This design comes from an exercise in tuning for small area and a short achievable clock period on the open sky130 flow, not from production work.
At most, simulation tests tie the RTL to the original design; equivalence was not proved.
Not every run is shown, and edits may drop behaviour that the tests do not exercise.
No functional check of the RTL was part of run 5.

Fig. 1: run 1, placed cells, one color a class
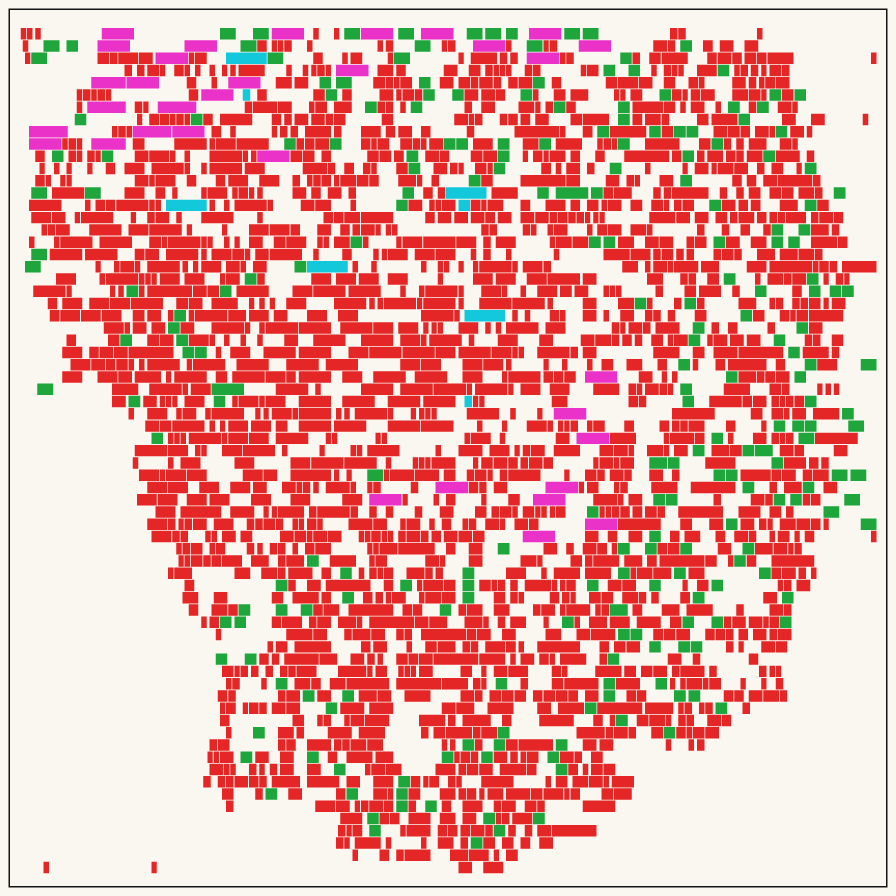
Fig. 2: run 1, placement view
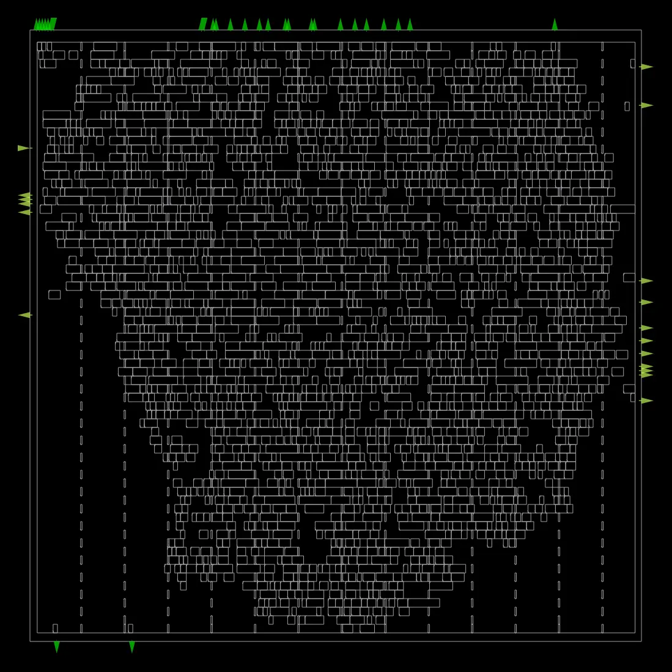
Fig. 3: run 1, where the registers sit
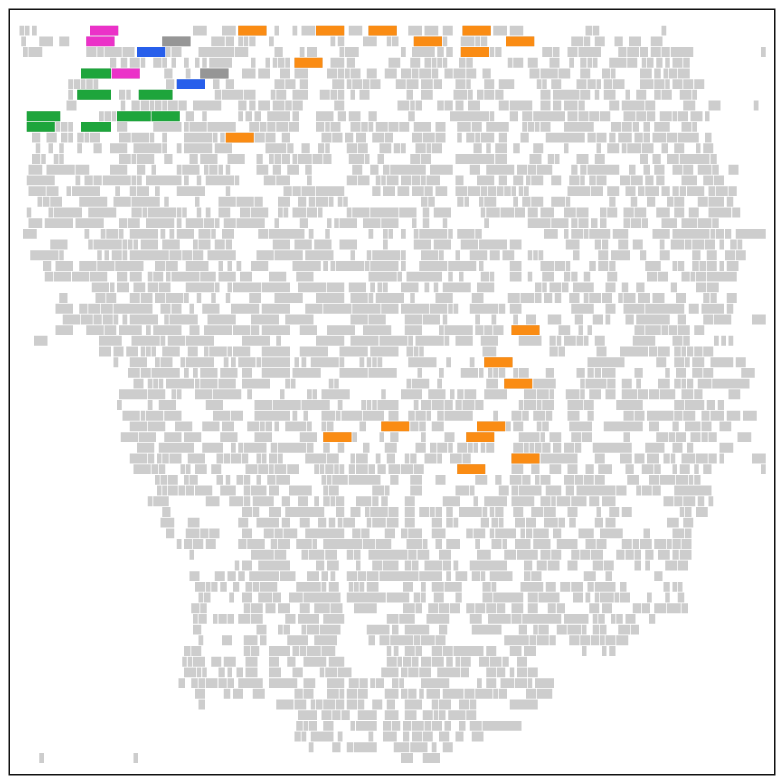
Fig. 4: run 1, signal wires on met1
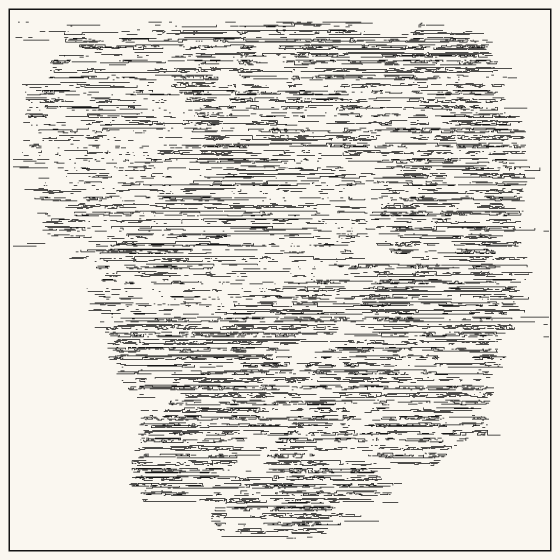
==> flow/design.v <==
`timescale 1ns/1ns
module uart_circle_area (
clock         ,  
reset         ,  
rx_i          ,  
rx_data       ,  
area_o        ,  
rx_data_valid ,  
rx_error         
);
input  clock;
input  reset;
input  rx_i;
output [7:0] rx_data;
output reg   rx_data_valid;
output reg   rx_error;
output [31:0] area_o;
parameter IDLE = 2'b00, DATA = 2'b01, CHECK_STOP = 2'b10, ERROR = 2'b11;   
parameter PI = 16'd31416;  
reg [1:0] state      ;  
reg [1:0] next_state ;  
reg [2:0] counter    ;  
reg [7:0] shift	     ;  
reg [31:0] area;
always @ (*) begin
  case(state)
    IDLE : if (rx_i == 1'b1) begin  
             next_state = IDLE;
           end else begin
             next_state = DATA;
           end
    DATA : if (counter < 7) begin	 
             next_state = DATA;
           end else begin
             next_state = CHECK_STOP;
           end
    CHECK_STOP : if (rx_i == 1'b1) begin
                   next_state = IDLE;
                 end else begin
                   next_state = ERROR;
                 end
    ERROR : if (rx_i == 1'b1) begin
	      next_state = IDLE;
            end else begin
	      next_state = ERROR;
            end
    default : next_state = IDLE;
  endcase
end
always @ (posedge clock) begin   
  if (reset == 1'b1) begin
    state <= IDLE;
  end else begin
    state <= next_state;
  end
end
always @ (posedge clock) begin   
  if (reset == 1'b1) begin
    counter       <= 1'b0;
    shift         <= 8'b0;
    rx_error      <= 1'b0;
    rx_data_valid <= 1'b0;
    area          <= 16'b0;
  end else begin
    case(state)
      IDLE : begin
               counter       <= 1'b0;
               shift         <= shift;
	       rx_error      <= 1'b0;
               rx_data_valid <= rx_data_valid;
               area          <= area;
             end
      DATA : begin
               counter       <= counter + 1;	    
	       shift[7]      <= rx_i;
               shift[6:0]    <= shift[7:1];
               rx_error      <= 1'b0;
               rx_data_valid <= 1'b0;
	       area          <= 16'b0;
             end
      CHECK_STOP : begin
                     counter  <= 1'b0;
		     shift    <= shift;
                     rx_error <= 1'b0;
		     if (rx_i == 1'b1) begin
		       rx_data_valid <= 1'b1;
		       area <= (PI * (shift * shift)) / 10_000;  
                     end else begin
		       rx_data_valid <= 1'b0;
		     end
                   end
      ERROR : begin
                counter       <= 1'b0;
		shift         <= shift;
		rx_error      <= 1'b1;
                rx_data_valid <= 1'b0;
                area          <= 16'b0;
	      end
      default : begin
                  counter       <= 1'b0;
		  shift         <= 8'b0;
		  rx_error      <= 1'b0;
		  rx_data_valid <= 1'b0;
                  area          <= 16'b0;
                end
    endcase
  end
end
assign rx_data = shift;
assign area_o = area;
endmodule  
==> flow/run.sh <==
#!/bin/bash
# synth_recipe.tcl (not shown) runs the flow's synth.tcl, then flattens the netlist and writes it again
# the make line also repeats each setting of config.mk as NAME=value (left out here)
make -C /OpenROAD-flow-scripts/flow DESIGN_CONFIG=/design/flow/config.mk WORK_HOME=/design/flow/orfs CLKGATE_MAP_FILE= SYNTH_SCRIPT=/design/flow/synth_recipe.tcl finish
==> flow/config.mk <==
export PLATFORM = sky130hd
export DESIGN_NAME = uart_circle_area
export DESIGN_NICKNAME = uart_circle_area
export VERILOG_FILES = /design/flow/design.v
export SDC_FILE = /design/flow/constraint.sdc
export NUM_CORES = 4
export LEC_CHECK = 0
export CAP_MARGIN = 20
export CORE_MARGIN = 2
export CORE_UTILIZATION = 40
export SLEW_MARGIN = 20
==> flow/constraint.sdc <==
create_clock -name core_clock -period 24.0 [get_ports {clock}]
set_input_delay 4.8000 -clock core_clock [delete_from_list [all_inputs] [get_ports {clock}]]
set_output_delay 4.8000 -clock core_clock [all_outputs]
set_load 0.01 [all_outputs]
==> metrics.md, run 1 <==
| Metric | Value |
|---|---|
| Synth Area per Inst | 7.603 um2 |
| Clock sink count | 33 |
| Leading cell kind | multi-input combinational cells |
| Tap cells | 461 |
| Placed cell areas | 0.01607 mm2 |
| Final WS setup | 1.092 ns |
| CP Capture Type | flop |
| Metal2 WL | 21.42 mm |
| CP Buf/Inv Count | 14 |
| Vias/cell | 5.930 |
| Critical path arrival | 23.10 ns |
| Signal buf overhead | 10.37% |
| Fraction of area in multi-input gates | between 70% and 80% |
| Worst Path Max Fanout | 12 |
| Xor-xnor portion of the synthesized cell area | 8.673% |
| Root Driver | clkbuf_16 |
| Worst rel slew slack | 23.35% |
| N_diodes | 0 |
| Vias | 15104 |
| Cts bufs inserted | 5 |
| Max FFs per register | 18 |
| Core area | 0.03566 mm2 |
| Clk buf depth | 2 |
| Commonest non-fill, non-tap cell in the layout | buf_4 |
| Vias in the first global route | approximately 14000 |
| Most used cell along the critical path | inv_1 |
| Met1 usage | 30.33% |
| CP required | 24.19 ns |
| FF+latch count, synth | 33 |
| Hold path cells | 1 |
| Final Wtd Congestion | 0.9122 |
| Post-synth EDFFs | 0 |
| Mux share of post-synthesis cell area | approximately 1.9% |
| Initial detailed-routing violation count | 1035 |
| Max Cap Viol | 0 |
| FF-to-FF path depth | 89 |
| Met3 Wirelength | 1.705 mm |
| Layout cells sized above 1 | 24.40% |
| GRT Resource Usage Total | between 20% and 30% |
| R2R Path End | area[0] |
| Max incr delay on CP | 0.55 ns |
| Top post-synthesis cells by area | fa_1, ha_1, xnor2_1, inv_1, a21oi_1 |
| Top FF cell, synth | dfxtp_1 |
| Pre-CTS setup slack | -0.6084 ns |
| Critical path depth | 89 |
| I/O Buffers | 30 |
| Synth unique cells | 125 |
| Fin Setup TNS | 0 ns |
| Number of non-clock buffers | 234 |
| Die ar. | about 0.038 mm2 |
| Most numerous cell in the Yosys netlist | inv_1 |
| Critical path launch point type | flop |
| Post-CTS setup buffer count | 3 |
| Hold-fix buffers, CTS | 0 |
| Adder-Cell Fraction of Synth Area | a little under a quarter |
| Slew @ Worst Pin | between 1 and 1.5 ns |
| Status | timing/DRC/antenna clean |
| Most area-hungry cell type in the Yosys netlist | fa_1 |
| WHS Endpoint | counter[0] |
| Seq cells | 33 |
| H-Tree Depth | 2 |
| # fillers | around 3400 |
About Fig. 1:
[flops] magenta | cells: 33 | share of their area: 3.9%
[all other logic] red | cells: 1811 | share of their area: 85%
[clock drivers and dummy loads] cyan | cells: 8 | share of their area: 0.82%
[other buffers and delay cells] green | cells: 234 | share of their area: 11%

About Fig. 2:
sequential cell area share: 3.763%
# rows: 69

About Fig. 3:
[`counter`] magenta | placed flops: 3
[`area`] orange | placed flops: 18
[`state`] blue | placed flops: 2
[`shift`] green | placed flops: 8 | where: north-west
not colored: 2
sequential cell area: 678.2 um2
fin util: 50.54%

About Fig. 4:
nets with wire on the layer: 2200
main direction: horizontal

Fig. 5: run 1, M2 wires
Bar = 50 um.
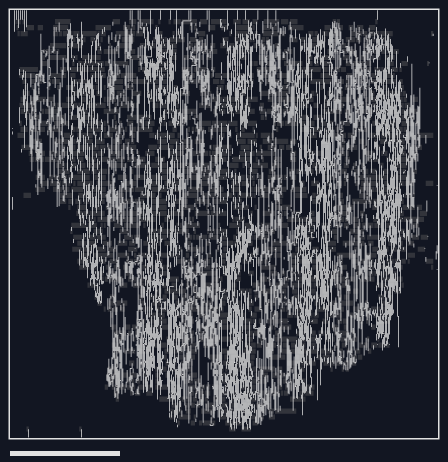

--- run 2 (changed files replaced; the others as in run 1) ---
==> flow/design.v <==
module uart_circle_area (
  input         clock,
  input         reset,
  input         rx_i,
  output [7:0]  rx_data,
  output [31:0] area_o,
  output reg    rx_data_valid,
  output reg    rx_error
);
  localparam IDLE = 2'd0, DATA = 2'd1, CHECK_STOP = 2'd2, ERROR = 2'd3;
  reg [1:0]  state;
  reg [2:0]  cnt;
  reg [7:0]  shift;
  reg [17:0] acc;
  always @(posedge clock) begin
    if (reset) begin
      state <= IDLE;
      cnt <= 3'd0;
      shift <= 8'd0;
      rx_data_valid <= 1'b0;
      rx_error <= 1'b0;
    end else begin
      rx_error <= (state == ERROR);
      case (state)
        IDLE: begin
          cnt <= 3'd0;
          if (!rx_i) state <= DATA;
        end
        DATA: begin
          cnt <= cnt + 3'd1;
          shift <= {rx_i, shift[7:1]};
          rx_data_valid <= 1'b0;
          if (cnt == 3'd7) state <= CHECK_STOP;
        end
        CHECK_STOP: begin
          rx_data_valid <= rx_i;
          state <= rx_i ? IDLE : ERROR;
        end
        default: begin
          rx_data_valid <= 1'b0;
          if (rx_i) state <= IDLE;
        end
      endcase
    end
  end
  wire [7:0] mask = {cnt != 3'd0, cnt > 3'd1, cnt > 3'd2, cnt > 3'd3,
                     cnt > 3'd4, cnt > 3'd5, cnt > 3'd6, 1'b0};
  wire [7:0] sp   = shift & mask;
  wire [6:0] ahi  = (cnt == 3'd0) ? 7'd0 : acc[17:11];
  wire [8:0] sum  = {2'b00, ahi} + {1'b0, sp} + 9'd128;
  wire [17:0] area;
  kmul u_kmul (.s(acc[17:2]), .a(area));
  wire        in_data = (state == DATA);
  wire [17:0] keep = (state == CHECK_STOP) ? area : acc;
  wire [8:0]  hi0  = in_data ? {2'b00, ahi} : keep[17:9];
  wire [8:0]  lo   = in_data ? acc[10:2] : keep[8:0];
  wire        take = in_data & rx_i;
  always @(posedge clock)
    acc <= {take ? sum : hi0, lo};
  assign rx_data = shift;
  assign area_o  = {14'd0, acc & {18{rx_data_valid}}};
endmodule
module kmul(input [15:0] s, output [17:0] a);
  wire n1 = ~s[8];
  wire n2 = ~s[9];
  wire n3 = ~s[10];
  wire n4 = ~s[11];
  wire n5 = ~s[12];
  wire n6 = ~s[13];
  wire n7 = ~s[14];
  wire n8 = ~s[15];
  wire n9 = ~s[0];
  wire n10 = ~s[2];
  wire n11 = ~s[3];
  wire n12 = ~s[4];
  wire n13 = ~s[5];
  wire n14 = ~s[6];
  wire n15 = ~s[7];
  wire s16 = s[12] ^ s[8];
  wire c17 = s[12] & s[8];
  wire s18 = s[13] ^ s[9];
  wire c19 = s[13] & s[9];
  wire s20 = s[14] ^ s[10] ^ s[7];
  wire c21 = (s[14] & s[10]) | (s[14] & s[7]) | (s[10] & s[7]);
  wire s22 = s[15] ^ s[11] ^ s[8];
  wire c23 = (s[15] & s[11]) | (s[15] & s[8]) | (s[11] & s[8]);
  wire s24 = s[12] ^ s[9];
  wire c25 = s[12] & s[9];
  wire s26 = s[13] ^ s[10];
  wire c27 = s[13] & s[10];
  wire s28 = s[14] ^ s[11];
  wire c29 = s[14] & s[11];
  wire s30 = s[15] ^ s[12];
  wire c31 = s[15] & s[12];
  wire s32 = s[15] ^ n6;
  wire c33 = s[15] & n6;
  wire s34 = s[7] ^ s[3];
  wire c35 = s[7] & s[3];
  wire s36 = s[8] ^ s[4];
  wire c37 = s[8] & s[4];
  wire s38 = s[9] ^ s[5] ^ s[2];
  wire c39 = (s[9] & s[5]) | (s[9] & s[2]) | (s[5] & s[2]);
  wire s40 = s[10] ^ s[6] ^ s[3];
  wire c41 = (s[10] & s[6]) | (s[10] & s[3]) | (s[6] & s[3]);
  wire s42 = s[11] ^ s[7] ^ s[4];
  wire c43 = (s[11] & s[7]) | (s[11] & s[4]) | (s[7] & s[4]);
  wire s44 = s[5] ^ n10 ^ s[0];
  wire c45 = (s[5] & n10) | (s[5] & s[0]) | (n10 & s[0]);
  wire s46 = s[6] ^ n11 ^ s18;
  wire c47 = (s[6] & n11) | (s[6] & s18) | (n11 & s18);
  wire s48 = n12 ^ s[2] ^ s20;
  wire c49 = (n12 & s[2]) | (n12 & s20) | (s[2] & s20);
  wire s50 = n13 ^ s[3] ^ s22;
  wire c51 = (n13 & s[3]) | (n13 & s22) | (s[3] & s22);
  wire s52 = n14 ^ s[4] ^ s24;
  wire c53 = (n14 & s[4]) | (n14 & s24) | (s[4] & s24);
  wire s54 = n15 ^ s[5] ^ s26;
  wire c55 = (n15 & s[5]) | (n15 & s26) | (s[5] & s26);
  wire s56 = n1 ^ s[6] ^ s28;
  wire c57 = (n1 & s[6]) | (n1 & s28) | (s[6] & s28);
  wire s58 = n2 ^ s[7] ^ s30;
  wire c59 = (n2 & s[7]) | (n2 & s30) | (s[7] & s30);
  wire s60 = s[13] ^ n3 ^ s[8];
  wire c61 = (s[13] & n3) | (s[13] & s[8]) | (n3 & s[8]);
  wire s62 = s[14] ^ n4;
  wire c63 = s[14] & n4;
  wire s64 = s[15] ^ n5;
  wire c65 = s[15] & n5;
  wire s66 = s[10] ^ n1;
  wire c67 = s[10] & n1;
  wire s68 = s[11] ^ n2 ^ s[0];
  wire c69 = (s[11] & n2) | (s[11] & s[0]) | (n2 & s[0]);
  wire s70 = s[12] ^ n3;
  wire c71 = s[12] & n3;
  wire s72 = s[13] ^ n4 ^ s[2];
  wire c73 = (s[13] & n4) | (s[13] & s[2]) | (n4 & s[2]);
  wire s74 = s[14] ^ n5 ^ s[3];
  wire c75 = (s[14] & n5) | (s[14] & s[3]) | (n5 & s[3]);
  wire s76 = s[4] ^ s[0] ^ s32;
  wire c77 = (s[4] & s[0]) | (s[4] & s32) | (s[0] & s32);
  wire s78 = n7 ^ s[5] ^ c33;
  wire c79 = (n7 & s[5]) | (n7 & c33) | (s[5] & c33);
  wire s80 = n8 ^ s[6] ^ s[2];
  wire c81 = (n8 & s[6]) | (n8 & s[2]) | (s[6] & s[2]);
  wire s82 = s[0] ^ 1'b1 ^ s34;
  wire c83 = (s[0] & 1'b1) | (s[0] & s34) | (1'b1 & s34);
  wire s84 = 1'b1 ^ s36 ^ c35;
  wire c85 = (1'b1 & s36) | (1'b1 & c35) | (s36 & c35);
  wire s86 = 1'b1 ^ s38 ^ c37;
  wire c87 = (1'b1 & s38) | (1'b1 & c37) | (s38 & c37);
  wire s88 = n9 ^ s40 ^ c39;
  wire c89 = (n9 & s40) | (n9 & c39) | (s40 & c39);
  wire s90 = 1'b1 ^ s42 ^ c41;
  wire c91 = (1'b1 & s42) | (1'b1 & c41) | (s42 & c41);
  wire s92 = s16 ^ s44 ^ c43;
  wire c93 = (s16 & s44) | (s16 & c43) | (s44 & c43);
  wire s94 = c17 ^ s46 ^ c45;
  wire c95 = (c17 & s46) | (c17 & c45) | (s46 & c45);
  wire s96 = c19 ^ s48 ^ c47;
  wire c97 = (c19 & s48) | (c19 & c47) | (s48 & c47);
  wire s98 = c21 ^ s50 ^ c49;
  wire c99 = (c21 & s50) | (c21 & c49) | (s50 & c49);
  wire s100 = c23 ^ s52 ^ c51;
  wire c101 = (c23 & s52) | (c23 & c51) | (s52 & c51);
  wire s102 = c25 ^ s54 ^ c53;
  wire c103 = (c25 & s54) | (c25 & c53) | (s54 & c53);
  wire s104 = c27 ^ s56 ^ c55;
  wire c105 = (c27 & s56) | (c27 & c55) | (s56 & c55);
  wire s106 = c29 ^ s58 ^ c57;
  wire c107 = (c29 & s58) | (c29 & c57) | (s58 & c57);
  wire s108 = c31 ^ s60 ^ c59;
  wire c109 = (c31 & s60) | (c31 & c59) | (s60 & c59);
  wire s110 = s[9] ^ s62 ^ c61;
  wire c111 = (s[9] & s62) | (s[9] & c61) | (s62 & c61);
  wire s112 = s[10] ^ s64 ^ c63;
  wire c113 = (s[10] & s64) | (s[10] & c63) | (s64 & c63);
  wire s114 = n6 ^ s[11] ^ c65;
  wire c115 = (n6 & s[11]) | (n6 & c65) | (s[11] & c65);
  wire s116 = n7 ^ s[12];
  wire c117 = n7 & s[12];
  wire s118 = n8 ^ s[13];
  wire c119 = n8 & s[13];
  wire s120 = s[14] ^ 1'b1;
  wire c121 = s[14] & 1'b1;
  wire s122 = s[15] ^ 1'b1;
  wire c123 = s[15] & 1'b1;
  wire s124 = 1'b1 ^ s66;
  wire c125 = 1'b1 & s66;
  wire s126 = s68 ^ c67 ^ c125;
  wire c127 = (s68 & c67) | (s68 & c125) | (c67 & c125);
  wire s128 = s70 ^ c69 ^ c127;
  wire c129 = (s70 & c69) | (s70 & c127) | (c69 & c127);
  wire s130 = s72 ^ c71 ^ c129;
  wire c131 = (s72 & c71) | (s72 & c129) | (c71 & c129);
  wire s132 = s74 ^ c73 ^ c131;
  wire c133 = (s74 & c73) | (s74 & c131) | (c73 & c131);
  wire s134 = s76 ^ c75 ^ c133;
  wire c135 = (s76 & c75) | (s76 & c133) | (c75 & c133);
  wire s136 = s78 ^ c77 ^ c135;
  wire c137 = (s78 & c77) | (s78 & c135) | (c77 & c135);
  wire s138 = s80 ^ c79 ^ c137;
  wire c139 = (s80 & c79) | (s80 & c137) | (c79 & c137);
  wire s140 = s82 ^ c81 ^ c139;
  wire c141 = (s82 & c81) | (s82 & c139) | (c81 & c139);
  wire s142 = s84 ^ c83 ^ c141;
  wire c143 = (s84 & c83) | (s84 & c141) | (c83 & c141);
  wire s144 = s86 ^ c85 ^ c143;
  wire c145 = (s86 & c85) | (s86 & c143) | (c85 & c143);
  wire s146 = s88 ^ c87 ^ c145;
  wire c147 = (s88 & c87) | (s88 & c145) | (c87 & c145);
  wire s148 = s90 ^ c89 ^ c147;
  wire c149 = (s90 & c89) | (s90 & c147) | (c89 & c147);
  wire s150 = s92 ^ c91 ^ c149;
  wire c151 = (s92 & c91) | (s92 & c149) | (c91 & c149);
  wire s152 = s94 ^ c93 ^ c151;
  wire c153 = (s94 & c93) | (s94 & c151) | (c93 & c151);
  wire s154 = s96 ^ c95 ^ c153;
  wire c155 = (s96 & c95) | (s96 & c153) | (c95 & c153);
  wire s156 = s98 ^ c97 ^ c155;
  wire c157 = (s98 & c97) | (s98 & c155) | (c97 & c155);
  wire s158 = s100 ^ c99 ^ c157;
  wire c159 = (s100 & c99) | (s100 & c157) | (c99 & c157);
  wire s160 = s102 ^ c101 ^ c159;
  wire c161 = (s102 & c101) | (s102 & c159) | (c101 & c159);
  wire s162 = s104 ^ c103 ^ c161;
  wire c163 = (s104 & c103) | (s104 & c161) | (c103 & c161);
  wire s164 = s106 ^ c105 ^ c163;
  wire c165 = (s106 & c105) | (s106 & c163) | (c105 & c163);
  wire s166 = s108 ^ c107 ^ c165;
  wire c167 = (s108 & c107) | (s108 & c165) | (c107 & c165);
  wire s168 = s110 ^ c109 ^ c167;
  wire c169 = (s110 & c109) | (s110 & c167) | (c109 & c167);
  wire s170 = s112 ^ c111 ^ c169;
  wire c171 = (s112 & c111) | (s112 & c169) | (c111 & c169);
  wire s172 = s114 ^ c113 ^ c171;
  wire c173 = (s114 & c113) | (s114 & c171) | (c113 & c171);
  wire s174 = s116 ^ c115 ^ c173;
  wire c175 = (s116 & c115) | (s116 & c173) | (c115 & c173);
  wire s176 = s118 ^ c117 ^ c175;
  wire c177 = (s118 & c117) | (s118 & c175) | (c117 & c175);
  wire s178 = s120 ^ c119 ^ c177;
  wire c179 = (s120 & c119) | (s120 & c177) | (c119 & c177);
  wire s180 = s122 ^ c121 ^ c179;
  wire c181 = (s122 & c121) | (s122 & c179) | (c121 & c179);
  assign a = {s180, s178, s176, s174, s172, s170, s168, s166, s164, s162, s160, s158, s156, s154, s152, s150, s148, s146};
endmodule
==> flow/config.mk <==
export PLATFORM = sky130hd
export DESIGN_NAME = uart_circle_area
export DESIGN_NICKNAME = uart_circle_area
export VERILOG_FILES = /design/flow/design.v
export SDC_FILE = /design/flow/constraint.sdc
export NUM_CORES = 4
export LEC_CHECK = 0
export ABC_AREA = 1
export CAP_MARGIN = 20
export CORE_MARGIN = 2
export CORE_UTILIZATION = 40
export SLEW_MARGIN = 20
Fig. 6: run 2, M2 wires
Bar = 20 um.
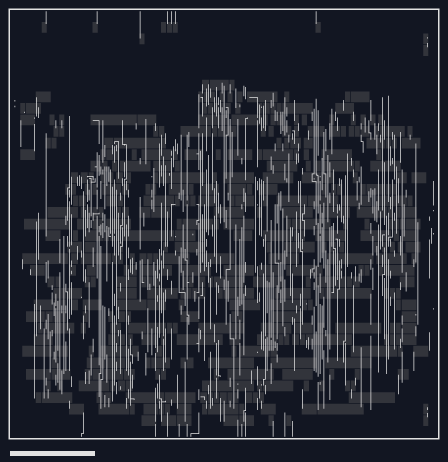
longest straight run: 38.9 um
nets with wire on the layer: 434
Vias: 2724
final WL: 8.040 mm

Fig. 7: run 2, where the registers sit
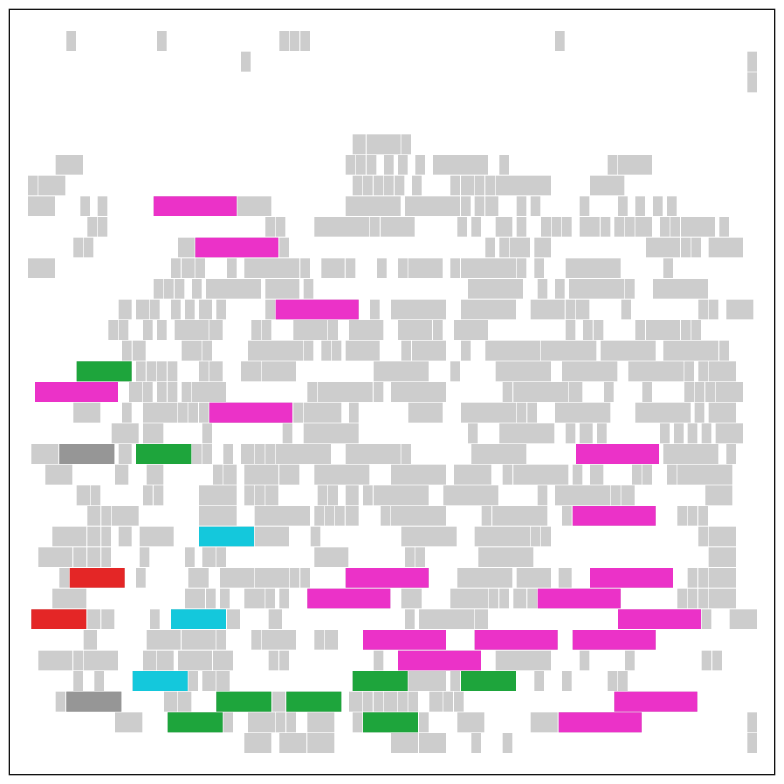
[`shift`] green | placed flops: 8
[`cnt`] cyan | placed flops: 3
[`state`] red | placed flops: 2
[`acc`] magenta | placed flops: 18
not colored: 2

==> run 2 against run 1 <==
  * Non-clock buffer count decreased by 204
  * Highest routed layer unchanged
  * Still clean on timing, DRC and antenna
  * Critical path depth decreased by 54
  * Worst setup slack improved by 14 ns
  * Flip-flop and latch count unchanged
  * Area after synthesis decreased by 74%
==> metrics.md, run 2 <==
| Metric | Value |
|---|---|
| Clk buf depth | 2 |
| Die ar. | approximately 0.010 mm2 |
| Tap cells | 111 |
| Post-synth EDFFs | 18 |
| Met3 Wirelength | 252 um |
| Initial detailed-routing violation count | approximately 140 |
| Async SR Flop Fraction | 0% |
| Root Driver | clkbuf_8 |
| CP Buf/Inv Count | 5 |
| Fin Setup TNS | 0 ns |
| Cell family with most CP delay | adder cells |
| Final Wtd Congestion | 0.8956 |
| Core area | 0.009153 mm2 |
| Adder-Cell Fraction of Synth Area | 40.05% |
| Top cells by count, synth | inv_1, nand2_1, fa_1 |
| Top FF cell, synth | edfxtp_1 |
| Placed cell areas | 0.004089 mm2 |
| Synth Area per Inst | 8.415 um2 |
| Status | timing/DRC/antenna clean |
| I/O Buffers | 30 |
| Max FFs per register | 18 |
| Slew @ Worst Pin | 0.8330 ns |
| Seq cells | 33 |
| Metal2 WL | 4.090 mm |
| Vias in the first global route | 2780 |
| Pre-CTS setup slack | between 10 and 15 ns |
| # fillers | around 890 |
| WHS Endpoint | shift[5] |
| Commonest non-fill, non-tap cell in the layout | inv_1 |
| Worst rel slew slack | 44.46% |
| Top post-synthesis cells by area | fa_1, edfxtp_1, ha_1, inv_1, nand2_1 |
| Most used cell along the critical path | fa_1 |
| CP Capture Type | flop |
| GRT Resource Usage Total | between 10% and 20% |
| Cts bufs inserted | 5 |
| R2R Path End | acc[17] |
| Most numerous cell in the Yosys netlist | inv_1 |
| Final WS setup | 14.75 ns |
| Max incr delay on CP | 0.51 ns |
| Synthesis Warnings | 1 |
| # rows | 35 |
| Antenna violations before repair | 0 |
| Critical path arrival | 9.30 ns |
| Cell area after synthesis | 0.003736 mm2 |
| Mux share of post-synthesis cell area | 0% |
| Hold path cells | 2 |
| Xor-xnor portion of the synthesized cell area | less than 1% |
| Hold-fix buffers, CTS | 0 |
| Clock sink count | 33 |
| First-pass DRT Iterations | 4 |
| FF+latch count, synth | 33 |
| Vias/cell | 4.648 |
| Leading cell kind | multi-input combinational cells |
| Max Cap Viol | 0 |
| Fin util | between 40% and 50% |
| Fraction of area in multi-input gates | 56.62% |
| Sequential cell area | 840.8 um2 |
| Multi-input gate area | between 0.002 and 0.0025 mm2 |
| Worst Path Max Fanout | 7 |
| Sequential cell area share | 20.12% |
| N_diodes | 0 |
| Post-CTS setup buffer count | 0 |
| Critical path depth | 35 |
| CP required | 24.05 ns |
| Number of non-clock buffers | 30 |
| H-Tree Depth | 2 |
| Die Span Y | just over 100 um |
Fig. 8: run 2, signal wires on met1
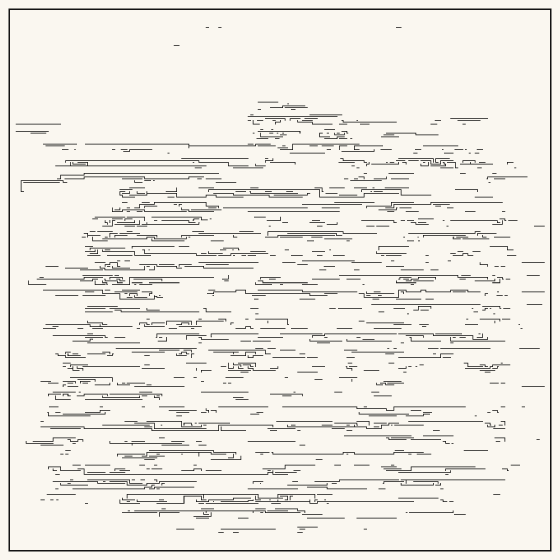
wire length on this layer: 3540 um
nets with wire on the layer: 504
share of all routed wire: 44%
longest straight run: 34.3 um
met1 usage: 22.55%

Fig. 9: run 2, placed cells, one color a class
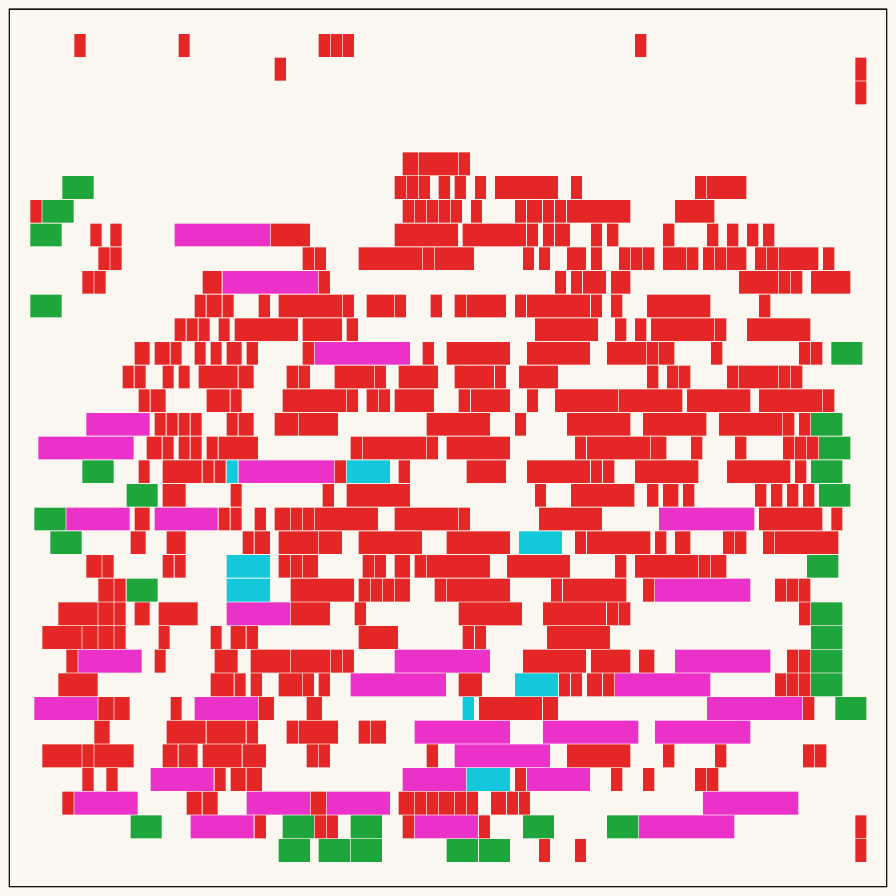

## Run 3: files that changed since run 2, shown whole
==> flow/design.v <==
module uart_circle_area (
  input         clock,
  input         reset,
  input         rx_i,
  output [7:0]  rx_data,
  output [31:0] area_o,
  output reg    rx_data_valid,
  output reg    rx_error
);
  localparam IDLE = 2'd0, DATA = 2'd1, CHECK_STOP = 2'd2, ERROR = 2'd3;
  reg [1:0]  state;
  reg [2:0]  cnt;
  reg [7:0]  shift;
  reg [17:0] acc;
  always @(posedge clock) begin
    if (reset) begin
      state <= IDLE;
      cnt <= 3'd0;
      shift <= 8'd0;
      rx_data_valid <= 1'b0;
      rx_error <= 1'b0;
    end else begin
      rx_error <= (state == ERROR);
      case (state)
        IDLE: begin
          cnt <= 3'd0;
          if (!rx_i) state <= DATA;
        end
        DATA: begin
          cnt <= cnt + 3'd1;
          shift <= {rx_i, shift[7:1]};
          rx_data_valid <= 1'b0;
          if (cnt == 3'd7) state <= CHECK_STOP;
        end
        CHECK_STOP: begin
          rx_data_valid <= rx_i;
          state <= rx_i ? IDLE : ERROR;
        end
        default: begin
          rx_data_valid <= 1'b0;
          if (rx_i) state <= IDLE;
        end
      endcase
    end
  end
  wire [7:0] mask = {cnt != 3'd0, cnt > 3'd1, cnt > 3'd2, cnt > 3'd3,
                     cnt > 3'd4, cnt > 3'd5, cnt > 3'd6, 1'b0};
  wire [7:0] sp   = shift & mask;
  wire [6:0] ahi  = (cnt == 3'd0) ? 7'd0 : acc[17:11];
  wire [8:0] sum  = {2'b00, ahi} + {1'b0, sp} + 9'd128;
  wire [17:0] area;
  kmul u_kmul (.s(acc[17:2]), .a(area));
  wire        in_data = (state == DATA);
  wire [17:0] keep = (state == CHECK_STOP) ? area : acc;
  wire [8:0]  hi0  = in_data ? {2'b00, ahi} : keep[17:9];
  wire [8:0]  lo   = in_data ? acc[10:2] : keep[8:0];
  wire        take = in_data & rx_i;
  always @(posedge clock)
    acc <= {take ? sum : hi0, lo};
  assign rx_data = shift;
  assign area_o  = {14'd0, acc & {18{rx_data_valid}}};
endmodule
module kmul(input [15:0] s, output [17:0] a);
  wire n1 = ~s[8];
  wire n2 = ~s[9];
  wire n3 = ~s[10];
  wire n4 = ~s[11];
  wire n5 = ~s[12];
  wire n6 = ~s[13];
  wire n7 = ~s[14];
  wire n8 = ~s[15];
  wire n9 = ~s[0];
  wire n10 = ~s[2];
  wire n11 = ~s[3];
  wire n12 = ~s[4];
  wire n13 = ~s[5];
  wire n14 = ~s[6];
  wire n15 = ~s[7];
  wire s16 = s[12] ^ s[8];
  wire c17 = s[12] & s[8];
  wire s18 = s[13] ^ s[9];
  wire c19 = s[13] & s[9];
  wire s20 = s[14] ^ s[10] ^ s[7];
  wire c21 = (s[14] & s[10]) | (s[14] & s[7]) | (s[10] & s[7]);
  wire s22 = s[15] ^ s[11] ^ s[8];
  wire c23 = (s[15] & s[11]) | (s[15] & s[8]) | (s[11] & s[8]);
  wire s24 = s[12] ^ s[9];
  wire c25 = s[12] & s[9];
  wire s26 = s[13] ^ s[10];
  wire c27 = s[13] & s[10];
  wire s28 = s[14] ^ s[11];
  wire c29 = s[14] & s[11];
  wire s30 = s[15] ^ s[12];
  wire c31 = s[15] & s[12];
  wire s32 = s[15] ^ n6;
  wire c33 = s[15] & n6;
  wire s34 = s[7] ^ s[3];
  wire c35 = s[7] & s[3];
  wire s36 = s[8] ^ s[4];
  wire c37 = s[8] & s[4];
  wire s38 = s[9] ^ s[5] ^ s[2];
  wire c39 = (s[9] & s[5]) | (s[9] & s[2]) | (s[5] & s[2]);
  wire s40 = s[10] ^ s[6] ^ s[3];
  wire c41 = (s[10] & s[6]) | (s[10] & s[3]) | (s[6] & s[3]);
  wire s42 = s[11] ^ s[7] ^ s[4];
  wire c43 = (s[11] & s[7]) | (s[11] & s[4]) | (s[7] & s[4]);
  wire s44 = s[5] ^ n10 ^ s[0];
  wire c45 = (s[5] & n10) | (s[5] & s[0]) | (n10 & s[0]);
  wire s46 = s[6] ^ n11 ^ s18;
  wire c47 = (s[6] & n11) | (s[6] & s18) | (n11 & s18);
  wire s48 = n12 ^ s[2] ^ s20;
  wire c49 = (n12 & s[2]) | (n12 & s20) | (s[2] & s20);
  wire s50 = n13 ^ s[3] ^ s22;
  wire c51 = (n13 & s[3]) | (n13 & s22) | (s[3] & s22);
  wire s52 = n14 ^ s[4] ^ s24;
  wire c53 = (n14 & s[4]) | (n14 & s24) | (s[4] & s24);
  wire s54 = n15 ^ s[5] ^ s26;
  wire c55 = (n15 & s[5]) | (n15 & s26) | (s[5] & s26);
  wire s56 = n1 ^ s[6] ^ s28;
  wire c57 = (n1 & s[6]) | (n1 & s28) | (s[6] & s28);
  wire s58 = n2 ^ s[7] ^ s30;
  wire c59 = (n2 & s[7]) | (n2 & s30) | (s[7] & s30);
  wire s60 = s[13] ^ n3 ^ s[8];
  wire c61 = (s[13] & n3) | (s[13] & s[8]) | (n3 & s[8]);
  wire s62 = s[14] ^ n4;
  wire c63 = s[14] & n4;
  wire s64 = s[15] ^ n5;
  wire c65 = s[15] & n5;
  wire s66 = s[10] ^ n1;
  wire c67 = s[10] & n1;
  wire s68 = s[11] ^ n2 ^ s[0];
  wire c69 = (s[11] & n2) | (s[11] & s[0]) | (n2 & s[0]);
  wire s70 = s[12] ^ n3;
  wire c71 = s[12] & n3;
  wire s72 = s[13] ^ n4 ^ s[2];
  wire c73 = (s[13] & n4) | (s[13] & s[2]) | (n4 & s[2]);
  wire s74 = s[14] ^ n5 ^ s[3];
  wire c75 = (s[14] & n5) | (s[14] & s[3]) | (n5 & s[3]);
  wire s76 = s[4] ^ s[0] ^ s32;
  wire c77 = (s[4] & s[0]) | (s[4] & s32) | (s[0] & s32);
  wire s78 = n7 ^ s[5] ^ c33;
  wire c79 = (n7 & s[5]) | (n7 & c33) | (s[5] & c33);
  wire s80 = n8 ^ s[6] ^ s[2];
  wire c81 = (n8 & s[6]) | (n8 & s[2]) | (s[6] & s[2]);
  wire s82 = s[0] ^ 1'b1 ^ s34;
  wire c83 = (s[0] & 1'b1) | (s[0] & s34) | (1'b1 & s34);
  wire s84 = 1'b1 ^ s36 ^ c35;
  wire c85 = (1'b1 & s36) | (1'b1 & c35) | (s36 & c35);
  wire s86 = 1'b1 ^ s38 ^ c37;
  wire c87 = (1'b1 & s38) | (1'b1 & c37) | (s38 & c37);
  wire s88 = n9 ^ s40 ^ c39;
  wire c89 = (n9 & s40) | (n9 & c39) | (s40 & c39);
  wire s90 = 1'b1 ^ s42 ^ c41;
  wire c91 = (1'b1 & s42) | (1'b1 & c41) | (s42 & c41);
  wire s92 = s16 ^ s44 ^ c43;
  wire c93 = (s16 & s44) | (s16 & c43) | (s44 & c43);
  wire s94 = c17 ^ s46 ^ c45;
  wire c95 = (c17 & s46) | (c17 & c45) | (s46 & c45);
  wire s96 = c19 ^ s48 ^ c47;
  wire c97 = (c19 & s48) | (c19 & c47) | (s48 & c47);
  wire s98 = c21 ^ s50 ^ c49;
  wire c99 = (c21 & s50) | (c21 & c49) | (s50 & c49);
  wire s100 = c23 ^ s52 ^ c51;
  wire c101 = (c23 & s52) | (c23 & c51) | (s52 & c51);
  wire s102 = c25 ^ s54 ^ c53;
  wire c103 = (c25 & s54) | (c25 & c53) | (s54 & c53);
  wire s104 = c27 ^ s56 ^ c55;
  wire c105 = (c27 & s56) | (c27 & c55) | (s56 & c55);
  wire s106 = c29 ^ s58 ^ c57;
  wire c107 = (c29 & s58) | (c29 & c57) | (s58 & c57);
  wire s108 = c31 ^ s60 ^ c59;
  wire c109 = (c31 & s60) | (c31 & c59) | (s60 & c59);
  wire s110 = s[9] ^ s62 ^ c61;
  wire c111 = (s[9] & s62) | (s[9] & c61) | (s62 & c61);
  wire s112 = s[10] ^ s64 ^ c63;
  wire c113 = (s[10] & s64) | (s[10] & c63) | (s64 & c63);
  wire s114 = n6 ^ s[11] ^ c65;
  wire c115 = (n6 & s[11]) | (n6 & c65) | (s[11] & c65);
  wire s116 = n7 ^ s[12];
  wire c117 = n7 & s[12];
  wire s118 = n8 ^ s[13];
  wire c119 = n8 & s[13];
  wire s120 = s[14] ^ 1'b1;
  wire c121 = s[14] & 1'b1;
  wire s122 = s[15] ^ 1'b1;
  wire c123 = s[15] & 1'b1;
  wire g124 = 1'b1 & s66;
  wire p125 = 1'b1 ^ s66;
  wire g126 = s68 & c67;
  wire p127 = s68 ^ c67;
  wire g128 = s70 & c69;
  wire p129 = s70 ^ c69;
  wire g130 = s72 & c71;
  wire p131 = s72 ^ c71;
  wire g132 = s74 & c73;
  wire p133 = s74 ^ c73;
  wire g134 = s76 & c75;
  wire p135 = s76 ^ c75;
  wire g136 = s78 & c77;
  wire p137 = s78 ^ c77;
  wire g138 = s80 & c79;
  wire p139 = s80 ^ c79;
  wire g140 = s82 & c81;
  wire p141 = s82 ^ c81;
  wire g142 = s84 & c83;
  wire p143 = s84 ^ c83;
  wire g144 = s86 & c85;
  wire p145 = s86 ^ c85;
  wire g146 = s88 & c87;
  wire p147 = s88 ^ c87;
  wire g148 = s90 & c89;
  wire p149 = s90 ^ c89;
  wire g150 = s92 & c91;
  wire p151 = s92 ^ c91;
  wire g152 = s94 & c93;
  wire p153 = s94 ^ c93;
  wire g154 = s96 & c95;
  wire p155 = s96 ^ c95;
  wire g156 = s98 & c97;
  wire p157 = s98 ^ c97;
  wire g158 = s100 & c99;
  wire p159 = s100 ^ c99;
  wire g160 = s102 & c101;
  wire p161 = s102 ^ c101;
  wire g162 = s104 & c103;
  wire p163 = s104 ^ c103;
  wire g164 = s106 & c105;
  wire p165 = s106 ^ c105;
  wire g166 = s108 & c107;
  wire p167 = s108 ^ c107;
  wire g168 = s110 & c109;
  wire p169 = s110 ^ c109;
  wire g170 = s112 & c111;
  wire p171 = s112 ^ c111;
  wire g172 = s114 & c113;
  wire p173 = s114 ^ c113;
  wire g174 = s116 & c115;
  wire p175 = s116 ^ c115;
  wire g176 = s118 & c117;
  wire p177 = s118 ^ c117;
  wire g178 = s120 & c119;
  wire p179 = s120 ^ c119;
  wire g180 = s122 & c121;
  wire p181 = s122 ^ c121;
  wire G182 = g126 | (p127 & g124);
  wire G183 = g130 | (p131 & g128);
  wire P184 = p131 & p129;
  wire G185 = g134 | (p135 & g132);
  wire P186 = p135 & p133;
  wire G187 = g138 | (p139 & g136);
  wire P188 = p139 & p137;
  wire G189 = g142 | (p143 & g140);
  wire P190 = p143 & p141;
  wire G191 = g146 | (p147 & g144);
  wire P192 = p147 & p145;
  wire G193 = g150 | (p151 & g148);
  wire P194 = p151 & p149;
  wire G195 = g154 | (p155 & g152);
  wire P196 = p155 & p153;
  wire G197 = g158 | (p159 & g156);
  wire P198 = p159 & p157;
  wire G199 = g162 | (p163 & g160);
  wire P200 = p163 & p161;
  wire G201 = g166 | (p167 & g164);
  wire P202 = p167 & p165;
  wire G203 = g170 | (p171 & g168);
  wire P204 = p171 & p169;
  wire G205 = g174 | (p175 & g172);
  wire P206 = p175 & p173;
  wire G207 = g178 | (p179 & g176);
  wire P208 = p179 & p177;
  wire G209 = G183 | (P184 & G182);
  wire G210 = G187 | (P188 & G185);
  wire P211 = P188 & P186;
  wire G212 = G191 | (P192 & G189);
  wire P213 = P192 & P190;
  wire G214 = G195 | (P196 & G193);
  wire P215 = P196 & P194;
  wire G216 = G199 | (P200 & G197);
  wire P217 = P200 & P198;
  wire G218 = G203 | (P204 & G201);
  wire P219 = P204 & P202;
  wire G220 = G207 | (P208 & G205);
  wire P221 = P208 & P206;
  wire G222 = G210 | (P211 & G209);
  wire G223 = G214 | (P215 & G212);
  wire P224 = P215 & P213;
  wire G225 = G218 | (P219 & G216);
  wire P226 = P219 & P217;
  wire G227 = G223 | (P224 & G222);
  wire G228 = G225 | (P226 & G227);
  wire G229 = G212 | (P213 & G222);
  wire G230 = G216 | (P217 & G227);
  wire G231 = G220 | (P221 & G228);
  wire G232 = G185 | (P186 & G209);
  wire G233 = G189 | (P190 & G222);
  wire G234 = G193 | (P194 & G229);
  wire G235 = G197 | (P198 & G227);
  wire G236 = G201 | (P202 & G230);
  wire G237 = G205 | (P206 & G228);
  wire G238 = g128 | (p129 & G182);
  wire G239 = g132 | (p133 & G209);
  wire G240 = g136 | (p137 & G232);
  wire G241 = g140 | (p141 & G222);
  wire G242 = g144 | (p145 & G233);
  wire G243 = g148 | (p149 & G229);
  wire G244 = g152 | (p153 & G234);
  wire G245 = g156 | (p157 & G227);
  wire G246 = g160 | (p161 & G235);
  wire G247 = g164 | (p165 & G230);
  wire G248 = g168 | (p169 & G236);
  wire G249 = g172 | (p173 & G228);
  wire G250 = g176 | (p177 & G237);
  wire G251 = g180 | (p181 & G231);
  wire x252 = p147 ^ G242;
  wire x253 = p149 ^ G229;
  wire x254 = p151 ^ G243;
  wire x255 = p153 ^ G234;
  wire x256 = p155 ^ G244;
  wire x257 = p157 ^ G227;
  wire x258 = p159 ^ G245;
  wire x259 = p161 ^ G235;
  wire x260 = p163 ^ G246;
  wire x261 = p165 ^ G230;
  wire x262 = p167 ^ G247;
  wire x263 = p169 ^ G236;
  wire x264 = p171 ^ G248;
  wire x265 = p173 ^ G228;
  wire x266 = p175 ^ G249;
  wire x267 = p177 ^ G237;
  wire x268 = p179 ^ G250;
  wire x269 = p181 ^ G231;
  assign a = {x269, x268, x267, x266, x265, x264, x263, x262, x261, x260, x259, x258, x257, x256, x255, x254, x253, x252};
endmodule
Fig. 10: run 3, placed cells, one color a class
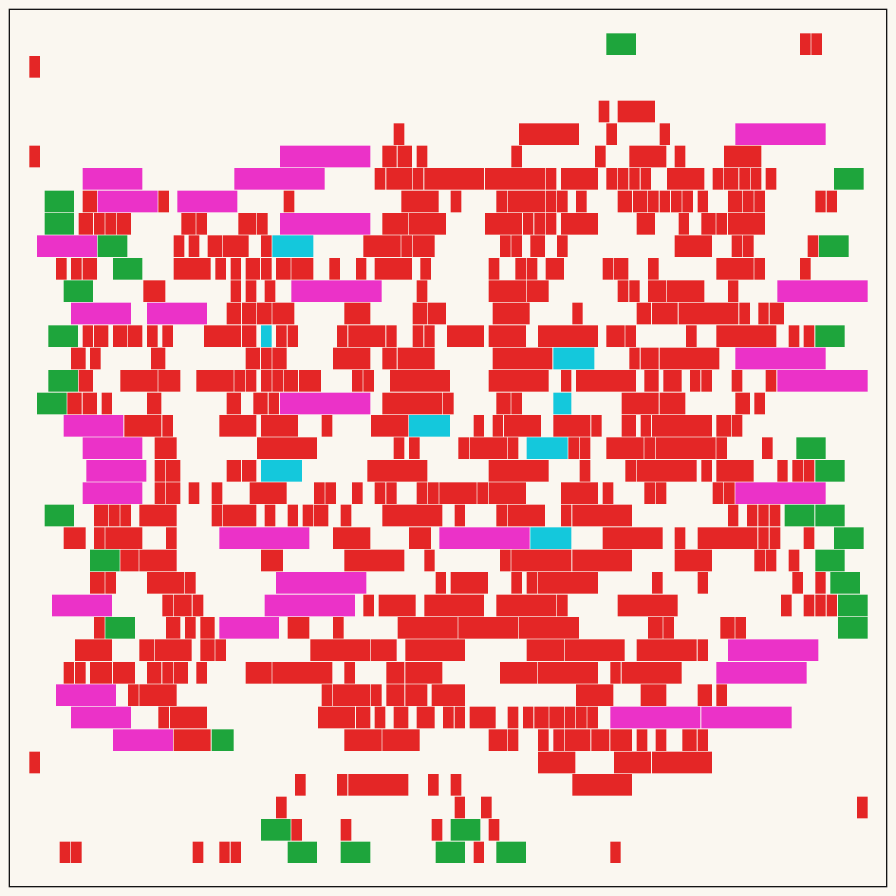
[other buffers and delay cells] green | cells: 31 | share of their area: 6.9%
[flops] magenta | cells: 33 | share of their area: 19%
[clock drivers and dummy loads] cyan | cells: 8 | share of their area: 2.1%
[all other logic] red | cells: 464 | share of their area: 72%
sequential cell area share: 18.06%
fin util: 45.49%
# rows: 37
core area: 0.01023 mm2
post-route cell area: 0.004654 mm2

Fig. 11: run 3, signal wires on met1
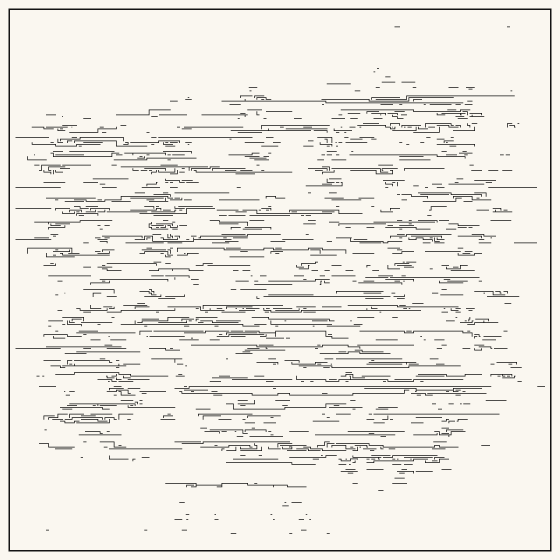
longest straight run: 59.3 um
nets with wire on the layer: 581
met1 usage: 21.79%
Vias: 3175
final WL: 8.924 mm

Fig. 12: run 3, placement view
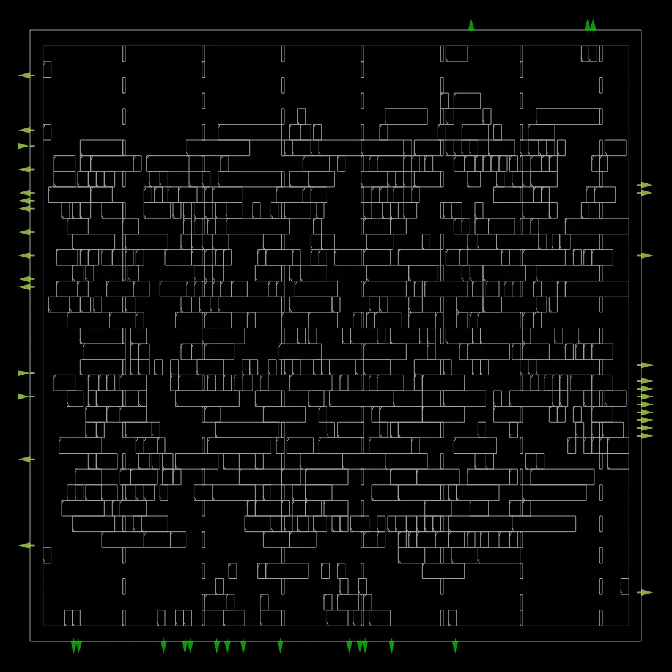
Layout Cells excl Fill: 672
tap cells: 136
# fillers: 1011
Seq cells: 33

==> run 3 against run 2 <==
  * Still clean on timing, DRC and antenna
  * Via count up 17%
  * Maximum frequency up 39%
  * Critical path type is now flop to primary output
==> metrics.md, run 3 <==
| Metric | Value |
|---|---|
| Status | timing/DRC/antenna clean |
| Multi-input gate area | 0.002796 mm2 |
| H-Tree Depth | 2 |
| Max Cap Viol | 0 |
| Die ar. | approximately 0.011 mm2 |
| Antenna violations before repair | 0 |
| Leading cell kind | multi-input combinational cells |
| I/O Buffers | 30 |
| Die Span Y | 106.2 um |
| Synth Area per Inst | 8.282 um2 |
| Vias in the first global route | 3370 |
| Signal buf overhead | between 6 and 7% |
| Max FFs per register | 18 |
| Most area-hungry cell type in the Yosys netlist | fa_1 |
| Metal2 WL | ~4.6 mm |
| Cells along the critical path | nand2_1, inv_1, clkdlybuf4s50_1 |
| N_diodes | 0 |
| Critical path depth | 3 |
| FF-to-FF setup slack | just under 20 ns |
| Adder-Cell Fraction of Synth Area | roughly two fifths |
| Fin Setup TNS | 0 ns |
| Cell family with most CP delay | flip-flops |
| Clock sink count | 33 |
| Vias/cell | 4.725 |
| Post-synth EDFFs | 18 |
| Synthesis Warnings | 1 |
| Hold path cells | 2 |
| Fraction of area in multi-input gates | roughly three fifths |
| Synth unique cells | 35 |
| Most numerous cell in the Yosys netlist | inv_1 |
| Sequential cell area | 840.8 um2 |
| Xor-xnor portion of the synthesized cell area | approximately 2.1% |
| Final WS setup | 17.35 ns |
| Worst-path clk slew | 0.07 ns |
| Layout cells sized above 1 | 4.104% |
| Met3 Use GR | 2.820% |
| Met3 Wirelength | 289 um |
| Commonest non-fill, non-tap cell in the layout | inv_1 |
| Async SR Flop Fraction | 0% |
| GRT Resource Usage Total | between 10% and 20% |
| Initial detailed-routing violation count | 107 |
| Critical path arrival | about 1.9 ns |
| Post-CTS sizing | 0 |
| Nets | 645 |
| FF+latch count, synth | 33 |
| CP Capture Type | primary output |
| First-pass DRT Iterations | 4 |
| Worst Setup SP | rx_data_valid |
| Crit Path Class | flop to primary output |
| Top post-synthesis cells by area | fa_1, ha_1, edfxtp_1, inv_1, nand2_1 |
| R2R Path End | acc[10] |
| Slew @ Worst Pin | 0.8593 ns |
| Top cells by count, synth | inv_1, nand2_1, ha_1 |
| Top FF cell, synth | edfxtp_1 |
| Pre-CTS setup slack | ~18 ns |
| Post-CTS setup buffer count | 0 |
| Drt wl/cell | around 13 um |
| Worst hold start | shift[3] |
| Max incr delay on CP | 0.84 ns |
| CP Buf/Inv Count | 2 |
| CP required | 19.20 ns |
| Cell area after synthesis | 0.004174 mm2 |
| WHS Endpoint | shift[3] |
| Clk buf depth | 2 |
| RR Startpoint | acc[16] |
| Critical path launch point type | flop |
| FF-to-FF path depth | 16 |
| Cts bufs inserted | 5 |
| Worst rel slew slack | between 40% and 50% |
| Number of non-clock buffers | 31 |
| I/O pin count | 45 |
| Placed cell areas | 0.004562 mm2 |
| Worst Path Max Fanout | 20 |
| Hold-fix buffers, CTS | 0 |
| Final Wtd Congestion | around 0.86 |
| Root Driver | clkbuf_8 |
| Mux share of post-synthesis cell area | 0.2698% |
| Regs by FF count | acc x18, shift x8, cnt x3 |
| First-pass GRT wire length | 15.87 mm |
| Crit-path slowest cell | dfxtp_1 |
Fig. 13: run 3, M2 wires
Bar = 20 um.
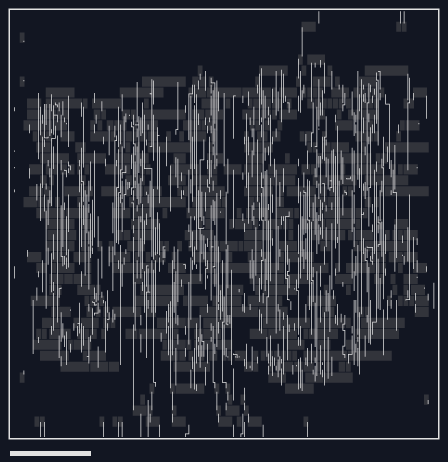

==> run 4: a larger rewrite; changed files in full <==
==> flow/design.v <==
module uart_circle_area (
  input         clock,
  input         reset,
  input         rx_i,
  output [7:0]  rx_data,
  output [31:0] area_o,
  output reg    rx_data_valid,
  output reg    rx_error
);
  localparam IDLE = 4'b0000, CHECK_STOP = 4'b0001, ERROR = 4'b0010;
  reg [3:0]  state;
  reg [7:0]  shift;
  reg [17:0] acc;
  reg [2:0]  vg;
  wire       in_data = state[3];
  wire [2:0] cnt     = state[2:0];
  wire       in_cs   = (state == CHECK_STOP);
  wire       in_idle = (state == IDLE);
  always @(posedge clock) begin
    if (reset) begin
      state <= IDLE;
      shift <= 8'd0;
      rx_data_valid <= 1'b0;
      vg <= 3'b000;
      rx_error <= 1'b0;
    end else begin
      rx_error <= (state == ERROR);
      rx_data_valid <= in_cs ? rx_i : (in_idle & rx_data_valid);
      vg[0] <= in_cs ? rx_i : (in_idle & vg[0]);
      vg[1] <= in_cs ? rx_i : (in_idle & vg[1]);
      vg[2] <= in_cs ? rx_i : (in_idle & vg[2]);
      if (in_data) begin
        shift <= {rx_i, shift[7:1]};
        state <= (cnt == 3'd7) ? CHECK_STOP : state + 4'd1;
      end else if (in_cs) begin
        state <= rx_i ? IDLE : ERROR;
      end else if (in_idle) begin
        if (!rx_i) state <= 4'b1000;
      end else begin
        if (rx_i) state <= IDLE;
      end
    end
  end
  wire [7:0] mask = {cnt != 3'd0, cnt > 3'd1, cnt > 3'd2, cnt > 3'd3,
                     cnt > 3'd4, cnt > 3'd5, cnt > 3'd6, 1'b0};
  wire [7:0] sp   = shift & mask;
  wire [6:0] ahi  = (cnt == 3'd0) ? 7'd0 : acc[17:11];
  wire [8:0] sum  = {2'b00, ahi} + {1'b0, sp} + 9'd128;
  wire [17:0] area;
  kmul u_kmul (.s(acc[17:2]), .a(area));
  wire [17:0] keep = in_cs ? area : acc;
  wire [8:0]  hi0  = in_data ? {2'b00, ahi} : keep[17:9];
  wire [8:0]  lo   = in_data ? acc[10:2] : keep[8:0];
  wire        take = in_data & rx_i;
  always @(posedge clock)
    acc <= {take ? sum : hi0, lo};
  assign rx_data = shift;
  assign area_o  = {14'd0, acc & {{6{vg[2]}}, {6{vg[1]}}, {6{vg[0]}}}};
endmodule
module kmul(input [15:0] s, output [17:0] a);
  wire n1 = ~s[8];
  wire n2 = ~s[9];
  wire n3 = ~s[10];
  wire n4 = ~s[11];
  wire n5 = ~s[12];
  wire n6 = ~s[13];
  wire n7 = ~s[14];
  wire n8 = ~s[15];
  wire n9 = ~s[0];
  wire n10 = ~s[2];
  wire n11 = ~s[3];
  wire n12 = ~s[4];
  wire n13 = ~s[5];
  wire n14 = ~s[6];
  wire n15 = ~s[7];
  wire s16 = s[12] ^ s[8];
  wire c17 = s[12] & s[8];
  wire s18 = s[13] ^ s[9];
  wire c19 = s[13] & s[9];
  wire s20 = s[14] ^ s[10] ^ s[7];
  wire c21 = (s[14] & s[10]) | (s[14] & s[7]) | (s[10] & s[7]);
  wire s22 = s[15] ^ s[11] ^ s[8];
  wire c23 = (s[15] & s[11]) | (s[15] & s[8]) | (s[11] & s[8]);
  wire s24 = s[12] ^ s[9];
  wire c25 = s[12] & s[9];
  wire s26 = s[13] ^ s[10];
  wire c27 = s[13] & s[10];
  wire s28 = s[14] ^ s[11];
  wire c29 = s[14] & s[11];
  wire s30 = s[15] ^ s[12];
  wire c31 = s[15] & s[12];
  wire s32 = s[15] ^ n6;
  wire c33 = s[15] & n6;
  wire s34 = s[7] ^ s[3];
  wire c35 = s[7] & s[3];
  wire s36 = s[8] ^ s[4];
  wire c37 = s[8] & s[4];
  wire s38 = s[9] ^ s[5] ^ s[2];
  wire c39 = (s[9] & s[5]) | (s[9] & s[2]) | (s[5] & s[2]);
  wire s40 = s[10] ^ s[6] ^ s[3];
  wire c41 = (s[10] & s[6]) | (s[10] & s[3]) | (s[6] & s[3]);
  wire s42 = s[11] ^ s[7] ^ s[4];
  wire c43 = (s[11] & s[7]) | (s[11] & s[4]) | (s[7] & s[4]);
  wire s44 = s[5] ^ n10 ^ s[0];
  wire c45 = (s[5] & n10) | (s[5] & s[0]) | (n10 & s[0]);
  wire s46 = s[6] ^ n11 ^ s18;
  wire c47 = (s[6] & n11) | (s[6] & s18) | (n11 & s18);
  wire s48 = n12 ^ s[2] ^ s20;
  wire c49 = (n12 & s[2]) | (n12 & s20) | (s[2] & s20);
  wire s50 = n13 ^ s[3] ^ s22;
  wire c51 = (n13 & s[3]) | (n13 & s22) | (s[3] & s22);
  wire s52 = n14 ^ s[4] ^ s24;
  wire c53 = (n14 & s[4]) | (n14 & s24) | (s[4] & s24);
  wire s54 = n15 ^ s[5] ^ s26;
  wire c55 = (n15 & s[5]) | (n15 & s26) | (s[5] & s26);
  wire s56 = n1 ^ s[6] ^ s28;
  wire c57 = (n1 & s[6]) | (n1 & s28) | (s[6] & s28);
  wire s58 = n2 ^ s[7] ^ s30;
  wire c59 = (n2 & s[7]) | (n2 & s30) | (s[7] & s30);
  wire s60 = s[13] ^ n3 ^ s[8];
  wire c61 = (s[13] & n3) | (s[13] & s[8]) | (n3 & s[8]);
  wire s62 = s[14] ^ n4;
  wire c63 = s[14] & n4;
  wire s64 = s[15] ^ n5;
  wire c65 = s[15] & n5;
  wire s66 = s[10] ^ n1;
  wire c67 = s[10] & n1;
  wire s68 = s[11] ^ n2 ^ s[0];
  wire c69 = (s[11] & n2) | (s[11] & s[0]) | (n2 & s[0]);
  wire s70 = s[12] ^ n3;
  wire c71 = s[12] & n3;
  wire s72 = s[13] ^ n4 ^ s[2];
  wire c73 = (s[13] & n4) | (s[13] & s[2]) | (n4 & s[2]);
  wire s74 = s[14] ^ n5 ^ s[3];
  wire c75 = (s[14] & n5) | (s[14] & s[3]) | (n5 & s[3]);
  wire s76 = s[4] ^ s[0] ^ s32;
  wire c77 = (s[4] & s[0]) | (s[4] & s32) | (s[0] & s32);
  wire s78 = n7 ^ s[5] ^ c33;
  wire c79 = (n7 & s[5]) | (n7 & c33) | (s[5] & c33);
  wire s80 = n8 ^ s[6] ^ s[2];
  wire c81 = (n8 & s[6]) | (n8 & s[2]) | (s[6] & s[2]);
  wire s82 = s[0] ^ 1'b1 ^ s34;
  wire c83 = (s[0] & 1'b1) | (s[0] & s34) | (1'b1 & s34);
  wire s84 = 1'b1 ^ s36 ^ c35;
  wire c85 = (1'b1 & s36) | (1'b1 & c35) | (s36 & c35);
  wire s86 = 1'b1 ^ s38 ^ c37;
  wire c87 = (1'b1 & s38) | (1'b1 & c37) | (s38 & c37);
  wire s88 = n9 ^ s40 ^ c39;
  wire c89 = (n9 & s40) | (n9 & c39) | (s40 & c39);
  wire s90 = 1'b1 ^ s42 ^ c41;
  wire c91 = (1'b1 & s42) | (1'b1 & c41) | (s42 & c41);
  wire s92 = s16 ^ s44 ^ c43;
  wire c93 = (s16 & s44) | (s16 & c43) | (s44 & c43);
  wire s94 = c17 ^ s46 ^ c45;
  wire c95 = (c17 & s46) | (c17 & c45) | (s46 & c45);
  wire s96 = c19 ^ s48 ^ c47;
  wire c97 = (c19 & s48) | (c19 & c47) | (s48 & c47);
  wire s98 = c21 ^ s50 ^ c49;
  wire c99 = (c21 & s50) | (c21 & c49) | (s50 & c49);
  wire s100 = c23 ^ s52 ^ c51;
  wire c101 = (c23 & s52) | (c23 & c51) | (s52 & c51);
  wire s102 = c25 ^ s54 ^ c53;
  wire c103 = (c25 & s54) | (c25 & c53) | (s54 & c53);
  wire s104 = c27 ^ s56 ^ c55;
  wire c105 = (c27 & s56) | (c27 & c55) | (s56 & c55);
  wire s106 = c29 ^ s58 ^ c57;
  wire c107 = (c29 & s58) | (c29 & c57) | (s58 & c57);
  wire s108 = c31 ^ s60 ^ c59;
  wire c109 = (c31 & s60) | (c31 & c59) | (s60 & c59);
  wire s110 = s[9] ^ s62 ^ c61;
  wire c111 = (s[9] & s62) | (s[9] & c61) | (s62 & c61);
  wire s112 = s[10] ^ s64 ^ c63;
  wire c113 = (s[10] & s64) | (s[10] & c63) | (s64 & c63);
  wire s114 = n6 ^ s[11] ^ c65;
  wire c115 = (n6 & s[11]) | (n6 & c65) | (s[11] & c65);
  wire s116 = n7 ^ s[12];
  wire c117 = n7 & s[12];
  wire s118 = n8 ^ s[13];
  wire c119 = n8 & s[13];
  wire s120 = s[14] ^ 1'b1;
  wire c121 = s[14] & 1'b1;
  wire s122 = s[15] ^ 1'b1;
  wire c123 = s[15] & 1'b1;
  wire g124 = 1'b1 & s66;
  wire p125 = 1'b1 ^ s66;
  wire g126 = s68 & c67;
  wire p127 = s68 ^ c67;
  wire g128 = s70 & c69;
  wire p129 = s70 ^ c69;
  wire g130 = s72 & c71;
  wire p131 = s72 ^ c71;
  wire g132 = s74 & c73;
  wire p133 = s74 ^ c73;
  wire g134 = s76 & c75;
  wire p135 = s76 ^ c75;
  wire g136 = s78 & c77;
  wire p137 = s78 ^ c77;
  wire g138 = s80 & c79;
  wire p139 = s80 ^ c79;
  wire g140 = s82 & c81;
  wire p141 = s82 ^ c81;
  wire g142 = s84 & c83;
  wire p143 = s84 ^ c83;
  wire g144 = s86 & c85;
  wire p145 = s86 ^ c85;
  wire g146 = s88 & c87;
  wire p147 = s88 ^ c87;
  wire g148 = s90 & c89;
  wire p149 = s90 ^ c89;
  wire g150 = s92 & c91;
  wire p151 = s92 ^ c91;
  wire g152 = s94 & c93;
  wire p153 = s94 ^ c93;
  wire g154 = s96 & c95;
  wire p155 = s96 ^ c95;
  wire g156 = s98 & c97;
  wire p157 = s98 ^ c97;
  wire g158 = s100 & c99;
  wire p159 = s100 ^ c99;
  wire g160 = s102 & c101;
  wire p161 = s102 ^ c101;
  wire g162 = s104 & c103;
  wire p163 = s104 ^ c103;
  wire g164 = s106 & c105;
  wire p165 = s106 ^ c105;
  wire g166 = s108 & c107;
  wire p167 = s108 ^ c107;
  wire g168 = s110 & c109;
  wire p169 = s110 ^ c109;
  wire g170 = s112 & c111;
  wire p171 = s112 ^ c111;
  wire g172 = s114 & c113;
  wire p173 = s114 ^ c113;
  wire g174 = s116 & c115;
  wire p175 = s116 ^ c115;
  wire g176 = s118 & c117;
  wire p177 = s118 ^ c117;
  wire g178 = s120 & c119;
  wire p179 = s120 ^ c119;
  wire g180 = s122 & c121;
  wire p181 = s122 ^ c121;
  wire G182 = g126 | (p127 & g124);
  wire G183 = g128 | (p129 & G182);
  wire G184 = g130 | (p131 & G183);
  wire G185 = g132 | (p133 & G184);
  wire G186 = g134 | (p135 & G185);
  wire G187 = g136 | (p137 & G186);
  wire G188 = g138 | (p139 & G187);
  wire G189 = g140 | (p141 & G188);
  wire G190 = g142 | (p143 & G189);
  wire G191 = g144 | (p145 & G190);
  wire G192 = g148 | (p149 & g146);
  wire P193 = p149 & p147;
  wire G194 = g152 | (p153 & g150);
  wire P195 = p153 & p151;
  wire G196 = g156 | (p157 & g154);
  wire P197 = p157 & p155;
  wire G198 = g160 | (p161 & g158);
  wire P199 = p161 & p159;
  wire G200 = g164 | (p165 & g162);
  wire P201 = p165 & p163;
  wire G202 = g168 | (p169 & g166);
  wire P203 = p169 & p167;
  wire G204 = g172 | (p173 & g170);
  wire P205 = p173 & p171;
  wire G206 = g176 | (p177 & g174);
  wire P207 = p177 & p175;
  wire G208 = g180 | (p181 & g178);
  wire P209 = p181 & p179;
  wire G210 = G192 | (P193 & G191);
  wire G211 = G196 | (P197 & G194);
  wire P212 = P197 & P195;
  wire G213 = G200 | (P201 & G198);
  wire P214 = P201 & P199;
  wire G215 = G204 | (P205 & G202);
  wire P216 = P205 & P203;
  wire G217 = G208 | (P209 & G206);
  wire P218 = P209 & P207;
  wire G219 = G211 | (P212 & G210);
  wire G220 = G215 | (P216 & G213);
  wire P221 = P216 & P214;
  wire G222 = G220 | (P221 & G219);
  wire G223 = G213 | (P214 & G219);
  wire G224 = G217 | (P218 & G222);
  wire G225 = G194 | (P195 & G210);
  wire G226 = G198 | (P199 & G219);
  wire G227 = G202 | (P203 & G223);
  wire G228 = G206 | (P207 & G222);
  wire G229 = g146 | (p147 & G191);
  wire G230 = g150 | (p151 & G210);
  wire G231 = g154 | (p155 & G225);
  wire G232 = g158 | (p159 & G219);
  wire G233 = g162 | (p163 & G226);
  wire G234 = g166 | (p167 & G223);
  wire G235 = g170 | (p171 & G227);
  wire G236 = g174 | (p175 & G222);
  wire G237 = g178 | (p179 & G228);
  wire x238 = p147 ^ G191;
  wire x239 = p149 ^ G229;
  wire x240 = p151 ^ G210;
  wire x241 = p153 ^ G230;
  wire x242 = p155 ^ G225;
  wire x243 = p157 ^ G231;
  wire x244 = p159 ^ G219;
  wire x245 = p161 ^ G232;
  wire x246 = p163 ^ G226;
  wire x247 = p165 ^ G233;
  wire x248 = p167 ^ G223;
  wire x249 = p169 ^ G234;
  wire x250 = p171 ^ G227;
  wire x251 = p173 ^ G235;
  wire x252 = p175 ^ G222;
  wire x253 = p177 ^ G236;
  wire x254 = p179 ^ G228;
  wire x255 = p181 ^ G237;
  assign a = {x255, x254, x253, x252, x251, x250, x249, x248, x247, x246, x245, x244, x243, x242, x241, x240, x239, x238};
endmodule
Fig. 14: run 4, M2 wires
Bar = 20 um.
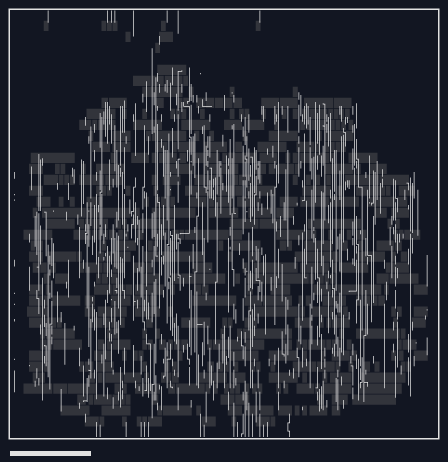
share of all routed wire: 49%
longest straight run: 53.4 um
main direction: vertical
Vias: 3102
final WL: 9.123 mm
GRT met2 Usage: 30.41%

Fig. 15: run 4, signal wires on met1
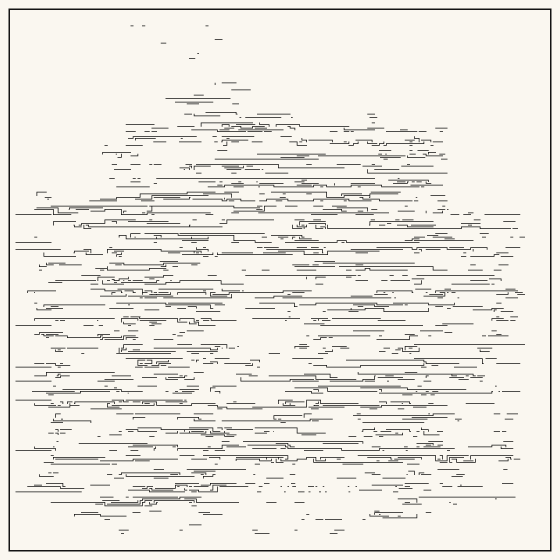
share of all routed wire: 46%
main direction: horizontal
nets with wire on the layer: 581
met1 usage: 23.38%

Fig. 16: run 4, placed cells, one color a class
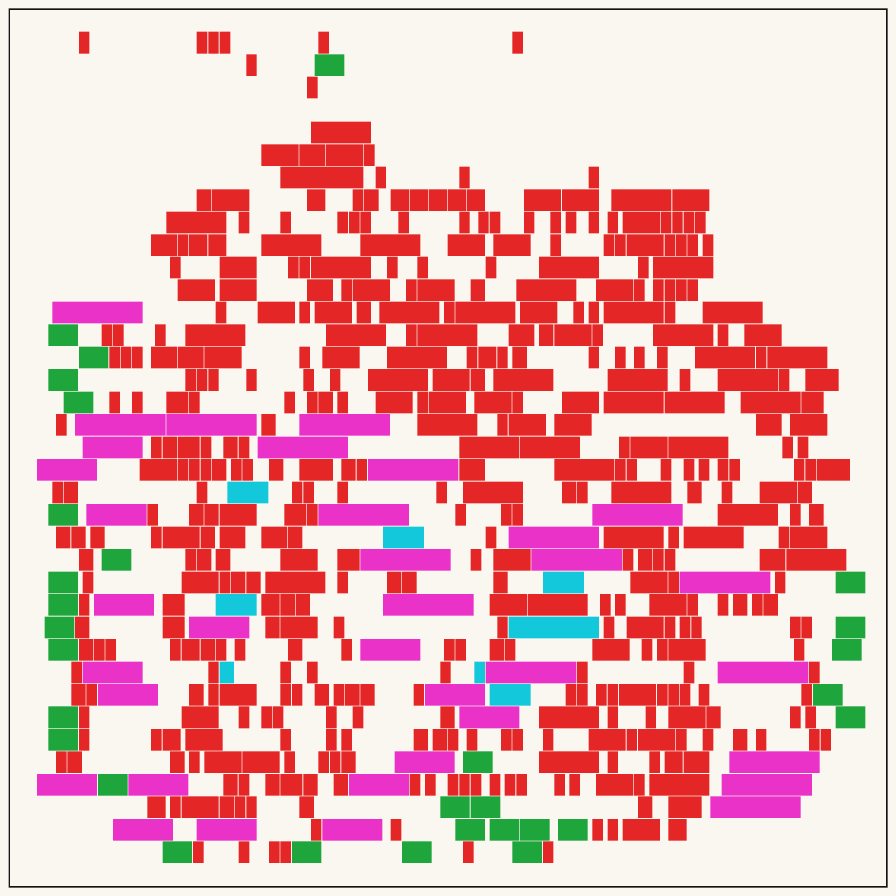
[all other logic] red | cells: 457 | share of their area: 71%
[flops] magenta | cells: 35 | share of their area: 20%
[clock drivers and dummy loads] cyan | cells: 8 | share of their area: 2.4%
[other buffers and delay cells] green | cells: 30 | share of their area: 6.7%
post-route cell area: 0.004653 mm2
fin util: 45.69%
sequential cell area share: 18.93%
core area: 0.01018 mm2

==> run 4 against run 3 <==
  * Still clean on timing, DRC and antenna
  * Clock skew is 0.0024 ns lower
  * Global-route usage is 0.11 points lower
  * Die area is 0.38% lower
  * Area after synthesis is 0.39% lower
  * Largest cell class unchanged
==> metrics.md, run 4 <==
| Metric | Value |
|---|---|
| Status | timing/DRC/antenna clean |
| Pre-CTS setup slack | 17.61 ns |
| FF-to-FF path depth | 19 |
| Clock Skew | 0.008888 ns |
| Met3 Use GR | under 10% |
| # rows | 37 |
| N_diodes | 0 |
| Cells along the critical path | nand2_1, inv_1, clkdlybuf4s50_1 |
| Adder-Cell Fraction of Synth Area | 38.46% |
| Slew @ Worst Pin | 0.9934 ns |
| Vias in the first global route | ~3300 |
| FF+latch count, synth | 35 |
| H-Tree Depth | 2 |
| Clock sink count | 35 |
| Seq cells | 35 |
| Worst hold start | rx_data_valid |
| WHS Endpoint | rx_data_valid |
| Tap cells | 136 |
| Metal2 WL | ~4.5 mm |
| Vias/cell | 4.658 |
| Top FF cell, synth | edfxtp_1 |
| Clk buf depth | 2 |
| Sequential cell area | between 800 and 900 um2 |
| First-pass GRT wire length | ~16 mm |
| Commonest non-fill, non-tap cell in the layout | inv_1 |
| Post-synth EDFFs | 18 |
| Mux share of post-synthesis cell area | 0.2708% |
| Critical path depth | 3 |
| Critical path arrival | about 1.6 ns |
| First-pass DRT Iterations | 4 |
| Die ar. | 0.01123 mm2 |
| Max FFs per register | 18 |
| Die Span Y | 106.0 um |
| Most numerous cell in the Yosys netlist | inv_1 |
| Synth Area per Inst | 8.315 um2 |
| Worst-path clk slew | 0.08 ns |
| Async SR Flop Fraction | 0% |
| Fin. max-slew vios | 0 |
| Signal buf overhead | approximately 6.5% |
| Max Cap Viol | 0 |
| Cell family with most CP delay | flip-flops |
| Post-CTS setup buffer count | 0 |
| Xor-xnor portion of the synthesized cell area | ~2.5% |
| Layout cells sized above 1 | under 10% |
| Max incr delay on CP | around 0.61 ns |
| Hold-fix buffers, CTS | 0 |
| Crit Path Class | flop to primary output |
| CLK BUF | 5 |
| Met3 Wirelength | 244 um |
| RR Startpoint | acc[17] |
| Number of non-clock buffers | 30 |
| Final Wtd Congestion | 0.8936 |
| Worst Setup SP | acc[14] |
| Synthesis Warnings | 1 |
| Hold path cells | 2 |
| Top cell type's share of synthesized area | 20.70% |
| Crit-path slowest cell | edfxtp_1 |
| Placed cell areas | 0.004546 mm2 |
| Root Driver | clkbuf_8 |
| Initial detailed-routing violation count | between 100 and 150 |
| Nets | 634 |
| Leading cell kind | multi-input combinational cells |
| CP Buf/Inv Count | 2 |
| Cts bufs inserted | 5 |
| FF-to-FF setup slack | 19.47 ns |
| CP required | 19.20 ns |
| Worst rel slew slack | 33.68% |
| Regs by FF count | acc x18, shift x8, state x4 |
| Fraction of area in multi-input gates | 58.97% |
| Most area-hungry cell type in the Yosys netlist | fa_1 |
| I/O Buffers | 30 |
| Sequential cell area fraction in the yosys report | between 20% and 30% |
| Drt wl/cell | 13.70 um |
| Top post-synthesis cells by area | fa_1, ha_1, edfxtp_1, inv_1, dfxtp_1 |
| GRT Resource Usage Total | 17.80% |
Fig. 17: run 4, where the registers sit
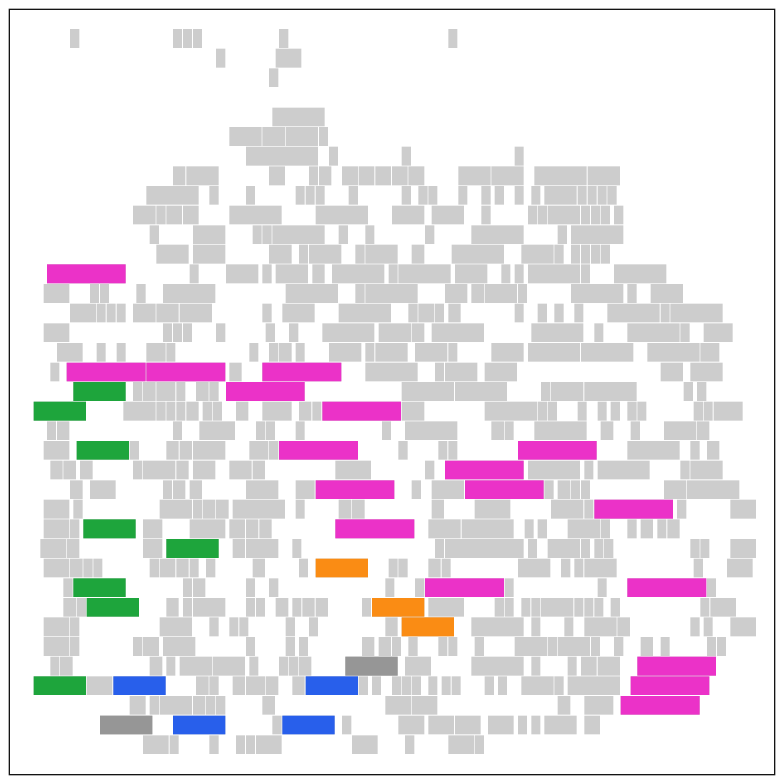

## Run 5: large edit since run 4, in outline
flow/design.v: 317 -> 1368 lines; modules unchanged: 0
  uart_circle_area: edited, 59 -> 36 lines
  fcomb: new, 1332 lines
  removed: kmul
==> module uart_circle_area as of run 5 <==
module uart_circle_area (
  input         clock,
  input         reset,
  input         rx_i,
  output [7:0]  rx_data,
  output [31:0] area_o,
  output reg    rx_data_valid,
  output reg    rx_error
);
  localparam IDLE = 4'd0, CHECK_STOP = 4'd9, ERROR = 4'd10;
  reg [3:0]  state;
  reg [7:0]  shift;
  reg [17:0] area_q;
  wire       in_data = (state >= 4'd1) && (state <= 4'd8);
  wire [17:0] f;
  always @(posedge clock) begin
    if (reset) begin
      state <= IDLE;
      shift <= 8'd0;
      rx_data_valid <= 1'b0;
      rx_error <= 1'b0;
    end else begin
      rx_error <= (state == ERROR);
      case (state)
        IDLE:       if (!rx_i) state <= 4'd1;
        CHECK_STOP: begin state <= rx_i ? IDLE : ERROR; rx_data_valid <= rx_i; end
        ERROR:      begin if (rx_i) state <= IDLE; rx_data_valid <= 1'b0; end
        default:    begin state <= state + 4'd1; shift <= {rx_i, shift[7:1]}; rx_data_valid <= 1'b0; end
      endcase
    end
  end
  always @(posedge clock) area_q <= f;
  assign rx_data = shift;
  assign area_o  = {14'd0, area_q & {18{rx_data_valid}}};
  fcomb u_f(.r(shift), .a(f));
endmodule
Fig. 18: run 5, where the registers sit
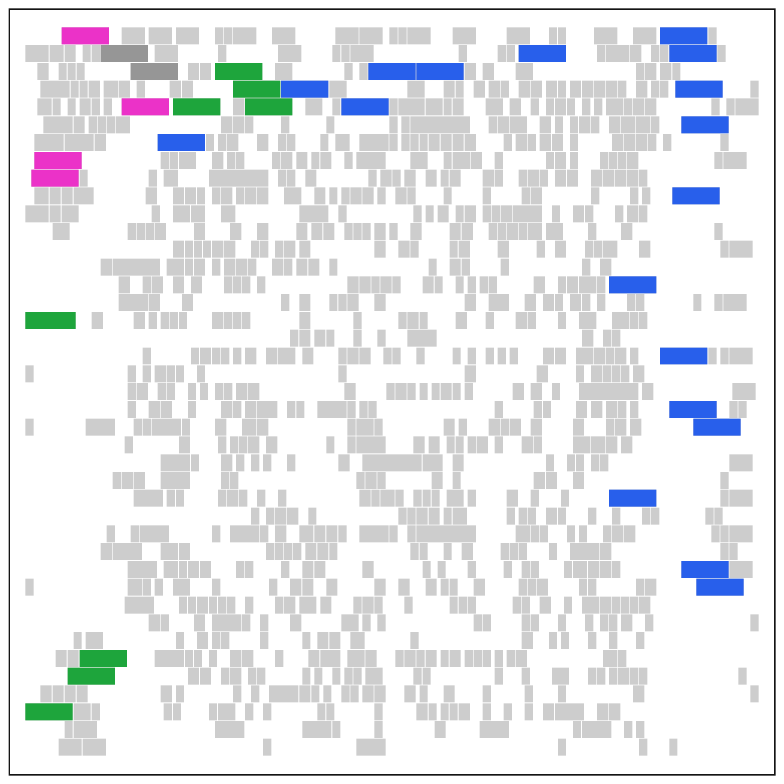
[`state`] magenta | placed flops: 4 | where: north-west
[`shift`] green | placed flops: 8
[`area_q`] blue | placed flops: 18
not colored: 2

Fig. 19: run 5, placement view
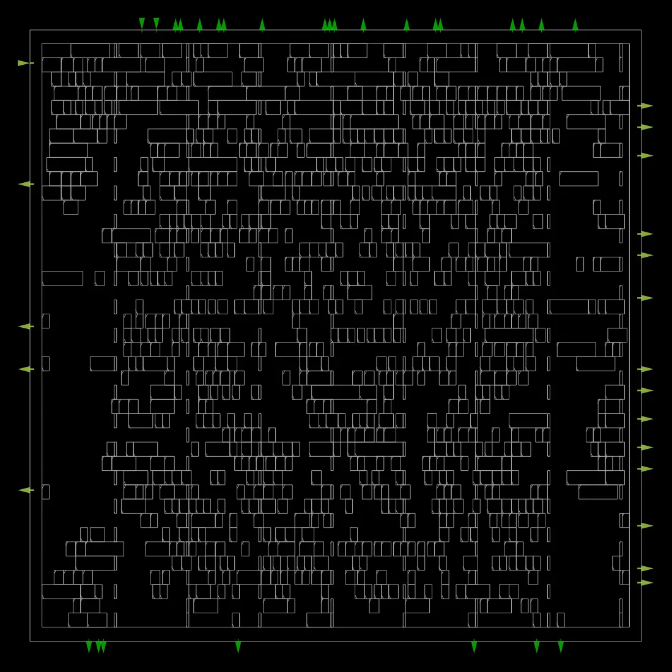
Layout Cells excl Fill: 1132
Seq cells: 32
tap cells: 172
fin util: 44.28%
core area: 0.01252 mm2

==> run 5 against run 4 <==
  * Critical path depth down 2
  * Clock-buffer cell count unchanged
  * Global-route usage up 25 points
  * Wire length rose to 3.2 times the previous value
  * Hold slack better by 0.10 ns
  * Maximum frequency down 7.1%
  * Synthesized cell count up 92%
  * First-iteration DRC count rose to 15 times the previous value
  * Register-to-register slack better by 0.27 ns
  * Sequential share of layout area down 7.3 points
==> metrics.md, run 5 <==
| Metric | Value |
|---|---|
| Status | timing/DRC/antenna clean |
| RR Startpoint | shift[2] |
| Placed cell areas | 0.005394 mm2 |
| Top cells by count, synth | nand2_1, nand3_1, nor2_1 |
| FF-to-FF path depth | 10 |
| Mux share of post-synthesis cell area | 0% |
| Clk buf depth | 2 |
| Max Cap Viol | 0 |
| Top FF cell, synth | dfxtp_1 |
| Critical path launch point type | flop |
| Regs by FF count | area_q x18, shift x8, state x4 |
| Most numerous cell in the Yosys netlist | nand2_1 |
| Antenna violations before repair | 0 |
| Worst-path clk slew | 0.06 ns |
| WHS Endpoint | state[2] |
| Post-CTS setup buffer count | 0 |
| Commonest non-fill, non-tap cell in the layout | nand2_1 |
| Post-route cell area | 0.005543 mm2 |
| Async SR Flop Fraction | 0% |
| Hold path cells | 2 |
| Multi-input gate area | ~0.0038 mm2 |
| Post-synth EDFFs | 0 |
| Leading cell kind | multi-input combinational cells |
| Sequential cell area fraction in the yosys report | 12.58% |
| Crit Path Class | flop to primary output |
| Most area-hungry cell type in the Yosys netlist | nand2_1 |
| Met3 Use GR | 16.94% |
| Fin Setup TNS | 0 ns |
| Top cell type's share of synthesized area | 21.82% |
| Slew @ Worst Pin | roughly 1.2 ns |
| Clock Skew | ~0.013 ns |
| Cell family with most CP delay | flip-flops |
| CLK BUF | 5 |
| FF-to-FF setup slack | ~20 ns |
| Pre-CTS setup slack | 17.53 ns |
| R2R Path End | area_q[9] |
| Synth unique cells | 33 |
| Sequential cell area share | 11.58% |
| Final Wtd Congestion | 1.084 |
| Nets | 996 |
| Xor-xnor portion of the synthesized cell area | 0.3440% |
| Crit-path slowest cell | dfxtp_1 |
| Synth Area per Inst | about 5.3 um2 |
| Adder-Cell Fraction of Synth Area | 8.501% |
| Root Driver | clkbuf_16 |
| First-pass GRT wire length | 42.39 mm |
| Worst hold start | state[2] |
| Number of non-clock buffers | 39 |
| Max incr delay on CP | 1.10 ns |
| GRT met2 Usage | approximately 60% |
| Critical path depth | 1 |
| Worst rel slew slack | 21.85% |
| Final WL | 29.20 mm |
| N_diodes | 0 |
| CP required | around 19 ns |
| FF+latch count, synth | 32 |
| Sequential cell area | around 640 um2 |
| Synthesis Warnings | 1 |
| I/O pin count | 45 |
| Top post-synthesis cells by area | nand2_1, dfxtp_1, nand3_1, ha_1, nor2_1 |
| Met1 usage | 53.83% |
| Vias in the first global route | 6578 |
| Cts bufs inserted | 5 |
| H-Tree Depth | 2 |
| CP Buf/Inv Count | 1 |
| Die ar. | between 0.01 and 0.015 mm2 |
| # fillers | 1441 |
| Post-CTS sizing | 0 |
| Fin. max-slew vios | 0 |
| Initial detailed-routing violation count | 1688 |
| GRT Resource Usage Total | a little over two fifths |
| Fraction of area in multi-input gates | ~69% |
| Drt wl/cell | roughly 26 um |
| Vias/cell | approximately 6.5 |
| Vias | roughly 7400 |
| Worst Setup SP | shift[4] |
| Cells along the critical path | clkdlybuf4s50_1 |
| Signal buf overhead | 6.637% |
| Final setup violation count | 0 |
| Critical path arrival | between 2 and 2.5 ns |
| # rows | 41 |
| Max FFs per register | 18 |
| Metal2 WL | 11.40 mm |
| Final WS setup | about 17 ns |
| Die Span Y | 116.8 um |
| Cell area after synthesis | 0.005092 mm2 |
| Layout cells sized above 1 | under 10% |
| CP Capture Type | primary output |
Fig. 20: run 5, M2 wires
Bar = 20 um.
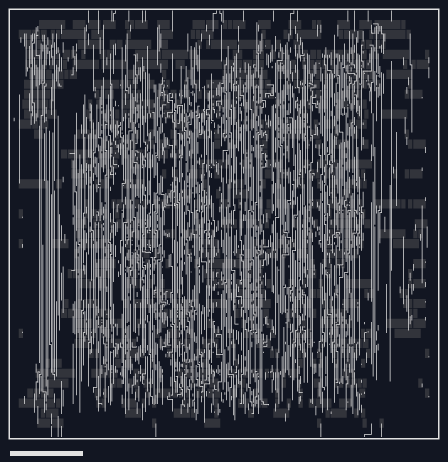
nets with wire on the layer: 761
longest straight run: 70.7 um
share of all routed wire: 39%
wire length on this layer: 11400 um
main direction: vertical

## afterwards: timing with drivers on the ports
The results above use ideal ports. As a check the final layouts listed here were re-extracted and re-timed, cells and wires unchanged. Step 1, drivers: a clkbuf_16 drives clock and a buf_2 each remaining input, both assumed. Step 2 moves the port delays by t, midway between the first and last clock arrival at a register: inputs arrive t later, outputs are due t later. That takes back most of the time a late clock gives input paths. a / b / c = ideal ports / drivers / drivers and shift; a / b = the first two.
run	shift t [ns]	setup WS [ns]	worst setup path at the end
run 1	0.331	1.092 / 1.092 / 1.092	register to register
run 2	0.309	14.746 / 14.746 / 14.746	register to register
run 3	0.320	17.348 / 17.318 / 17.638	register to output
run 4	0.318	17.585 / 17.556 / 17.602	input to register
run 5	0.343	17.094 / 17.052 / 17.395	register to output
After both steps every run listed still meets setup and hold.
